From an optimization exercise on the open Yosys and OpenROAD flow, aimed at small area; shortcuts taken in it are not production practice. RTL that was checked went through simulation tests only; none was proved equivalent to the original. The series may have gaps, and a smaller design here may also do less where the tests do not look. Function not checked in run 2: the RTL went through the layout flow alone. Power and IR drop assume default switching activity.

### design/flow/config.mk
export PLATFORM = sky130hd
export DESIGN_NAME = game_engine
export DESIGN_NICKNAME = game_engine
export VERILOG_FILES = /design/flow/design.v
export SDC_FILE = /design/flow/constraint.sdc
export NUM_CORES = 4
export LEC_CHECK = 0
export CAP_MARGIN = 20
export CORE_MARGIN = 2
export CORE_UTILIZATION = 40
export PLACE_DENSITY = 0.6
export SLEW_MARGIN = 20
### design/flow/constraint.sdc
create_clock -name core_clock -period 10.0 [get_ports {clk}]
set_input_delay 2.0000 -clock core_clock [delete_from_list [all_inputs] [get_ports {clk}]]
set_output_delay 2.0000 -clock core_clock [all_outputs]
set_load 0.01 [all_outputs]
### design/flow/design.v
`timescale 1ns / 1ps
module timer_parameter
    #(parameter FINAL_VALUE = 255)(
    input clk,
    input rst,
    input enable,
    output done
    );
    localparam BITS = $clog2(FINAL_VALUE);
    reg [BITS - 1:0] Q_reg, Q_next;
    always @(posedge clk)
    begin
        if (rst)
            Q_reg <= 0;
        else if(enable)
            Q_reg <= Q_next;
        else
            Q_reg <= Q_reg;
    end
    assign done = Q_reg == FINAL_VALUE;
    always @(*)
        Q_next = done? 'b0: Q_reg + 1;
endmodule
`timescale 1ns / 1ps
module debouncer_delayed_fsm(
    input clk,
    input rst,
    input noisy, timer_done,
    output timer_reset, debounced
    );
    reg [1:0] state_reg, state_next;
    parameter s0 = 0, s1 = 1, s2 = 2, s3 = 3;
    always @(posedge clk)
    begin
		if (rst)
			state_reg <= s0;
		else
			state_reg <= state_next;
    end
    always @(*)
    begin
        state_next = state_reg;
        case(state_reg)
            s0: if (noisy)
                    state_next = s0;
                else if (~noisy)
                    state_next = s1;
            s1: if (noisy)
                    state_next = s0;
                else if (~noisy & ~timer_done)
                    state_next = s1;
                else if (~noisy & timer_done)
                    state_next = s2;
            s2: if (noisy)
                    state_next = s3;
                else if (~noisy)
                    state_next = s2;
            s3: if (~noisy)
                    state_next = s2;
                else if (noisy & ~timer_done)
                    state_next = s3;
                else if (noisy & timer_done)
                    state_next = s0;
            default: state_next = s0;                                             
        endcase
    end
    assign timer_reset = (state_reg == s0) | (state_reg == s2);
    assign debounced = (state_reg == s2) | (state_reg == s3);
endmodule
`timescale 1ns / 1ps
module debouncer_delayed(
    input clk,
    input rst,
    input noisy,
    output debounced
    );
    wire timer_done, timer_reset;
    debouncer_delayed_fsm FSM0(
        .clk(clk),
        .rst(rst),
        .noisy(noisy),
        .timer_done(timer_done),
        .timer_reset(timer_reset),
        .debounced(debounced)
    );
    timer_parameter #(.FINAL_VALUE(19)) T0(
        .clk(clk),
        .rst(rst),
        .enable(~timer_reset),
        .done(timer_done)
    );
endmodule
`timescale 1ns / 1ps
module edge_detector(
    input clk,
    input rst,
    input level,
    output p_edge, n_edge, _edge
    );
    reg state_reg, state_next;
    parameter s0 = 0, s1 = 1;
    always @(posedge clk)
    begin
		if (rst)
			state_reg <= s0;
		else
			state_reg <= state_next;
    end
    always @(*)
    begin
        case(state_reg)
            s0: if (level)
                    state_next = s1;
                else
                    state_next = s0;
            s1: if (level)
                    state_next = s1;
                else
                    state_next = s0;
            default: state_next = s0;                
        endcase
    end
    assign p_edge = (state_reg == s0) & level;
    assign n_edge = (state_reg == s1) & ~level;
    assign _edge = p_edge | n_edge;
endmodule
`timescale 1ns / 1ps
module button(
    input clk,
    input rst,
    input button,
    output debounced,
    output p_edge, n_edge, _edge
    );
    debouncer_delayed DD0(
        .clk(clk),
        .rst(rst),
        .noisy(button),
        .debounced(debounced)
    );
    edge_detector ED0(
        .clk(clk),
        .rst(rst),
        .level(debounced),
        .p_edge(p_edge),
        .n_edge(n_edge),
        ._edge(_edge)
    );
endmodule
module button_top( 
	input clk,
	input rst,
	input logic0_button, logic1_button, activity_button,
	output logic0, logic1, activity,
	output reg activity_reset
); 
	parameter PUSH_TIME = 511;
	integer button_timer;
	integer count_enable;
	wire act_n;
	button logic0_btn (
		.clk(clk),
		.rst(rst),
		.button(logic0_button),
		.p_edge(logic0)
	);
	button logic1_btn (
		.clk(clk),
		.rst(rst),
		.button(logic1_button),
		.p_edge(logic1)
	);
	button activity_btn (
		.clk(clk),
		.rst(rst),
		.button(activity_button),
		.n_edge(activity),
		.p_edge(act_n)
	);
	always @(posedge clk) begin 
		if (rst) begin
			count_enable <= 0;
			button_timer <= 0;
			activity_reset <= 0;
		end else begin
		if (act_n == 1) begin 
			count_enable <= 1; 
		end 
		if (activity == 1) begin 
			count_enable <= 0;
			button_timer <= 0;	
		end 
		if (count_enable == 1 && activity == 0) begin 
			button_timer <= button_timer + 1; 
		end 
		if (button_timer == PUSH_TIME) begin
			activity_reset <= 1;
			button_timer <= 0;	
		end else begin
			activity_reset <= 0;
		end
		end
	end
endmodule 
module controller(
						input clk,
						input rst,
						input logic_0_button,
						input logic_1_button,
						input activity_button,
						input activity_reset,
						input [6:0] addr,
						output reg [1:0] q_a,
						output [4:0] xout,  
						output [4:0] yout,  
						output [4:0] scoreCircOut,  
						output [4:0] scoreTrigOut,  
						output [1:0] currentTurn,  
						output [3:0] pressCounterxOut,
						output [3:0] pressCounteryOut,
						output [2:0] st_out,
						output debugOut,
						output reg winCondition,
						output reg [3:0] movTrig,
						output reg [3:0] movCirc,
						output reg [1:0] slope,
						output reg [6:0] lastMovx,
						output reg [6:0] lastMovy,
						output reg recentMovflag,
						output reg bonus1,
						output reg [3:0] rptx,
						output reg [3:0] rpty,
						output reg [3:0] rpcx,
						output reg [3:0] rpcy,
						output reg [3:0] xpre,
						output reg [3:0] ypre,
						output reg drawCon,
						output reg error
 						);
reg [1:0] board [0:127];
reg [8:0] bookKeeper[25:0];
reg [2:0] game_st;
parameter parse_inp_st = 3'b000;  
parameter invld_mv_st = 3'b001; 
parameter win_chck_st = 3'b010; 
parameter modulo_st = 3'b011;
parameter rst_st = 3'b111; 
parameter rstParam = 255;  
parameter movParam = 25;				 
parameter buttonactivehighlow = 1;  
integer movCounter;  
reg [31:0] rstCounter;  
reg [3:0] pressCounterx;  
reg [3:0] pressCountery;
integer bookKeeperrst;
integer i3;
integer j3;
reg [1:0] prevTurn;  
reg [4:0] y;  
reg [4:0] x;  
reg firstMove;  
integer scoreTrig;
integer scoreCirc;
integer dxmin, dymin, dxmax, dymax, negdiagoffset_min, negdiagoffset_max, posdiagoffset_min, posdiagoffset_max;
integer dx, dy, negdiagoffset, posdiagoffset;
integer xcounter;
integer ycounter;
integer posdiagcounter;
integer negdiagcounter;
integer checker_st;  
wire [31:0] row_idx = y*10 + x + dx;
wire [31:0] col_idx = (y + dy)*10 + x;
wire [31:0] pos_idx = (y + posdiagoffset)*10+ x + posdiagoffset;
wire [31:0] neg_idx = (y - negdiagoffset)*10 + x + negdiagoffset;
wire [31:0] mov_idx = y*10+x;
always @(posedge clk) begin
	if (rst)
		q_a <= 2'b00;
	else
		q_a <= board[addr];
end
always @(posedge clk)
begin
	if (rst) begin
		game_st <= parse_inp_st;
		movCounter <= 0;
		rstCounter <= 0;
		pressCounterx <= 0;
		pressCountery <= 0;
		prevTurn <= 0;
		x <= 0;
		y <= 0;
		firstMove <= 1;
		scoreTrig <= 0;
		scoreCirc <= 0;
		xcounter <= 0;
		ycounter <= 0;
		posdiagcounter <= 0;
		negdiagcounter <= 0;
		checker_st <= 0;
		winCondition <= 0;
		movTrig <= 0;
		movCirc <= 0;
		slope <= 0;
		lastMovx <= 0;
		lastMovy <= 0;
		recentMovflag <= 0;
		bonus1 <= 0;
		rptx <= 0;
		rpty <= 0;
		rpcx <= 0;
		rpcy <= 0;
		xpre <= 0;
		ypre <= 0;
		drawCon <= 0;
		error <= 0;
		for(i3 = 0; i3 <= 127; i3 = i3 + 1)
			board[i3] <= 2'b00;
	end else
	case (game_st)
	parse_inp_st: begin
	xcounter <= 0;
	ycounter <= 0;
	negdiagcounter <= 0;
	posdiagcounter <= 0;
	checker_st <= 0;
	if(movCounter == movParam) begin
		movCounter <= movCounter + 1;
		game_st <= modulo_st;
		pressCounterx <= 0;
		pressCountery <= 0;
	end else if(activity_reset == 1) begin 
		pressCounterx <= 0;
		pressCountery <= 0;
		x <= 0;
		y <= 0;
		game_st <= parse_inp_st;	
	end else if (firstMove == 1) begin
		prevTurn <= 'b01;
		firstMove <= 0;
	end else if(logic_0_button == buttonactivehighlow && pressCountery <= 3) begin
		y[pressCountery] <= 1'b0; 
		pressCountery <= pressCountery + 'd1;
	end else if (logic_1_button == buttonactivehighlow && pressCountery <= 3) begin
		y[pressCountery] <= 1'b1; 
		pressCountery <= pressCountery + 'd1;
	end else if ((logic_0_button == buttonactivehighlow)  && ((pressCountery == 'd4) && pressCounterx <= 3)) begin 
		x[pressCounterx] <= 1'b0; 
		pressCounterx <= pressCounterx + 'd1;
	end else if ( (logic_1_button == buttonactivehighlow) && ((pressCountery == 'd4) && (pressCounterx <= 3)) ) begin 
		x[pressCounterx] <= 1'b1; 
		pressCounterx <= pressCounterx + 'd1;
	end else if (pressCounterx == 4 && pressCountery == 4 && activity_button == buttonactivehighlow) begin
		game_st <= invld_mv_st;
		xpre <= x;
		ypre <= y;
		bonus1 <= 1;
	end else if ((pressCounterx < 4 || pressCountery < 4) && activity_button == buttonactivehighlow) begin
		pressCounterx <= 0;
		pressCountery <= 0;
		x <= 0;
		y <= 0;
		game_st <= parse_inp_st;
	end
	end  
	invld_mv_st:begin
		bonus1 <= 0;
		pressCounterx <= 0;
		pressCountery <= 0;
		if (y >= 10 || x >= 10) begin
			game_st <= parse_inp_st;
			error <= 1;
		end else if (board[mov_idx[6:0]][0] | board[mov_idx[6:0]][1]) begin
			game_st <= parse_inp_st;
			error <= 1;
		end else begin
			error <= 0;
			game_st <= modulo_st;
			board[mov_idx[6:0]] <= prevTurn;  
			bookKeeper[movCounter] <= mov_idx;
			movCounter <= movCounter + 1;
			recentMovflag <= 1;
			if (prevTurn == 'b01) begin
				movTrig <= movTrig + 1;
				rptx <= x;
				rpty <= y;
			end
			else if (prevTurn == 'b10) begin
				movCirc <= movCirc + 1;
				rpcx <= x;
				rpcy <= y;
			end
		end
	end  
	modulo_st: begin
		recentMovflag <= 0;
		case (movCounter)
			movParam + 1:  begin
								game_st <= rst_st;
								end
			11: begin
			    board[bookKeeper[0][6:0]] <= 2'b11;
				 game_st <= win_chck_st;
				 end
			12: begin
				 board[bookKeeper[1][6:0]] <= 2'b11;
				 game_st <= win_chck_st;
				 end
			23: begin
				 board[bookKeeper[2][6:0]] <= 2'b11;
				 game_st <= win_chck_st;
				 end
			24: begin
				 board[bookKeeper[3][6:0]] <= 2'b11;
				 game_st <= win_chck_st;
				 end
			default: game_st <= win_chck_st;
		endcase
		end  
	win_chck_st: begin
		case (checker_st)
			0: begin
				dxmin <= ( ( (x - (5'b00011)) > 5'b10000)) ? (-x) : -3; 
				dymin <= ( ( (y - (5'b00011)) > 5'b10000)) ? (-y) : -3;
				dxmax <= ( ( (x + (5'b00011)) >= 5'b01010)) ? (10 - x) : 3;
				dymax <= ( ( (y + (5'b00011)) >= 5'b01010)) ? (10 - y) : 3;
				checker_st <= 1;
				end
			1: begin
				dx <= dxmin;
				dy <= dymin;
				if ((-dxmin) >= (-dymin)) begin
					posdiagoffset_min <= dymin;
				end else if ((-dymin) > (-dxmin)) begin
					posdiagoffset_min <= dxmin;
				end
				if (dxmax <= dymax) begin
					posdiagoffset_max <= dxmax;
				end else if (dxmax > dymax) begin
					posdiagoffset_max <= dymax;
				end
				if ((-dymin) >= (dxmax)) begin
					negdiagoffset_max <= dxmax;
				end else if ((dxmax) > (-dymin)) begin
					negdiagoffset_max <= dymin;
				end
				if ((-dxmin) <= dymax) begin
					negdiagoffset_min <= dxmin;
				end else if ((-dxmin) > dymax) begin
					negdiagoffset_min <= dymax;
				end	
				checker_st <= 2;
				end  
			2: begin
				posdiagoffset <= posdiagoffset_min;
				negdiagoffset <= negdiagoffset_min;
				if (xcounter == 4 && prevTurn == 2'b01) begin
					scoreTrig <= scoreTrig + 1;
					game_st <= rst_st;
					winCondition <= 1;
					slope <= 'b00;
					lastMovx <= x + dx - 1;
					lastMovy <= y;
				end else if (xcounter == 4 && prevTurn == 2'b10) begin
					scoreCirc <= scoreCirc + 1;
					game_st <= rst_st;
					winCondition <= 1;
					slope <= 'b00;
					lastMovx <= x + dx - 1;
					lastMovy <= y;
				end else if(dx > dxmax) begin
					xcounter <= 0;
					checker_st <= 3;
				end else if(board[row_idx[6:0]] == prevTurn) begin
					dx <= dx + 1;
					xcounter <= xcounter + 1;	 
				end else if (board[row_idx[6:0]] != prevTurn)  begin
					dx <= dx + 1;
					xcounter <= 0;
				end			
				end 
			3: begin
				if (ycounter == 4 && prevTurn == 2'b01) begin
					scoreTrig <= scoreTrig + 1;
					game_st <= rst_st;
					winCondition <= 1;
					slope <= 'b11;
					lastMovy <= y + dy - 1;
					lastMovx <= x;
				end else if (ycounter == 4 && prevTurn == 2'b10) begin
					scoreCirc <= scoreCirc + 1;
					game_st <= rst_st;
					winCondition <= 1;
					slope <= 'b11;
					lastMovy <= y + dy - 1;
					lastMovx <= x;
				end else if(dy > dymax) begin
					ycounter <= 0;
					checker_st <= 4;
				end else if(board[col_idx[6:0]] == prevTurn) begin
					dy <= dy + 1;
					ycounter <= ycounter + 1;	
				end else begin
					dy <= dy + 1;
					ycounter <= 0;
				end
				end
			4: begin
				if (posdiagcounter == 4 && prevTurn == 2'b01) begin
					scoreTrig <= scoreTrig + 1;
					game_st <= rst_st;
					winCondition <= 1;
					slope <= 'b01;
					lastMovy <= (y + posdiagoffset - 1);
					lastMovx <= x + posdiagoffset - 1;
				end else if (posdiagcounter == 4 && prevTurn == 2'b10) begin
					scoreCirc <= scoreCirc + 1;
					game_st <= rst_st;
					winCondition <= 1;
					slope <= 'b01;
					lastMovy <= (y + posdiagoffset - 1);
					lastMovx <= x + posdiagoffset - 1;
				end else if(posdiagoffset > posdiagoffset_max) begin 
					posdiagcounter <= 0; 
					checker_st <= 5;
				end else if(board[pos_idx[6:0]] == prevTurn) begin
					posdiagoffset <= posdiagoffset + 1;
					posdiagcounter <= posdiagcounter + 1;	
				end else begin
					posdiagoffset <= posdiagoffset + 1;
					posdiagcounter <= 0;
				end
				end
			5: begin
				if (negdiagcounter == 4 && prevTurn == 2'b01) begin
					scoreTrig <= scoreTrig + 1;
					game_st <= rst_st;
					winCondition <= 1;
					slope <= 'b10;	
					lastMovy <= (y - negdiagoffset + 1);
					lastMovx <= x + negdiagoffset - 1;
				end else if (negdiagcounter == 4 && prevTurn == 2'b10) begin
					scoreCirc <= scoreCirc + 1;
					game_st <= rst_st;
					winCondition <= 1;
					slope <= 'b10;
					lastMovy <= (y - negdiagoffset + 1);
					lastMovx <= x + negdiagoffset - 1;
				end else if(negdiagoffset > negdiagoffset_max) begin 
					negdiagcounter <= 0;
					checker_st <= 0;
					game_st <= parse_inp_st;
					pressCounterx <= 0;
					pressCountery <= 0;
					x <= 0;
					y <= 0;
					prevTurn[0] <= ~prevTurn[0]; 
					prevTurn[1] <= ~prevTurn[1];
				end else if(board[neg_idx[6:0]] == prevTurn) begin
					negdiagoffset <= negdiagoffset + 1;
					negdiagcounter <= negdiagcounter + 1;	
				end else begin
					negdiagoffset <= negdiagoffset + 1;
					negdiagcounter <= 0;
				end
			end  
		endcase
	end  
	rst_st: begin
				if(rstCounter == rstParam) begin
					drawCon <= 0;
					winCondition <= 0;
					rstCounter <= 0;
					movCounter <= 0;
					movTrig <= 0;
					movCirc <= 0;
					game_st <= parse_inp_st;
					for(bookKeeperrst = 0; bookKeeperrst <= 25; bookKeeperrst = bookKeeperrst + 1) begin
						bookKeeper[bookKeeperrst] <= 0;
					end
					for(i3 = 0; i3 <= 9; i3 = i3 + 1)
					begin
						for(j3 = 0; j3 <= 9; j3 = j3 + 1)
						begin
							board[i3*10+j3] <= 2'b00;
						end
					end
					end else begin
						rstCounter <= rstCounter + 1;
						drawCon <= 1;
					end
				end 
		default: game_st <= parse_inp_st;
	endcase
	end  
	assign xout = x[4:0];
	assign yout = y[4:0];
	assign scoreCircOut = scoreCirc[4:0];
	assign scoreTrigOut = scoreTrig[4:0];
	assign currentTurn = prevTurn;
	assign pressCounterxOut = pressCounterx;
	assign pressCounteryOut = pressCountery;
	assign st_out = game_st;
	assign debugOut = logic_0_button;
endmodule
module game_engine (
    input        clk,
    input        rst,
    input        btn_logic0,
    input        btn_logic1,
    input        btn_activity,
    input  [6:0] rd_addr,
    output [1:0] rd_data,
    output [4:0] cur_x,
    output [4:0] cur_y,
    output [4:0] score_circ,
    output [4:0] score_tri,
    output [1:0] turn,
    output [3:0] press_cnt_x,
    output [3:0] press_cnt_y,
    output [2:0] state,
    output       win,
    output [3:0] mov_tri,
    output [3:0] mov_circ,
    output [1:0] slope,
    output [6:0] win_end_x,
    output [6:0] win_end_y,
    output       recent_mov,
    output       move_entered,
    output [3:0] rp_tri_x,
    output [3:0] rp_tri_y,
    output [3:0] rp_circ_x,
    output [3:0] rp_circ_y,
    output [3:0] entered_x,
    output [3:0] entered_y,
    output       game_over,
    output       error
);
    wire logic0;
    wire logic1;
    wire activity;
    wire activity_reset;
    button_top bt(
        .clk(clk),
        .rst(rst),
        .logic0_button(btn_logic0),
        .logic1_button(btn_logic1),
        .activity_button(btn_activity),
        .logic0(logic0),
        .logic1(logic1),
        .activity(activity),
        .activity_reset(activity_reset)
    );
    controller c(
        .clk(clk),
        .rst(rst),
        .logic_0_button(logic0),
        .logic_1_button(logic1),
        .activity_button(activity),
        .activity_reset(activity_reset),
        .addr(rd_addr),
        .q_a(rd_data),
        .xout(cur_x),
        .yout(cur_y),
        .scoreCircOut(score_circ),
        .scoreTrigOut(score_tri),
        .currentTurn(turn),
        .pressCounterxOut(press_cnt_x),
        .pressCounteryOut(press_cnt_y),
        .st_out(state),
        .debugOut(),
        .winCondition(win),
        .movTrig(mov_tri),
        .movCirc(mov_circ),
        .slope(slope),
        .lastMovx(win_end_x),
        .lastMovy(win_end_y),
        .recentMovflag(recent_mov),
        .bonus1(move_entered),
        .rptx(rp_tri_x),
        .rpty(rp_tri_y),
        .rpcx(rp_circ_x),
        .rpcy(rp_circ_y),
        .xpre(entered_x),
        .ypre(entered_y),
        .drawCon(game_over),
        .error(error)
    );
endmodule
### design/flow/run.sh
#!/bin/bash
# synth_recipe.tcl (not shown) runs the flow's synth.tcl, then flattens the netlist and writes it again
# the make line also repeats each setting of config.mk as NAME=value (left out here)
make -C /OpenROAD-flow-scripts/flow DESIGN_CONFIG=/design/flow/config.mk WORK_HOME=/design/flow/orfs CLKGATE_MAP_FILE= SYNTH_SCRIPT=/design/flow/synth_recipe.tcl finish
**Run 1: clock network drawn from the DEF**

Bar = 100 µm.
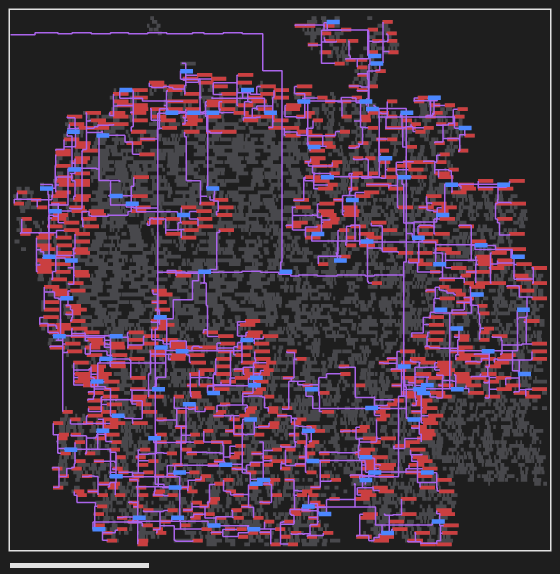
Key: clock wires = purple [length 12300 µm]; clock drivers = blue [count 98]; flip-flops = red [count 817]
Position of the flops: all over the die. There are 99 routed clock nets.

**Run 1: flops by top-level scope**

Other cells in grey.
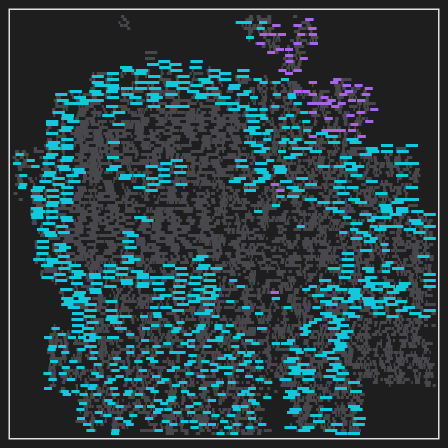
Key: c = cyan [placed flops 759, where all over the die]; bt = purple [placed flops 58]
post-layout util: 0.446
fin cells: 7788
die area: 151000 µm²

**Run 1: selected gate families**

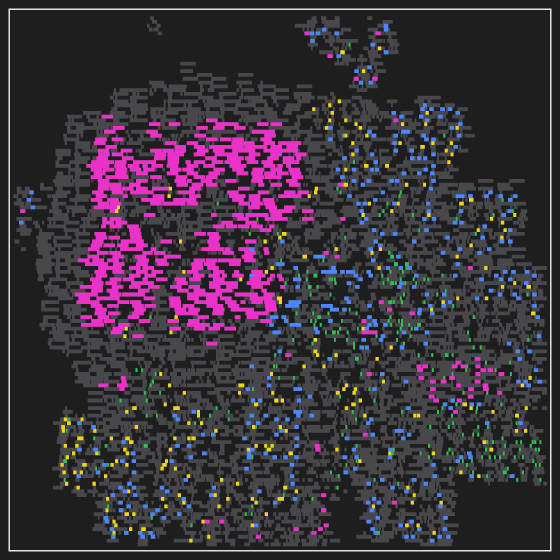
Key: multiplexers = magenta [cells 515]; XOR/XNOR gates = blue [cells 370, where all over the die]; AND and OR gates = yellow [cells 227, where all over the die]; inverters = green [cells 262]

==> results.txt, run 1 <==
Adder-Cell Fraction of Synth Area 0.0801; crit-path most repeated cell ha_1; P_leak roughly 23 nW; Syn Area/Cell about 10 µm²; Vias/cell 6.28; Final setup viols 0; CP max-delay cell dfxtp_1; WL/cell about 25 µm; Slew @ Worst Pin between 1000 and 1500 ps; share of the synthesized area in the top cell type 0.242; vias in the first global route 46600; DRT Pass-1 Iters 10; setup TNS 0 ps; initial antenna violation count 3; Crit Path Max Fanout 30; Place WS around 3300 ps; top-count cell post-synth nor2_1; status finished clean; Cells after Synth about 6000; Internal roughly 5.9 mW; Sw Ratio 0.232; largest family of logic cells by synthesized area simple AND/OR/NAND/NOR gates; Final Hold Fails 0; R2R cell count 22; global route overflow 0; slowest stage delay, CP between 700 and 800 ps; Switch Pwr 1.79 mW; sequential share of power 0.476; period utilisation layout 0.699; crit start category flop; Routed Antenna Nets 0; RSZ-0062 raised after global routing no; dpl cell area between 60000 and 70000 µm²; core area between 100000 and 150000 µm²; Final min period around 7000 ps; Crit path depth 22; prevailing post-synth register cell edfxtp_1; Comb pwr share 0.039; Final Instance Area approximately 65000 µm²; Post-synth top cells 530 x nor2_1, 475 x edfxtp_1, 401 x mux4_2, 401 x nand2_1, 377 x nor3_1; Clock Latency Late Sink 760 ps; peak supply drop between 0.1 and 0.15 mV; xor and xnor area share after synthesis 0.0560; Critical Path Sink Type flop; register bit total from synthesis 817; min-delay worst type reg -> reg; WP buf/inv 6; CTS clk-pin slew, worst paths approximately 60 ps; slew margin rel. 0.251; Post-synth ARST share 0; EDFF count, synth 475; critical path arrival between 7000 and 8000 ps; Fill cells about 14000; GRT Overall Usage 0.250; Clock Tree Root clkbuf_16; post-synthesis simple-gate area fraction 0.176; H-tree depth 3; post-CTS setup buffers 0; global-route wire length before repair 292000 µm; share of cells above drive strength 1 0.131; Cell Chain, Critical Path clkinv_1 -> ha_1 -> inv_1 -> a21o_1 -> a21o_1 -> xor2_1 -> ha_1 -> ha_1 -> inv_1 -> fa_1 -> inv_1 -> ha_1 -> xnor2_2 -> buf_4 -> mux4_2 -> mux2i_1 -> mux2i_1 -> mux2i_1 -> xnor2_1 -> a21oi_2 -> buf_4 -> nor3_1; Worst EP required 10590 ps; Synth area leader edfxtp_1; CTS tree done; CP Class reg -> reg; PD cells roughly 120 nW/µm²; CP delay by family, top adder cells; Layout area overhead 10.5%; Syn. warnings 6; Synth Area in Compound Gates 0.114; main area contributors after synthesis edfxtp_1 24%, mux4_2 15%, dfxtp_1 12%; clock power share 0.485; worst clock skew approximately 71 ps; largest net degree at the start of global routing 156; number of port buffers 99; Setup WS post-layout between 3000 and 4000 ps; DR DRC count 0; register area share after synthesis 0.358; die width between 300 and 400 µm; I/O pin total 100; placed cells between 7000 and 8000; Pins Over Slew Limit 0; Die Ht roughly 390 µm; mux contribution to synthesized area 0.173; Initial Utilization 0.404; max FFs per register approximately 260; FMAX ~140 MHz; CTS Hold Bufs 0; Initial DRC Count approximately 5400; unique cell type count in the Yosys netlist 93; Most flops, register c.board; total power around 7.7 mW; nets@finish around 6200; clk buf depth 3; Mapped Area 59000 µm²; row count between 100 and 150; CTS Buf Count 98; hpwl dp approximately 130000 µm; DRT Wirelength around 190000 µm; CTS resizes 0; Fin Hold WS between 400 and 500 ps; TritonCTS Sinks 817; routability cong. roughly 1; hold path cells 2; detailed-route via count approximately 50000; max_cap viols 0
==> run 1: final timing paths <==
path / start / end / slack [ps]
min: c.rpcx[3] / c.rpcx[3] / 460
min reg2reg: c.rpcx[3] / c.rpcx[3] / 460
max: c.y[0] / c.negdiagcounter[27] / 3010
max reg2reg: c.y[0] / c.negdiagcounter[27] / 3010
==> run 1: layer usage <==
| metal | global-route usage | routed length (µm) |
|---|---|---|
| met5 | 0 | 42 |
| met4 | 0.114 | 9570 |
| met3 | 0.0653 | 20100 |
| met2 | 0.383 | 85000 |
| met1 | 0.331 | 77100 |
==> run 1: power by group through the flow <==
stage / sequential, mW / clock [mW] / combinational (mW)
finish: 3.66 / 3.73 / 0.301
global route: 3.66 / 3.92 / 0.315
CTS: 3.65 / 3.79 / 0.294
detailed placement: 3.72 / 0 / 0.293
global placement: 3.72 / 0 / 0.289
floorplan: 3.69 / 0 / 0.217
==> run 1: layout by cell type, fill, tap and decap left out, types with 19 or more instances in the layout <==
cell	netlist	final
a21oi_1	341	338
nand2_1	401	397
nor4_1	65	64
fa_1	23	21
o211ai_1	19	19
dfxtp_1	342	341
o21a_1	30	30
clkdlybuf4s50_1	0	96
clkbuf_16	0	101
buf_4	8	88
nand4_1	123	123
or2_2	20	20
xnor2_1	160	156
nand3_1	249	248
o21ai_0	193	191
xor2_1	205	203
nor2b_1	59	58
a21o_1	82	82
nor2_1	530	523
mux2i_1	83	83
and2_1	39	39
mux2_2	31	31
nor3_1	377	374
and3_1	76	76
a211o_1	22	22
a211oi_1	59	59
nand2b_1	42	39
ha_1	341	335
or3_1	52	51
edfxtp_1	475	475
mux4_2	401	401
inv_1	257	256
o31ai_1	120	120
==> run 1: layout make-up <==
cell class	instances	area (µm²)	share of cell area
diodes	1	2.50	0.0000384
clock buffers	132	2770	0.0425
clock inverters	52	594	0.00911
inverters	262	983	0.0151
multi-input cells	4415	35600	0.546
flip-flops and latches	817	21100	0.324
well taps	1917	2400	0.0368
repair buffers	192	1750	0.0268
==> run 1: worst reg2reg max path: cells and delay by family, from the launching register on <==
family	cells	cell delay, ps
adders and majority gates	5	1790
and+or+nand+nor	1	120
muxes	4	1550
DFF	1	760
AOI/OAI and AO/OA	3	420
xor gates and xnor gates	3	720
buffers and inverters	6	1450
**Run 1: pin placement**

Pins as bars across the die edge, other pins in grey.
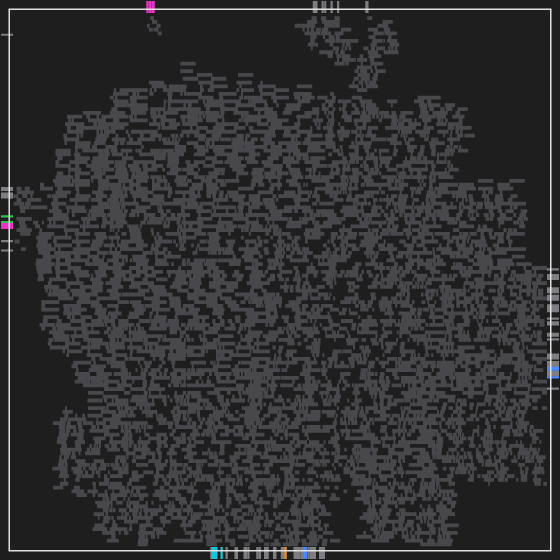

## Run 2: files that changed since run 1, shown whole
==> design/flow/design.v <==
module ge_button (
    input  clk,
    input  rst,
    input  noisy,
    output p_edge,
    output n_edge
);
    reg [1:0] st;
    reg [4:0] q;
    reg       ed;
    wire done = q[4] & q[1] & q[0];
    reg [1:0] st_n;
    always @(*) begin
        case (st)
            2'd0: st_n = noisy ? 2'd0 : 2'd1;
            2'd1: st_n = noisy ? 2'd0 : (done ? 2'd2 : 2'd1);
            2'd2: st_n = noisy ? 2'd3 : 2'd2;
            default: st_n = noisy ? (done ? 2'd0 : 2'd3) : 2'd2;
        endcase
    end
    always @(posedge clk) begin
        if (rst) begin
            st <= 2'd0;
            q  <= 5'd0;
            ed <= 1'b0;
        end else begin
            st <= st_n;
            ed <= st[1];
            if (st[0])
                q <= done ? 5'd0 : q + 5'd1;
        end
    end
    assign p_edge = st[1] & ~ed;
    assign n_edge = ~st[1] & ed;
endmodule
module game_engine (
    input        clk,
    input        rst,
    input        btn_logic0,
    input        btn_logic1,
    input        btn_activity,
    input  [6:0] rd_addr,
    output [1:0] rd_data,
    output [4:0] cur_x,
    output [4:0] cur_y,
    output [4:0] score_circ,
    output [4:0] score_tri,
    output [1:0] turn,
    output [3:0] press_cnt_x,
    output [3:0] press_cnt_y,
    output [2:0] state,
    output       win,
    output [3:0] mov_tri,
    output [3:0] mov_circ,
    output [1:0] slope,
    output [6:0] win_end_x,
    output [6:0] win_end_y,
    output       recent_mov,
    output       move_entered,
    output [3:0] rp_tri_x,
    output [3:0] rp_tri_y,
    output [3:0] rp_circ_x,
    output [3:0] rp_circ_y,
    output [3:0] entered_x,
    output [3:0] entered_y,
    output       game_over,
    output       error
);
    wire l0, l1, act, act_n;
    ge_button b0 (.clk(clk), .rst(rst), .noisy(btn_logic0),   .p_edge(l0),    .n_edge());
    ge_button b1 (.clk(clk), .rst(rst), .noisy(btn_logic1),   .p_edge(l1),    .n_edge());
    ge_button b2 (.clk(clk), .rst(rst), .noisy(btn_activity), .p_edge(act_n), .n_edge(act));
    reg       cen;
    reg [8:0] btim;
    reg       ar;
    always @(posedge clk) begin
        if (rst) begin
            cen  <= 1'b0;
            btim <= 9'd0;
            ar   <= 1'b0;
        end else begin
            if (act)
                cen <= 1'b0;
            else if (act_n)
                cen <= 1'b1;
            if (act)
                btim <= 9'd0;
            else if (cen)
                btim <= btim + 9'd1;
            ar <= &btim;
        end
    end
    localparam S_IN = 3'd0, S_MV = 3'd1, S_WIN = 3'd2, S_MOD = 3'd3, S_OVER = 3'd7;
    reg [2:0]  gs;
    reg [4:0]  mc;        
    reg [7:0]  rc;
    reg [2:0]  pcx, pcy;
    reg [1:0]  tn;
    reg [3:0]  x, y;
    reg [4:0]  sct, scc;
    reg [2:0]  cnt;       
    reg [2:0]  cs;        
    reg [3:0]  d;         
    reg [1:0]  slp;
    reg [3:0]  lmx, lmy;
    reg [3:0]  rtx, rty, rcx, rcy;
    reg [3:0]  xp, yp;
    reg        err;
    reg [1:0]  qa;
    reg [199:0] bd;       
    reg [6:0]  bk0, bk1, bk2, bk3;
    wire [6:0] mov_idx = {y, 3'b000} + {2'b00, y, 1'b0} + {3'b000, x};
    wire [1:0] mnx = {x[1] | x[2] | x[3], x[0] | x[2] | x[3]};    
    wire [1:0] mny = {y[1] | y[2] | y[3], y[0] | y[2] | y[3]};
    wire [1:0] mxx = {~(x[3] & x[0]), ~(x[3] & ~x[0])};            
    wire [1:0] mxy = {~(y[3] & y[0]), ~(y[3] & ~y[0])};
    wire [1:0] pmn = (mnx < mny) ? mnx : mny;
    wire [1:0] pmx = (mxx < mxy) ? mxx : mxy;
    wire [3:0] nmax = (mny >= mxx) ? {2'b00, mxx} : -{2'b00, mny};
    wire [3:0] nmin = (mnx <= mxy) ? -{2'b00, mnx} : {2'b00, mxy};
    reg [3:0] dmax;
    always @(*) begin
        case (cs)
            3'd2: dmax = {2'b00, mxx};
            3'd3: dmax = {2'b00, mxy};
            3'd4: dmax = {2'b00, pmx};
            default: dmax = nmax;
        endcase
    end
    wire dexit = {~d[3], d[2:0]} > {~dmax[3], dmax[2:0]};    
    wire [6:0] dx7 = {{3{d[3]}}, d};
    reg  [6:0] off;
    always @(*) begin
        case (cs)
            3'd2: off = dx7;
            3'd3: off = {dx7[3:0], 3'b000} + {dx7[5:0], 1'b0};
            3'd4: off = {dx7[3:0], 3'b000} + {dx7[5:0], 1'b0} + dx7;
            3'd5: off = dx7 - {dx7[3:0], 3'b000} - {dx7[5:0], 1'b0};
            default: off = 7'd0;
        endcase
    end
    wire [6:0] ridx = mov_idx + off;
    wire [1:0] rcell = (ridx < 7'd100) ? bd[{ridx, 1'b0} +: 2] : 2'b00;
    wire       match = (rcell == tn);
    wire [3:0] dm1 = d - 4'd1;
    wire [3:0] wlx = x + ((cs == 3'd3) ? 4'd0 : dm1);
    wire [3:0] wly = y + ((cs == 3'd2) ? 4'd0 : (cs == 3'd5) ? -dm1 : dm1);
    wire valid    = (x < 4'd10) && (y < 4'd10);
    wire place    = (gs == S_MV) && valid && (rcell == 2'b00);
    wire blk      = (gs == S_MOD) && (mc == 5'd11 || mc == 5'd12 || mc == 5'd23 || mc == 5'd24);
    wire [1:0] bsel = {mc[4], ~mc[0]};
    wire [6:0] bkv  = (bsel == 2'd0) ? bk0 : (bsel == 2'd1) ? bk1 : (bsel == 2'd2) ? bk2 : bk3;
    wire [6:0] waddr = (gs == S_MV) ? mov_idx : bkv;
    wire [1:0] wd    = (gs == S_MV) ? tn : 2'b11;
    wire       wen   = place | blk;
    wire       clr   = rst | ((gs == S_OVER) && (rc == 8'd255));
    wire [6:0]  hs0, hs1;
    wire [15:0] ls;
    genvar gi;
    generate
        for (gi = 0; gi < 7; gi = gi + 1) begin : g_hs
            assign hs0[gi] = wen && wd[0] && (waddr[6:4] == gi);
            assign hs1[gi] = wen && wd[1] && (waddr[6:4] == gi);
        end
        for (gi = 0; gi < 16; gi = gi + 1) begin : g_ls
            assign ls[gi] = (waddr[3:0] == gi);
        end
        for (gi = 0; gi < 100; gi = gi + 1) begin : g_cell
            always @(posedge clk) begin
                bd[2*gi]   <= ~clr & (bd[2*gi]   | (hs0[gi / 16] & ls[gi % 16]));
                bd[2*gi+1] <= ~clr & (bd[2*gi+1] | (hs1[gi / 16] & ls[gi % 16]));
            end
        end
    endgenerate
    always @(posedge clk) begin
        if (rst)
            qa <= 2'b00;
        else
            qa <= (rd_addr < 7'd100) ? bd[{rd_addr, 1'b0} +: 2] : 2'b00;
    end
    always @(posedge clk) begin
        if (place && mc[4:2] == 3'd0) begin
            case (mc[1:0])
                2'd0: bk0 <= mov_idx;
                2'd1: bk1 <= mov_idx;
                2'd2: bk2 <= mov_idx;
                default: bk3 <= mov_idx;
            endcase
        end
    end
    always @(posedge clk) begin
        if (rst) begin
            gs  <= S_IN;
            mc  <= 5'd0;
            rc  <= 8'd0;
            pcx <= 3'd0;
            pcy <= 3'd0;
            tn  <= 2'd0;
            x   <= 4'd0;
            y   <= 4'd0;
            sct <= 5'd0;
            scc <= 5'd0;
            cnt <= 3'd0;
            cs  <= 3'd0;
            slp <= 2'd0;
            lmx <= 4'd0;
            lmy <= 4'd0;
            rtx <= 4'd0;
            rty <= 4'd0;
            rcx <= 4'd0;
            rcy <= 4'd0;
            xp  <= 4'd0;
            yp  <= 4'd0;
            err <= 1'b0;
        end else begin
            case (gs)
                S_IN: begin
                    cnt <= 3'd0;
                    cs  <= 3'd0;
                    if (mc == 5'd25) begin
                        mc  <= 5'd26;
                        gs  <= S_MOD;
                        pcx <= 3'd0;
                        pcy <= 3'd0;
                    end else if (ar) begin
                        pcx <= 3'd0;
                        pcy <= 3'd0;
                        x   <= 4'd0;
                        y   <= 4'd0;
                    end else if (tn == 2'd0) begin
                        tn <= 2'd1;
                    end else if ((l0 | l1) && !pcy[2]) begin
                        y[pcy[1:0]] <= ~l0;
                        pcy <= pcy + 3'd1;
                    end else if ((l0 | l1) && !pcx[2]) begin
                        x[pcx[1:0]] <= ~l0;
                        pcx <= pcx + 3'd1;
                    end else if (act) begin
                        if (pcx[2] && pcy[2]) begin
                            gs <= S_MV;
                            xp <= x;
                            yp <= y;
                        end else begin
                            pcx <= 3'd0;
                            pcy <= 3'd0;
                            x   <= 4'd0;
                            y   <= 4'd0;
                        end
                    end
                end
                S_MV: begin
                    pcx <= 3'd0;
                    pcy <= 3'd0;
                    if (!place) begin
                        gs  <= S_IN;
                        err <= 1'b1;
                    end else begin
                        err <= 1'b0;
                        gs  <= S_MOD;
                        mc  <= mc + 5'd1;
                        if (tn == 2'd1) begin
                            rtx <= x;
                            rty <= y;
                        end else if (tn == 2'd2) begin
                            rcx <= x;
                            rcy <= y;
                        end
                    end
                end
                S_MOD: begin
                    gs <= (mc == 5'd26) ? S_OVER : S_WIN;
                end
                S_WIN: begin
                    if (cs == 3'd0) begin
                        cs <= 3'd1;
                    end else if (cs == 3'd1) begin
                        cs <= 3'd2;
                        d  <= -{2'b00, mnx};
                    end else if (cnt == 3'd4) begin
                        if (tn == 2'd1)
                            sct <= sct + 5'd1;
                        else if (tn == 2'd2)
                            scc <= scc + 5'd1;
                        gs  <= S_OVER;
                        slp <= (cs == 3'd2) ? 2'd0 : (cs == 3'd3) ? 2'd3 : (cs == 3'd4) ? 2'd1 : 2'd2;
                        lmx <= wlx;
                        lmy <= wly;
                    end else if (dexit) begin
                        cnt <= 3'd0;
                        if (cs == 3'd5) begin
                            cs  <= 3'd0;
                            gs  <= S_IN;
                            pcx <= 3'd0;
                            pcy <= 3'd0;
                            x   <= 4'd0;
                            y   <= 4'd0;
                            tn  <= ~tn;
                        end else begin
                            cs <= cs + 3'd1;
                            d  <= (cs == 3'd2) ? -{2'b00, mny} :
                                  (cs == 3'd3) ? -{2'b00, pmn} : nmin;
                        end
                    end else begin
                        d   <= d + 4'd1;
                        cnt <= match ? cnt + 3'd1 : 3'd0;
                    end
                end
                S_OVER: begin
                    if (rc == 8'd255) begin
                        rc  <= 8'd0;
                        mc  <= 5'd0;
                        gs  <= S_IN;
                    end else begin
                        rc <= rc + 8'd1;
                    end
                end
                default: gs <= S_IN;
            endcase
        end
    end
    assign rd_data      = qa;
    assign cur_x        = {1'b0, x};
    assign cur_y        = {1'b0, y};
    assign score_circ   = scc;
    assign score_tri    = sct;
    assign turn         = tn;
    assign press_cnt_x  = {1'b0, pcx};
    assign press_cnt_y  = {1'b0, pcy};
    assign state        = gs;
    assign win          = (gs == S_OVER) && (mc != 5'd26);
    wire [4:0] mcl  = (mc == 5'd26) ? 5'd25 : mc;
    wire       stri = tn[0] ^ mc[0] ^ gs[1];
    assign mov_tri      = mcl[4:1] + {3'b000, stri & mcl[0]};
    assign mov_circ     = mcl[4:1] + {3'b000, ~stri & mcl[0]};
    assign slope        = slp;
    assign win_end_x    = {3'b000, lmx};
    assign win_end_y    = {3'b000, lmy};
    assign recent_mov   = (gs == S_MOD) && (mc != 5'd26);
    assign move_entered = (gs == S_MV);
    assign rp_tri_x     = rtx;
    assign rp_tri_y     = rty;
    assign rp_circ_x    = rcx;
    assign rp_circ_y    = rcy;
    assign entered_x    = xp;
    assign entered_y    = yp;
    assign game_over    = (gs == S_OVER) && (rc != 8'd0);
    assign error        = err;
endmodule
==> design/flow/config.mk <==
export PLATFORM = sky130hd
export DESIGN_NAME = game_engine
export DESIGN_NICKNAME = game_engine
export VERILOG_FILES = /design/flow/design.v
export SDC_FILE = /design/flow/constraint.sdc
export NUM_CORES = 4
export LEC_CHECK = 0
export CAP_MARGIN = 20
export CORE_MARGIN = 2
export CORE_UTILIZATION = 70
export CTS_BUF_LIST = sky130_fd_sc_hd__clkbuf_4
export PLACE_DENSITY = 0.8
export SLEW_MARGIN = 20
**Run 2: pin placement**

Pins as bars across the die edge, other pins in grey.
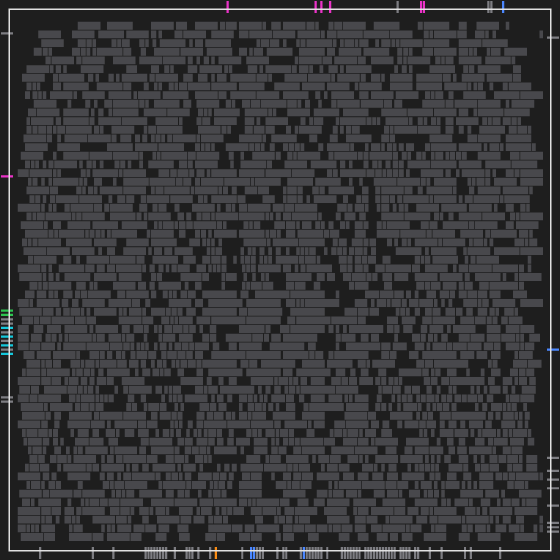
Key: mov_circ = cyan [pins 4, direction output, edge west]; rd_data = green [pins 2, direction output, edge west]; move_entered = orange [pins 1, direction output, edge south]; rd_addr = magenta [pins 7, direction input, edge 6 north, 1 west]; cur_x = blue [pins 5, direction output, edge 3 south, 1 east, 1 north]

**Run 2: placement density heat map**

Bar = 50 µm. 17 x 17 tiles, from black (low) to pale yellow (high), 0 to 100% covered.
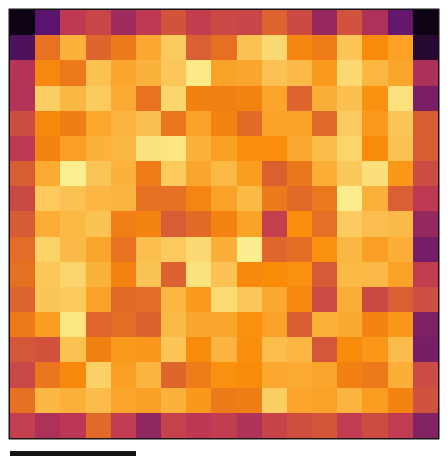
53% of the tiles are over 75% full. The mean over all tiles is 72%. The fullest tile reaches 97%.

==> results.txt, run 2 <==
Worst EP required 10620 ps (+30 ps); largest net degree at the start of global routing 114 (-27%); post-layout util 0.785 (+0.338); row count 60 (-57%); Die Ht 170 µm (-56%); status finished clean; die width 170 µm (-56%); number of port buffers 89 (-10%); unique cell type count in the Yosys netlist 79 (-15%); DRT Wirelength 50700 µm (-74%); nets@finish 2185 (-65%); die area 28700 µm² (-81%); worst clock skew 45.1 ps (-25.9 ps); crit start category flop; Mapped Area 19200 µm² (-67%); H-tree depth 3 (unchanged); EDFF count, synth 32 (-93%); hpwl dp 35100 µm (-74%); setup TNS 0 ps (unchanged); post-CTS setup buffers 0 (unchanged); Pins Over Slew Limit 0 (unchanged); I/O pin total 100 (unchanged); register bit total from synthesis 352 (-57%); Cells after Synth 2020 (-66%); global-route wire length before repair 80700 µm (-72%); CTS tree done; Vias/cell 6.43 (+2.3%); Syn. warnings 2 (-4); PD cells 134 nW/µm² (+14%); WL/cell 20.3 µm (-18%); main area contributors after synthesis dfxtp_1 33%, mux4_2 15%, nand2_1 6.4%; vias in the first global route 15600 (-67%); Clock Latency Late Sink 750 ps (about the same); core area 27000 µm² (-82%); Slew @ Worst Pin 1210 ps (+82.8 ps); detailed-route via count 16100 (-67%); Final min period 6820 ps (-169 ps); Most flops, register bd; Synth area leader dfxtp_1; commonest cells after routing, fill and taps aside 325 x nand2_1, 320 x dfxtp_1, 164 x nor2_1, 150 x o21ai_0, 139 x clkbuf_4; routability cong. 0.972 (-1.2%); Post-synth ARST share 0 (unchanged); CTS Hold Bufs 0 (unchanged); Critical Path Sink Type flop; P_leak 7.84 nW (-66%); Final Hold Fails 0 (unchanged); Routed Antenna Nets 0 (unchanged); min-delay worst type reg -> reg; Final setup viols 0 (unchanged); CTS Buf Count 92 (-6.1%); Crit Path Max Fanout 50 (+67%); share of the synthesized area in the top cell type 0.334 (+0.0923); initial antenna violation count 5 (+2); DRT Pass-1 Iters 7 (-3); Initial DRC Count 1695 (-69%); Clock Tree Root clkbuf_4; DR DRC count 0 (unchanged); Layout area overhead 10.3%; prevailing post-synth register cell dfxtp_1; CTS clk-pin slew, worst paths 70 ps (about the same); critical path arrival 7440 ps (-140 ps); GRT Overall Usage 0.358 (+0.108); max FFs per register 200 (-22%); TritonCTS Sinks 352 (-57%); FMAX 147 MHz (+2.5%); Post-synth top cells 325 x nand2_1, 320 x dfxtp_1, 164 x nor2_1; CP Class reg -> reg; register area share after synthesis 0.384 (+0.0264); peak supply drop 0.148 mV (+15%); RSZ-0062 raised after global routing no; Initial Utilization 0.712 (+0.308); global route overflow 0 (unchanged); clk buf depth 3 (unchanged); Syn Area/Cell 9.49 µm² (-5.4%); max_cap viols 0 (unchanged); slew margin rel. 0.193 (-0.0582); top-count cell post-synth nand2_1; CTS resizes 0 (unchanged); period utilisation layout 0.682 (-0.0169); share of cells above drive strength 1 0.165 (+0.0336); Largest regs bd x200, btim x9, rc x8
**Run 2: selected gate families**

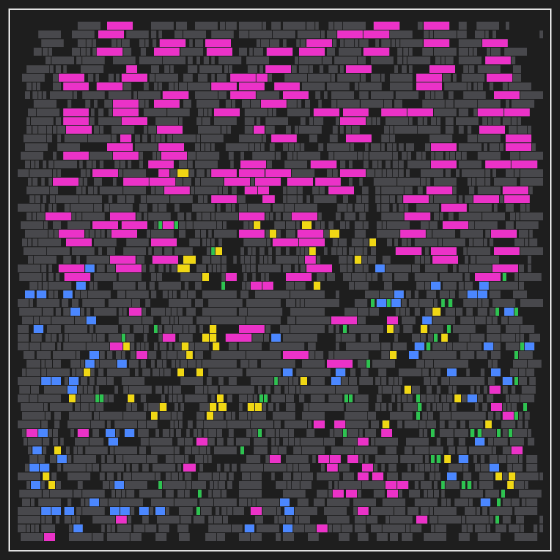
commonest non-fill, non-tap cell in the layout: nand2_1
fin cells: 2496
multi-input combinational area share: 0.521

run 2: logic make-up (layout without fill, tap and decap cells):
| logic type | Yosys count | in the layout | share of synthesized area |
|---|---|---|---|
| other | 1 | 14 | 0.000196 |
| AO/OA/AOI/OAI | 424 | 424 | 0.135 |
| multiplexers | 176 | 176 | 0.175 |
| XOR/XNOR | 65 | 65 | 0.0297 |
| adder cells (fa/ha/maj) | 94 | 94 | 0.0642 |
| flip-flops | 352 | 352 | 0.384 |
| AND/OR/NAND/NOR | 715 | 715 | 0.167 |
| buffers and inverters | 193 | 315 | 0.0445 |
run 2: worst max-delay path, stage by stage, from the launching register on:
cell and delay (ps):
edfxtp_1 590, inv_1 300, ha_1 520, xnor2_1 150, a21oi_1 80, a22o_1 270
ha_4 190, fa_2 510, buf_4 650, mux4_2 470, and2_1 190, a2111oi_0 410
a311o_1 180, nand3_1 120, o211ai_1 140, o211a_1 450, a21bo_4 230, nand3_1 750
o21ai_0 450
run 2: stage by stage:
stage               instance area (µm²)  cells  hold WS [ps]  worst slack [ps]  power (mW)
finish                            21100   2496           460              3180        2.84
global route                      21100   2495           482              2780        2.94
CTS                               21100   2491           457              3350        2.85
detailed placement                19900   2327           452              3380        1.63
global placement                  19900   2327           439              3510        1.62
floorplan                         19200   2029           433              4670        1.59
run 2: routing by layer:
metal	part of all wire	track usage	wire, µm
met1	0.40	0.467	20300
met2	0.47	0.567	23800
met3	0.096	0.102	4860
met4	0.032	0.137	1630
met5	0.0021	0.0243	105
run 2: power breakdown:
part / leakage [nW] / internal, mW / switching (mW)
logic: 4.26 / 0.0467 / 0.109
registers: 2.87 / 1.43 / 0.0150
clock network: 0.706 / 0.639 / 0.601
run 2: final timing paths:
path | to | slack [ps] | cells after the start | startpoint
worst max-delay path | bd[54] | 3180 | 18 | d[1]
worst min-delay path | lmy[0] | 460 | 2 | lmy[0]
worst max register to register | bd[54] | 3180 | 18 | d[1]
worst min register to register | lmy[0] | 460 | 2 | lmy[0]
run 2: cell type report:
cell class	count	area [µm²]
diodes	4	10.0
flip-flops and latches	352	7370
multi-input cells	1484	11000
repair buffers	99	965
clock buffers	139	1040
well taps	341	427
fillers	1865	5800
clock inverters	25	128
inverters	52	195
**Run 2: critical path on the layout**

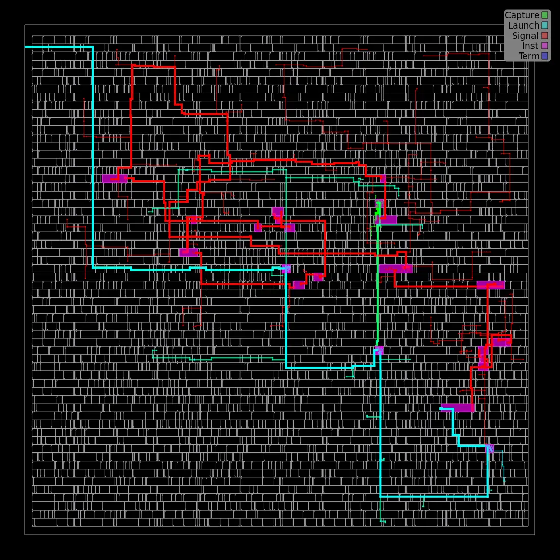

==> run 3: changes to the inputs <==
--- a/design/flow/design.v
+++ b/design/flow/design.v
@@ -103,2 +103,3 @@
     reg [3:0]  d;         
+    reg [3:0]  mvt, mvc;
     reg [1:0]  slp;
@@ -156,17 +157,11 @@
     wire       clr   = rst | ((gs == S_OVER) && (rc == 8'd255));
-    wire [6:0]  hs0, hs1;
-    wire [15:0] ls;
     genvar gi;
     generate
-        for (gi = 0; gi < 7; gi = gi + 1) begin : g_hs
-            assign hs0[gi] = wen && wd[0] && (waddr[6:4] == gi);
-            assign hs1[gi] = wen && wd[1] && (waddr[6:4] == gi);
-        end
-        for (gi = 0; gi < 16; gi = gi + 1) begin : g_ls
-            assign ls[gi] = (waddr[3:0] == gi);
-        end
         for (gi = 0; gi < 100; gi = gi + 1) begin : g_cell
+            wire we = wen && (waddr == gi);
             always @(posedge clk) begin
-                bd[2*gi]   <= ~clr & (bd[2*gi]   | (hs0[gi / 16] & ls[gi % 16]));
-                bd[2*gi+1] <= ~clr & (bd[2*gi+1] | (hs1[gi / 16] & ls[gi % 16]));
+                if (clr)
+                    bd[2*gi +: 2] <= 2'b00;
+                else if (we)
+                    bd[2*gi +: 2] <= bd[2*gi +: 2] | wd;
             end
@@ -204,2 +199,4 @@
             cs  <= 3'd0;
+            mvt <= 4'd0;
+            mvc <= 4'd0;
             slp <= 2'd0;
@@ -261,2 +258,3 @@
                         if (tn == 2'd1) begin
+                            mvt <= mvt + 4'd1;
                             rtx <= x;
@@ -264,2 +262,3 @@
                         end else if (tn == 2'd2) begin
+                            mvc <= mvc + 4'd1;
                             rcx <= x;
@@ -311,2 +310,4 @@
                         mc  <= 5'd0;
+                        mvt <= 4'd0;
+                        mvc <= 4'd0;
                         gs  <= S_IN;
@@ -330,6 +331,4 @@
     assign win          = (gs == S_OVER) && (mc != 5'd26);
-    wire [4:0] mcl  = (mc == 5'd26) ? 5'd25 : mc;
-    wire       stri = tn[0] ^ mc[0] ^ gs[1];
-    assign mov_tri      = mcl[4:1] + {3'b000, stri & mcl[0]};
-    assign mov_circ     = mcl[4:1] + {3'b000, ~stri & mcl[0]};
+    assign mov_tri      = mvt;
+    assign mov_circ     = mvc;
     assign slope        = slp;
--- a/design/flow/config.mk
+++ b/design/flow/config.mk
@@ -9,5 +9,4 @@
 export CORE_MARGIN = 2
-export CORE_UTILIZATION = 70
-export CTS_BUF_LIST = sky130_fd_sc_hd__clkbuf_4
-export PLACE_DENSITY = 0.8
+export CORE_UTILIZATION = 40
+export PLACE_DENSITY = 0.6
 export SLEW_MARGIN = 20
**Run 3: critical path on the layout**

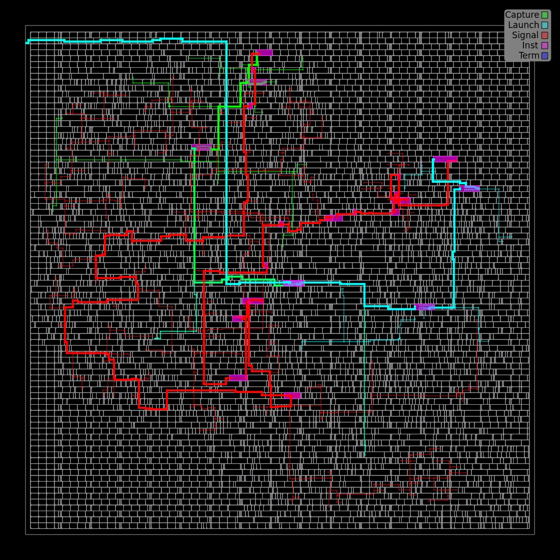
fin cells: 3086
setup TNS: 0 ps
Final min period: 7280 ps
post-layout util: 0.455

**Run 3: the clock tree on the layout**

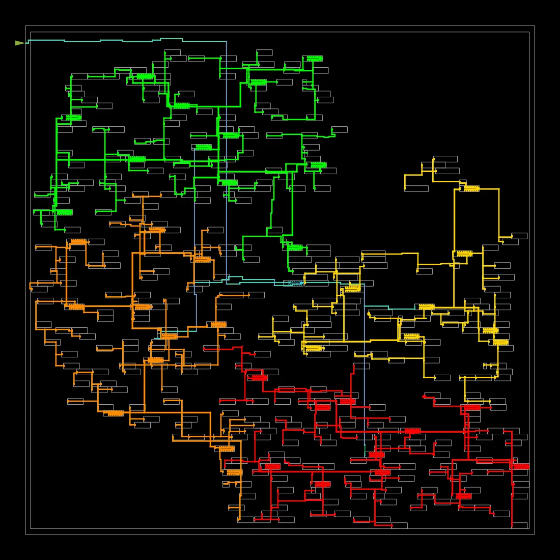
H-tree depth: 2
CTS Buf Count: 43

**Run 3: clock network drawn from the DEF**

Bar = 50 µm.
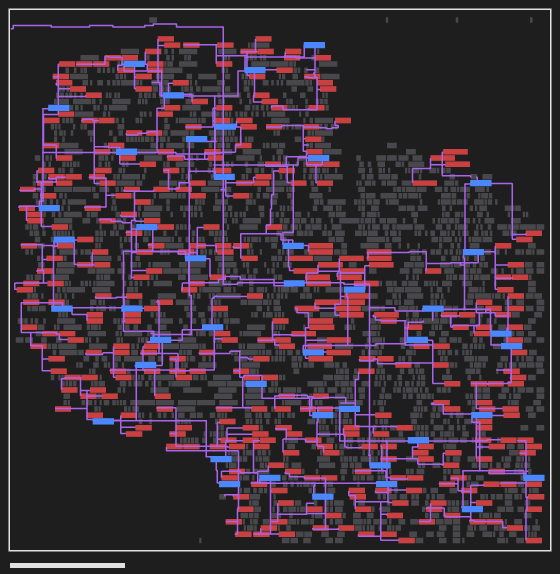
Key: clock drivers = blue [count 43]; clock wires = purple [length 5120 µm]; flip-flops = red [count 360]
Position of the flops: all over the die.
Clock Latency Late Sink: 590 ps
clock power share: 0.508

==> results.txt, run 3 <==
status finished clean; Initial DRC Count 1835 (+8.3%); Fill cells 5004 (+170%); CTS tree done; Clock Tree Root clkbuf_16; Vias/cell 5.89 (-8.4%); Worst EP required 10500 ps (-120 ps); DR DRC count 0 (unchanged); CTS resizes 0 (unchanged); register area share after synthesis 0.355 (-0.0291); die area 54800 µm² (+91%); top-count cell post-synth dfxtp_1; Routed Antenna Nets 0 (unchanged); Setup crit end bd[141]; origin of the critical flop-to-flop path d[1]; Initial Utilization 0.404 (-0.307); post-CTS setup buffers 0 (unchanged); Critical Path Sink Type flop; core area 52400 µm² (+95%); CTS Hold Bufs 0 (unchanged); P_leak 8.27 nW (+5.4%); R2R cell count 18 (unchanged); routability cong. 0.891 (-8.4%); critical path arrival 7780 ps (+340 ps); prevailing post-synth register cell dfxtp_1; EDFF count, synth 32 (unchanged); PD cells 130 nW/µm² (-2.8%); CP Class reg -> reg; Largest regs bd x200, btim x9, rc x8; Post-synth top cells 328 x dfxtp_1, 278 x a21oi_1, 259 x inv_1; number of port buffers 89 (unchanged); global-route wire length before repair 98300 µm (+22%); CP delay by family, top compound AO/OA/AOI/OAI gates; CTS clk-pin slew, worst paths 60 ps (about the same); peak supply drop 0.122 mV (-18%); Crit path depth 18 (unchanged); Syn. warnings 2 (unchanged); period utilisation layout 0.728 (+0.0464); # diodes 0 (-4); worst clock skew 36.0 ps (-9.11 ps); share of the synthesized area in the top cell type 0.310 (-0.0243); nets@finish 2468 (+13%); die width 234 µm (+38%); Crit Path Max Fanout 168 (+240%); TritonCTS Sinks 360 (+2.3%); WL/cell 20.5 µm (+0.98%); slew margin rel. 0.259 (+0.0661); largest net degree at the start of global routing 209 (+83%); global route overflow 0 (unchanged); main area contributors after synthesis dfxtp_1 31%, mux4_2 13%, a21oi_1 6.6%; max FFs per register 200 (unchanged); Slew @ Worst Pin 1110 ps (-94.7 ps); Layout area overhead 12.5%; Final Hold Fails 0 (unchanged); detailed-route via count 18200 (+13%); row count 84 (+40%); Final setup viols 0 (unchanged); Cells after Synth 2387 (+18%); Synth area leader dfxtp_1; CP startpoint d[1]; Post-synth ARST share 0 (unchanged); unique cell type count in the Yosys netlist 78 (-1.3%); initial antenna violation count 2 (-3); WP buf/inv 3 (+1); commonest non-fill, non-tap cell in the layout dfxtp_1; I/O pin total 100 (unchanged); CP max-delay cell o211a_4; total power 3.11 mW (+9.6%); RSZ-0062 raised after global routing no; DRT Pass-1 Iters 7 (unchanged); FMAX 137 MHz (-6.4%); share of cells above drive strength 1 0.117 (-0.0478); DRT Wirelength 63300 µm (+25%); GRT Overall Usage 0.227 (-0.130); Fin Hold WS 457 ps (-2.13 ps); max_cap viols 0 (unchanged); worst r2r dst bd[141]; Syn Area/Cell 8.88 µm² (-6.5%); R2R Setup Slk 2720 ps (-460 ps); Most flops, register bd; crit start category flop; Mapped Area 21200 µm² (+11%); clk buf depth 3 (unchanged); commonest cells after routing, fill and taps aside 328 x dfxtp_1, 278 x a21oi_1, 259 x inv_1, 249 x nor2_1, 143 x o21ai_0; min-delay worst type reg -> reg; Die Ht 234 µm (+38%); vias in the first global route 17400 (+11%); slowest stage delay, CP 780 ps (+30 ps); Pins Over Slew Limit 0 (unchanged); Cell Chain, Critical Path inv_1 -> ha_1 -> nor2b_1 -> o21ai_0 -> o21ai_0 -> a222oi_1 -> inv_1 -> ha_1 -> a21oi_2 -> nand3_1 -> nand2_1 -> mux4_2 -> a211oi_2 -> a22o_1 -> o211a_4 -> buf_12 -> o21ai_0 -> a21oi_1; hpwl dp 40600 µm (+16%); register bit total from synthesis 360 (+2.3%); crit-path most repeated cell o21ai_0
-- run 3: how the worst min path moves through the flow --
stage / start / to / slack [ps] / depth (start not counted)
after floorplan: bd[103] / bd[103] / 430 / 2
after global placement: bd[8] / bd[8] / 440 / 2
after detailed placement: bd[148] / bd[148] / 450 / 2
after CTS: bd[0] / bd[0] / 460 / 2
after global routing: bd[66] / bd[66] / 480 / 2
final: bd[0] / bd[0] / 460 / 2
-- run 3: stage by stage --
stage	util	cell area, µm²	std cells	setup WS (ps)
after detailed placement	0.428	22400	3011	2900
after floorplan	-	21200	2396	5050
after CTS	0.455	23800	3086	2890
after global placement	0.428	22400	3011	3000
final	0.455	23800	3086	2720
after global routing	0.455	23800	3086	2330
-- run 3: logic make-up (layout without fill, tap and decap cells) --
| group | after synthesis | after routing | share of synthesized area |
|---|---|---|---|
| other cells | 1 | 10 | 0.000177 |
| compound gates | 649 | 649 | 0.188 |
| flops | 360 | 360 | 0.355 |
| mux | 174 | 174 | 0.156 |
| fa+ha+maj | 89 | 89 | 0.0553 |
| xor+xnor | 64 | 64 | 0.0268 |
| simple gates | 600 | 600 | 0.132 |
| buf+inv | 450 | 452 | 0.0872 |
-- run 3: worst min-delay path, delay by kind of cell, from the launching register on --
family          cells  cell delay, ps
buf+inv             1              50
flops               1             310
compound gates      1              50
-- run 3: final cells by class --
type                       count  area, µm²  share of cell area
inverter                     261        980              0.0411
sequential                   360       7530               0.316
timing repair buffer         116       1140              0.0476
clock buffer                  59       1260              0.0528
clock inverter                16        160             0.00672
multi-input combinational   1586      11900               0.500
tap                          688        861              0.0361
-- run 3: report_power, final --
| part | internal (mW) | switching (mW) | leakage [nW] |
|---|---|---|---|
| Sequential | 1.45 | 0.00443 | 2.94 |
| Clock | 0.934 | 0.647 | 0.695 |
| Combinational | 0.0218 | 0.0482 | 4.64 |
| Total | 2.41 | 0.700 | 8.27 |
-- run 3: metal layers --
layer	wire length (µm)	global-route usage	up-vias	share of wire
li1	-	-	8420	-
met1	27300	0.306	8876	0.43
met2	28900	0.362	731	0.46
met3	4910	0.0437	155	0.078
met4	2140	0.0858	4	0.034
met5	23	0	-	0.00036
**Run 3: placement density heat map**

Bar = 50 µm. 23 x 23 tiles, from black (low) to pale yellow (high), 0 to 100% covered.
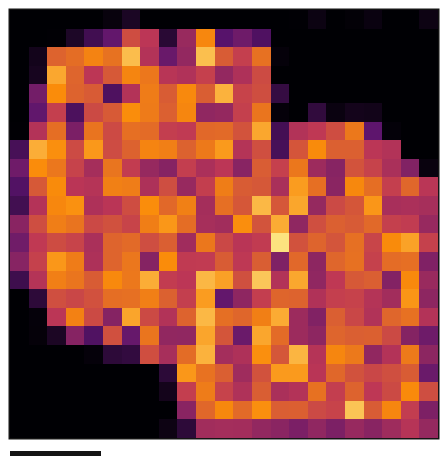

--- run 4 (changed files replaced; the others as in run 3) ---
==> design/flow/design.v <==
module ge_button (
    input  clk,
    input  rst,
    input  noisy,
    output p_edge,
    output n_edge
);
    reg [1:0] st;
    reg [1:0] qa;         
    reg [2:0] qb;         
    reg       ed;
    wire done = qa[1] & ~qa[0] & qb[2] & ~qb[1];
    reg [1:0] st_n;
    always @(*) begin
        case (st)
            2'd0: st_n = noisy ? 2'd0 : 2'd1;
            2'd1: st_n = noisy ? 2'd0 : (done ? 2'd2 : 2'd1);
            2'd2: st_n = noisy ? 2'd3 : 2'd2;
            default: st_n = noisy ? (done ? 2'd0 : 2'd3) : 2'd2;
        endcase
    end
    always @(posedge clk) begin
        if (rst) begin
            st <= 2'd0;
            qa <= 2'd0;
            qb <= 3'd0;
            ed <= 1'b0;
        end else begin
            st <= st_n;
            ed <= st[1];
            if (st[0]) begin
                qa <= {qa[0], ~qa[1]};
                if (qa[1] & ~qa[0])
                    qb <= {qb[1:0], ~(qb[2] | qb[1])};
            end
        end
    end
    assign p_edge = st[1] & ~ed;
    assign n_edge = ~st[1] & ed;
endmodule
module game_engine (
    input        clk,
    input        rst,
    input        btn_logic0,
    input        btn_logic1,
    input        btn_activity,
    input  [6:0] rd_addr,
    output [1:0] rd_data,
    output [4:0] cur_x,
    output [4:0] cur_y,
    output [4:0] score_circ,
    output [4:0] score_tri,
    output [1:0] turn,
    output [3:0] press_cnt_x,
    output [3:0] press_cnt_y,
    output [2:0] state,
    output       win,
    output [3:0] mov_tri,
    output [3:0] mov_circ,
    output [1:0] slope,
    output [6:0] win_end_x,
    output [6:0] win_end_y,
    output       recent_mov,
    output       move_entered,
    output [3:0] rp_tri_x,
    output [3:0] rp_tri_y,
    output [3:0] rp_circ_x,
    output [3:0] rp_circ_y,
    output [3:0] entered_x,
    output [3:0] entered_y,
    output       game_over,
    output       error
);
    wire l0, l1, act, act_n;
    ge_button b0 (.clk(clk), .rst(rst), .noisy(btn_logic0),   .p_edge(l0),    .n_edge());
    ge_button b1 (.clk(clk), .rst(rst), .noisy(btn_logic1),   .p_edge(l1),    .n_edge());
    ge_button b2 (.clk(clk), .rst(rst), .noisy(btn_activity), .p_edge(act_n), .n_edge(act));
    reg       cen;
    reg [8:0] btim;
    reg       ar;
    wire      bz = ~|btim[7:0];
    always @(posedge clk) begin
        if (rst) begin
            cen  <= 1'b0;
            btim <= 9'd0;
            ar   <= 1'b0;
        end else begin
            if (act)
                cen <= 1'b0;
            else if (act_n)
                cen <= 1'b1;
            if (act | ~cen)
                btim <= 9'd0;
            else
                btim <= {btim[7:0], btim[8] ^ btim[4] ^ bz};
            ar <= btim[8] & bz;
        end
    end
    localparam S_IN = 3'd0, S_MV = 3'd1, S_WIN = 3'd2, S_MOD = 3'd3, S_OVER = 3'd7;
    reg [2:0]  gs;
    reg [4:0]  mc;        
    reg [2:0]  pcx, pcy;
    reg [1:0]  tn;
    reg [3:0]  x, y;
    reg [4:0]  sct, scc;
    reg [2:0]  cnt;       
    reg [2:0]  cs;        
    reg [3:0]  d;         
    reg [1:0]  slp;
    reg [3:0]  lmx, lmy;
    reg [3:0]  rtx, rty, rcx, rcy;
    reg [3:0]  xp, yp;
    reg        err;
    reg [1:0]  qa;
    reg [199:0] bd;       
    reg [6:0]  bk0, bk1, bk2, bk3;
    wire [7:0] rc    = {d, cnt, cs[0]};
    wire       rcz   = ~|rc[6:0];
    wire       rcend = rc[7] & rcz;
    wire       rcfb  = rc[7] ^ rc[3] ^ rc[2] ^ rc[1] ^ rcz;
    wire [1:0] mnx = {x[1] | x[2] | x[3], x[0] | x[2] | x[3]};    
    wire [1:0] mny = {y[1] | y[2] | y[3], y[0] | y[2] | y[3]};
    wire [1:0] mxx = {~(x[3] & x[0]), ~(x[3] & ~x[0])};            
    wire [1:0] mxy = {~(y[3] & y[0]), ~(y[3] & ~y[0])};
    wire [1:0] pmn = (mnx < mny) ? mnx : mny;
    wire [1:0] pmx = (mxx < mxy) ? mxx : mxy;
    wire [3:0] nmax = (mny >= mxx) ? {2'b00, mxx} : -{2'b00, mny};
    wire [3:0] nmin = (mnx <= mxy) ? -{2'b00, mnx} : {2'b00, mxy};
    reg [3:0] dmax;
    always @(*) begin
        case (cs)
            3'd2: dmax = {2'b00, mxx};
            3'd3: dmax = {2'b00, mxy};
            3'd4: dmax = {2'b00, pmx};
            default: dmax = nmax;
        endcase
    end
    wire dexit = {~d[3], d[2:0]} > {~dmax[3], dmax[2:0]};    
    wire [3:0] er = (cs == 3'd3 || cs == 3'd4) ? d : (cs == 3'd5) ? -d : 4'd0;
    wire [3:0] ec = (cs == 3'd2 || cs == 3'd4 || cs == 3'd5) ? d : 4'd0;
    wire [3:0] rr = y + er;
    wire [3:0] cc = x + ec;
    wire [6:0] ridx = {rr, 3'b000} + {2'b00, rr, 1'b0} + {3'b000, cc};
    wire [1:0] rcell = (ridx < 7'd100) ? bd[{ridx, 1'b0} +: 2] : 2'b00;
    wire       match = (rcell == tn);
    wire [3:0] wlx = cc - {3'b000, cs != 3'd3};
    wire [3:0] wly = rr + ((cs == 3'd2) ? 4'd0 : (cs == 3'd5) ? 4'd1 : 4'd15);
    wire valid    = (x < 4'd10) && (y < 4'd10);
    wire place    = (gs == S_MV) && valid && (rcell == 2'b00);
    wire blk      = (gs == S_MOD) && (mc == 5'd11 || mc == 5'd12 || mc == 5'd23 || mc == 5'd24);
    wire [6:0] waddr = (gs == S_MV) ? ridx : bk3;
    wire [1:0] wd    = (gs == S_MV) ? tn : 2'b11;
    wire       wen   = place | blk;
    wire       clr   = rst | ((gs == S_OVER) && rcend);
    wire [6:0]  hs0, hs1;
    wire [15:0] ls;
    genvar gi;
    generate
        for (gi = 0; gi < 7; gi = gi + 1) begin : g_hs
            assign hs0[gi] = wen && wd[0] && (waddr[6:4] == gi);
            assign hs1[gi] = wen && wd[1] && (waddr[6:4] == gi);
        end
        for (gi = 0; gi < 16; gi = gi + 1) begin : g_ls
            assign ls[gi] = (waddr[3:0] == gi);
        end
        for (gi = 0; gi < 100; gi = gi + 1) begin : g_cell
            always @(posedge clk) begin
                bd[2*gi]   <= ~clr & (bd[2*gi]   | (hs0[gi / 16] & ls[gi % 16]));
                bd[2*gi+1] <= ~clr & (bd[2*gi+1] | (hs1[gi / 16] & ls[gi % 16]));
            end
        end
    endgenerate
    always @(posedge clk) begin
        if (rst)
            qa <= 2'b00;
        else
            qa <= (rd_addr < 7'd100) ? bd[{rd_addr, 1'b0} +: 2] : 2'b00;
    end
    always @(posedge clk) begin
        if ((place && mc[4:2] == 3'd0) || blk) begin
            bk3 <= bk2;
            bk2 <= bk1;
            bk1 <= bk0;
            bk0 <= ridx;
        end
    end
    always @(posedge clk) begin
        if (rst) begin
            gs  <= S_IN;
            mc  <= 5'd0;
            pcx <= 3'd0;
            pcy <= 3'd0;
            tn  <= 2'd0;
            x   <= 4'd0;
            y   <= 4'd0;
            sct <= 5'd0;
            scc <= 5'd0;
            cnt <= 3'd0;
            cs  <= 3'd0;
            slp <= 2'd0;
            lmx <= 4'd0;
            lmy <= 4'd0;
            rtx <= 4'd0;
            rty <= 4'd0;
            rcx <= 4'd0;
            rcy <= 4'd0;
            xp  <= 4'd0;
            yp  <= 4'd0;
            err <= 1'b0;
        end else begin
            case (gs)
                S_IN: begin
                    cnt <= 3'd0;
                    cs  <= 3'd0;
                    if (mc == 5'd25) begin
                        mc  <= 5'd26;
                        gs  <= S_MOD;
                        pcx <= 3'd0;
                        pcy <= 3'd0;
                    end else if (ar) begin
                        pcx <= 3'd0;
                        pcy <= 3'd0;
                        x   <= 4'd0;
                        y   <= 4'd0;
                    end else if (tn == 2'd0) begin
                        tn <= 2'd1;
                    end else if ((l0 | l1) && !pcy[2]) begin
                        y[pcy[1:0]] <= ~l0;
                        pcy <= pcy + 3'd1;
                    end else if ((l0 | l1) && !pcx[2]) begin
                        x[pcx[1:0]] <= ~l0;
                        pcx <= pcx + 3'd1;
                    end else if (act) begin
                        if (pcx[2] && pcy[2]) begin
                            gs <= S_MV;
                            xp <= x;
                            yp <= y;
                        end else begin
                            pcx <= 3'd0;
                            pcy <= 3'd0;
                            x   <= 4'd0;
                            y   <= 4'd0;
                        end
                    end
                end
                S_MV: begin
                    pcx <= 3'd0;
                    pcy <= 3'd0;
                    if (!place) begin
                        gs  <= S_IN;
                        err <= 1'b1;
                    end else begin
                        err <= 1'b0;
                        gs  <= S_MOD;
                        mc  <= mc + 5'd1;
                        if (tn == 2'd1) begin
                            rtx <= x;
                            rty <= y;
                        end else if (tn == 2'd2) begin
                            rcx <= x;
                            rcy <= y;
                        end
                    end
                end
                S_MOD: begin
                    d  <= 4'd0;
                    gs <= (mc == 5'd26) ? S_OVER : S_WIN;
                end
                S_WIN: begin
                    if (cs == 3'd0) begin
                        cs <= 3'd1;
                    end else if (cs == 3'd1) begin
                        cs <= 3'd2;
                        d  <= -{2'b00, mnx};
                    end else if (cnt == 3'd4) begin
                        if (tn == 2'd1)
                            sct <= sct + 5'd1;
                        else if (tn == 2'd2)
                            scc <= scc + 5'd1;
                        gs  <= S_OVER;
                        d   <= 4'd0;
                        cnt <= 3'd0;
                        cs  <= 3'd0;
                        slp <= (cs == 3'd2) ? 2'd0 : (cs == 3'd3) ? 2'd3 : (cs == 3'd4) ? 2'd1 : 2'd2;
                        lmx <= wlx;
                        lmy <= wly;
                    end else if (dexit) begin
                        cnt <= 3'd0;
                        if (cs == 3'd5) begin
                            cs  <= 3'd0;
                            gs  <= S_IN;
                            pcx <= 3'd0;
                            pcy <= 3'd0;
                            x   <= 4'd0;
                            y   <= 4'd0;
                            tn  <= ~tn;
                        end else begin
                            cs <= cs + 3'd1;
                            d  <= (cs == 3'd2) ? -{2'b00, mny} :
                                  (cs == 3'd3) ? -{2'b00, pmn} : nmin;
                        end
                    end else begin
                        d   <= d + 4'd1;
                        cnt <= match ? cnt + 3'd1 : 3'd0;
                    end
                end
                S_OVER: begin
                    if (rcend) begin
                        mc  <= 5'd0;
                        gs  <= S_IN;
                    end else begin
                        {d, cnt, cs[0]} <= {rc[6:0], rcfb};
                    end
                end
                default: gs <= S_IN;
            endcase
        end
    end
    assign rd_data      = qa;
    assign cur_x        = {1'b0, x};
    assign cur_y        = {1'b0, y};
    assign score_circ   = scc;
    assign score_tri    = sct;
    assign turn         = tn;
    assign press_cnt_x  = {1'b0, pcx};
    assign press_cnt_y  = {1'b0, pcy};
    assign state        = gs;
    assign win          = (gs == S_OVER) && (mc != 5'd26);
    wire [4:0] mcl  = (mc == 5'd26) ? 5'd25 : mc;
    wire       stri = tn[0] ^ mc[0] ^ gs[1];
    assign mov_tri      = mcl[4:1] + {3'b000, stri & mcl[0]};
    assign mov_circ     = mcl[4:1] + {3'b000, ~stri & mcl[0]};
    assign slope        = slp;
    assign win_end_x    = {3'b000, lmx};
    assign win_end_y    = {3'b000, lmy};
    assign recent_mov   = (gs == S_MOD) && (mc != 5'd26);
    assign move_entered = (gs == S_MV);
    assign rp_tri_x     = rtx;
    assign rp_tri_y     = rty;
    assign rp_circ_x    = rcx;
    assign rp_circ_y    = rcy;
    assign entered_x    = xp;
    assign entered_y    = yp;
    assign game_over    = (gs == S_OVER) && (rc != 8'd0);
    assign error        = err;
endmodule
==> design/flow/config.mk <==
export PLATFORM = sky130hd
export DESIGN_NAME = game_engine
export DESIGN_NICKNAME = game_engine
export VERILOG_FILES = /design/flow/design.v
export SDC_FILE = /design/flow/constraint.sdc
export NUM_CORES = 4
export LEC_CHECK = 0
export CAP_MARGIN = 20
export CORE_MARGIN = 2
export CORE_UTILIZATION = 70
export CTS_BUF_LIST = sky130_fd_sc_hd__clkbuf_4
export PLACE_DENSITY = 0.8
export SLEW_MARGIN = 20
**Run 4: placement density heat map**

Bar = 50 µm. 16 x 16 tiles, from black (low) to pale yellow (high), 0 to 100% covered.
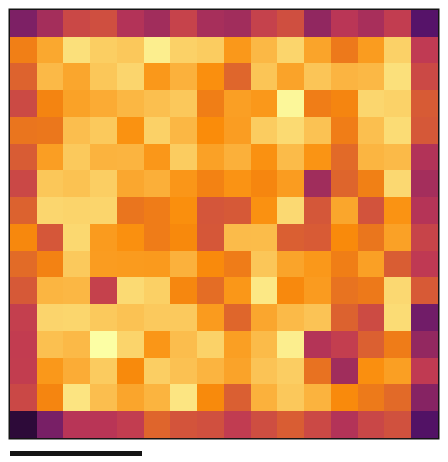
The fullest tile reaches 100%. 55% of the tiles are over 75% full. The mean over all tiles is 73%.
Initial Utilization: 0.714
post-layout util: 0.797
core area: 24400 µm²

**Run 4: pin placement**

Pins as bars across the die edge, other pins in grey.
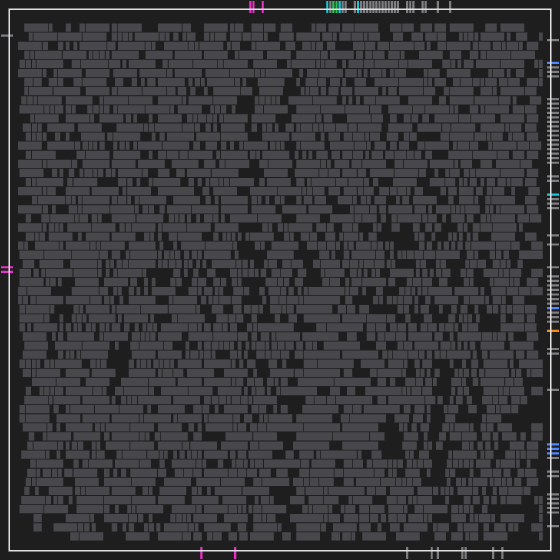
Key: rd_addr = magenta [pins 7, direction input, edge 3 north, 2 south, 2 west]; rd_data = green [pins 2, direction output, edge north]; cur_x = blue [pins 5, direction output, edge east]; move_entered = orange [pins 1, direction output, edge east]; mov_circ = cyan [pins 4, direction output, edge 3 north, 1 east]
All pins by edge: 56 east, 32 north, 9 south, 3 west.
die width: 162 µm
Die Ht: 162 µm

==> results.txt, run 4 <==
Layout area overhead 11.7%; Post-synth top cells 312 x dfxtp_1, 305 x nand2_1, 167 x nor2_1; Most flops, register bd; FMAX 125 MHz (-9.3%); main area contributors after synthesis dfxtp_1 36%, mux4_2 14%, nand2_1 6.6%; met2 GRT Util 0.571 (+0.209); CP Class reg -> reg; crit start category flop; RSZ-0062 raised after global routing no; CTS resizes 0 (unchanged); Vias/cell 6.34 (+7.6%); Fin Hold WS 399 ps (-58.2 ps); Crit Path Max Fanout 28 (-83%); Slew @ Worst Pin 979 ps (-133 ps); worst r2r dst bd[128]; register area share after synthesis 0.414 (+0.0590); Critical Path Sink Type flop; GRT Overall Usage 0.353 (+0.126); global-route wire length before repair 73000 µm (-26%); GR Layer Usage met1 0.462 (+0.156); dpl cell area 18300 µm² (-18%); EDFF count, synth 32 (unchanged); Largest regs bd x200, btim x9; prevailing post-synth register cell dfxtp_1; top-count cell post-synth dfxtp_1; Clock Latency Late Sink 740 ps (+150 ps); H-tree depth 3 (+1); commonest cells after routing, fill and taps aside 312 x dfxtp_1, 304 x nand2_1, 167 x nor2_1, 147 x o21ai_0, 126 x clkbuf_4; hpwl dp 31600 µm (-22%); Mapped Area 17400 µm² (-18%); grt peak-use layer met2; max FFs per register 200 (unchanged); origin of the critical flop-to-flop path cs[0]; nets@finish 1987 (-19%); Syn. warnings 2 (unchanged); global route overflow 0 (unchanged); status finished clean; CTS tree done; TritonCTS Sinks 344 (-4.4%); worst clock skew 77.0 ps (+41.0 ps); unique cell type count in the Yosys netlist 70 (-10%); CTS Hold Bufs 0 (unchanged); R2R cell count 22 (+4); row count 57 (-32%); setup TNS 0 ps (unchanged); I/O pin total 100 (unchanged); Initial DRC Count 1449 (-21%); R2R Setup Slk 1970 ps (-740 ps); Final setup viols 0 (unchanged); Final Hold Fails 0 (unchanged); total power 2.63 mW (-15%); Routed Antenna Nets 0 (unchanged); Clock Tree Root clkbuf_4; hold wc startpoint bk2[2]; share of cells above drive strength 1 0.146 (+0.0294); Worst Hold End bk3[2]; placed cells 2144 (-29%); hold path cells 0 (-2); Final Instance Area 19400 µm² (-19%); commonest non-fill, non-tap cell in the layout dfxtp_1; Pins Over Slew Limit 0 (unchanged); die area 26100 µm² (-52%); slew margin rel. 0.346 (+0.0867); max_cap viols 0 (unchanged); register bit total from synthesis 344 (-4.4%); M3 GR Usage 0.0718 (+0.0281); post-CTS setup buffers 0 (unchanged); share of the synthesized area in the top cell type 0.359 (+0.0491); critical path arrival 8620 ps (+840 ps); Place WS 2090 ps (-813 ps); P_leak 6.98 nW (-16%); min-delay worst type reg -> reg; vias in the first global route 13800 (-21%); DRT Wirelength 45900 µm (-28%); number of port buffers 89 (unchanged); peak supply drop 0.161 mV (+32%); DR DRC count 0 (unchanged); DRT Pass-1 Iters 7 (unchanged); detailed-route via count 14600 (-20%); PD cells 135 nW/µm² (+3.8%); Cells after Synth 1826 (-24%); routability cong. 0.976 (+9.6%); largest net degree at the start of global routing 187 (-11%); period utilisation layout 0.803 (+0.0743); clk buf depth 3 (unchanged); Synth area leader dfxtp_1; CTS Buf Count 88 (+100%); Post-synth ARST share 0 (unchanged); WL/cell 20.0 µm (-2.5%); CTS clk-pin slew, worst paths 70 ps (about the same); Worst EP required 10600 ps (+100 ps); Syn Area/Cell 9.53 µm² (+7.3%); initial antenna violation count 1 (-1)
**Run 4: critical path on the layout**

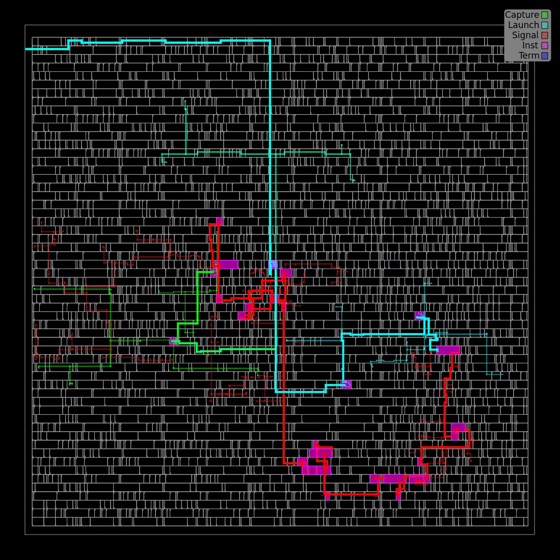
fin cells: 2295
Final min period: 8030 ps
Setup WS post-layout: 1970 ps

[run 4: how the worst max path moves through the flow]
stage	startpoint	to	slack, ps	depth (start not counted)
floorplan	cs[0]	bk0[0]	3630	25
global placement	cs[0]	bd[188]	2420	22
detailed placement	cs[0]	bd[128]	2090	22
CTS	cs[0]	bd[182]	2090	22
global route	cs[0]	bd[168]	1320	22
finish	cs[0]	bd[128]	1970	22
[run 4: routing by layer]
layer	share of wire	up-vias
met4	0.047	0
met2	0.47	758
li1	-	6754
met1	0.39	6889
met5	0	-
met3	0.090	153
[run 4: critical path: stages (launching register included)]
cell and delay (ps):
dfxtp_1 670, and2_1 210, ha_1 360, inv_1 170, a21oi_1 160, ha_1 190, inv_1 60, fa_1 370
xnor2_1 300, inv_1 110, fa_1 520, inv_1 70, ha_1 280, a21o_1 170, a21oi_1 160, xor2_1 710
clkinv_1 470, nor4_1 380, a31oi_1 100, or4_1 720, nand3_2 450, nand3_1 790, o21ai_0 500
[run 4: final cells by class]
| cell class | instances | area (µm²) |
|---|---|---|
| inverters | 52 | 195 |
| fillers | 1635 | 4960 |
| diodes | 1 | 2.50 |
| flip-flops and latches | 344 | 7210 |
| multi-input cells | 1319 | 9500 |
| repair buffers | 106 | 1040 |
| clock inverters | 23 | 138 |
| well taps | 324 | 405 |
| clock buffers | 126 | 946 |
[run 4: cells by family (layout without fill, tap and decap cells)]
kind of cell | after synthesis | count (layout) | synth area share
other | 1 | 11 | 0.000215
AOI/OAI and AO/OA | 388 | 388 | 0.130
DFF | 344 | 344 | 0.414
and+or+nand+nor | 643 | 643 | 0.162
buffers and inverters | 172 | 307 | 0.0436
muxes | 173 | 173 | 0.180
xor gates and xnor gates | 41 | 41 | 0.0221
adders and majority gates | 64 | 64 | 0.0482
[run 4: power breakdown]
| part | switching (mW) | total (mW) | internal [mW] |
|---|---|---|---|
| combinational | 0.0415 | 0.0617 | 0.0203 |
| clock | 0.570 | 1.18 | 0.605 |
| sequential | 0.00252 | 1.39 | 1.39 |
| total | 0.614 | 2.63 | 2.02 |

## separate check: timing with driven ports
The flow's constraints put no driver on any port. The routed layouts listed below were extracted and timed again, unchanged, in two steps. Step 1 (the two cells are an assumption about what drives the block):
set clk [get_ports {clk}]
set_driving_cell -lib_cell sky130_fd_sc_hd__clkbuf_16 $clk
set_driving_cell -lib_cell sky130_fd_sc_hd__buf_2 [delete_from_list [all_inputs] $clk]
Step 2 also shifts input and output timing later by t, the mid clock arrival at the registers, as if the neighbouring blocks saw the same clock. Three values: no drivers, after step 1, after step 2; two values: the first two.
run	shift t [ns]	setup slack, ns	worst slew at a driven data input, ns
run 1	0.806	3.011 / 3.011 / 3.011	0.04
run 2	0.774	3.180 / 3.180 / 3.180	0.06
run 3	0.635	2.717 / 2.717 / 2.717	0.14
run 4	0.742	1.974 / 1.974 / 1.974	0.04
After both steps every run listed still meets setup and hold.
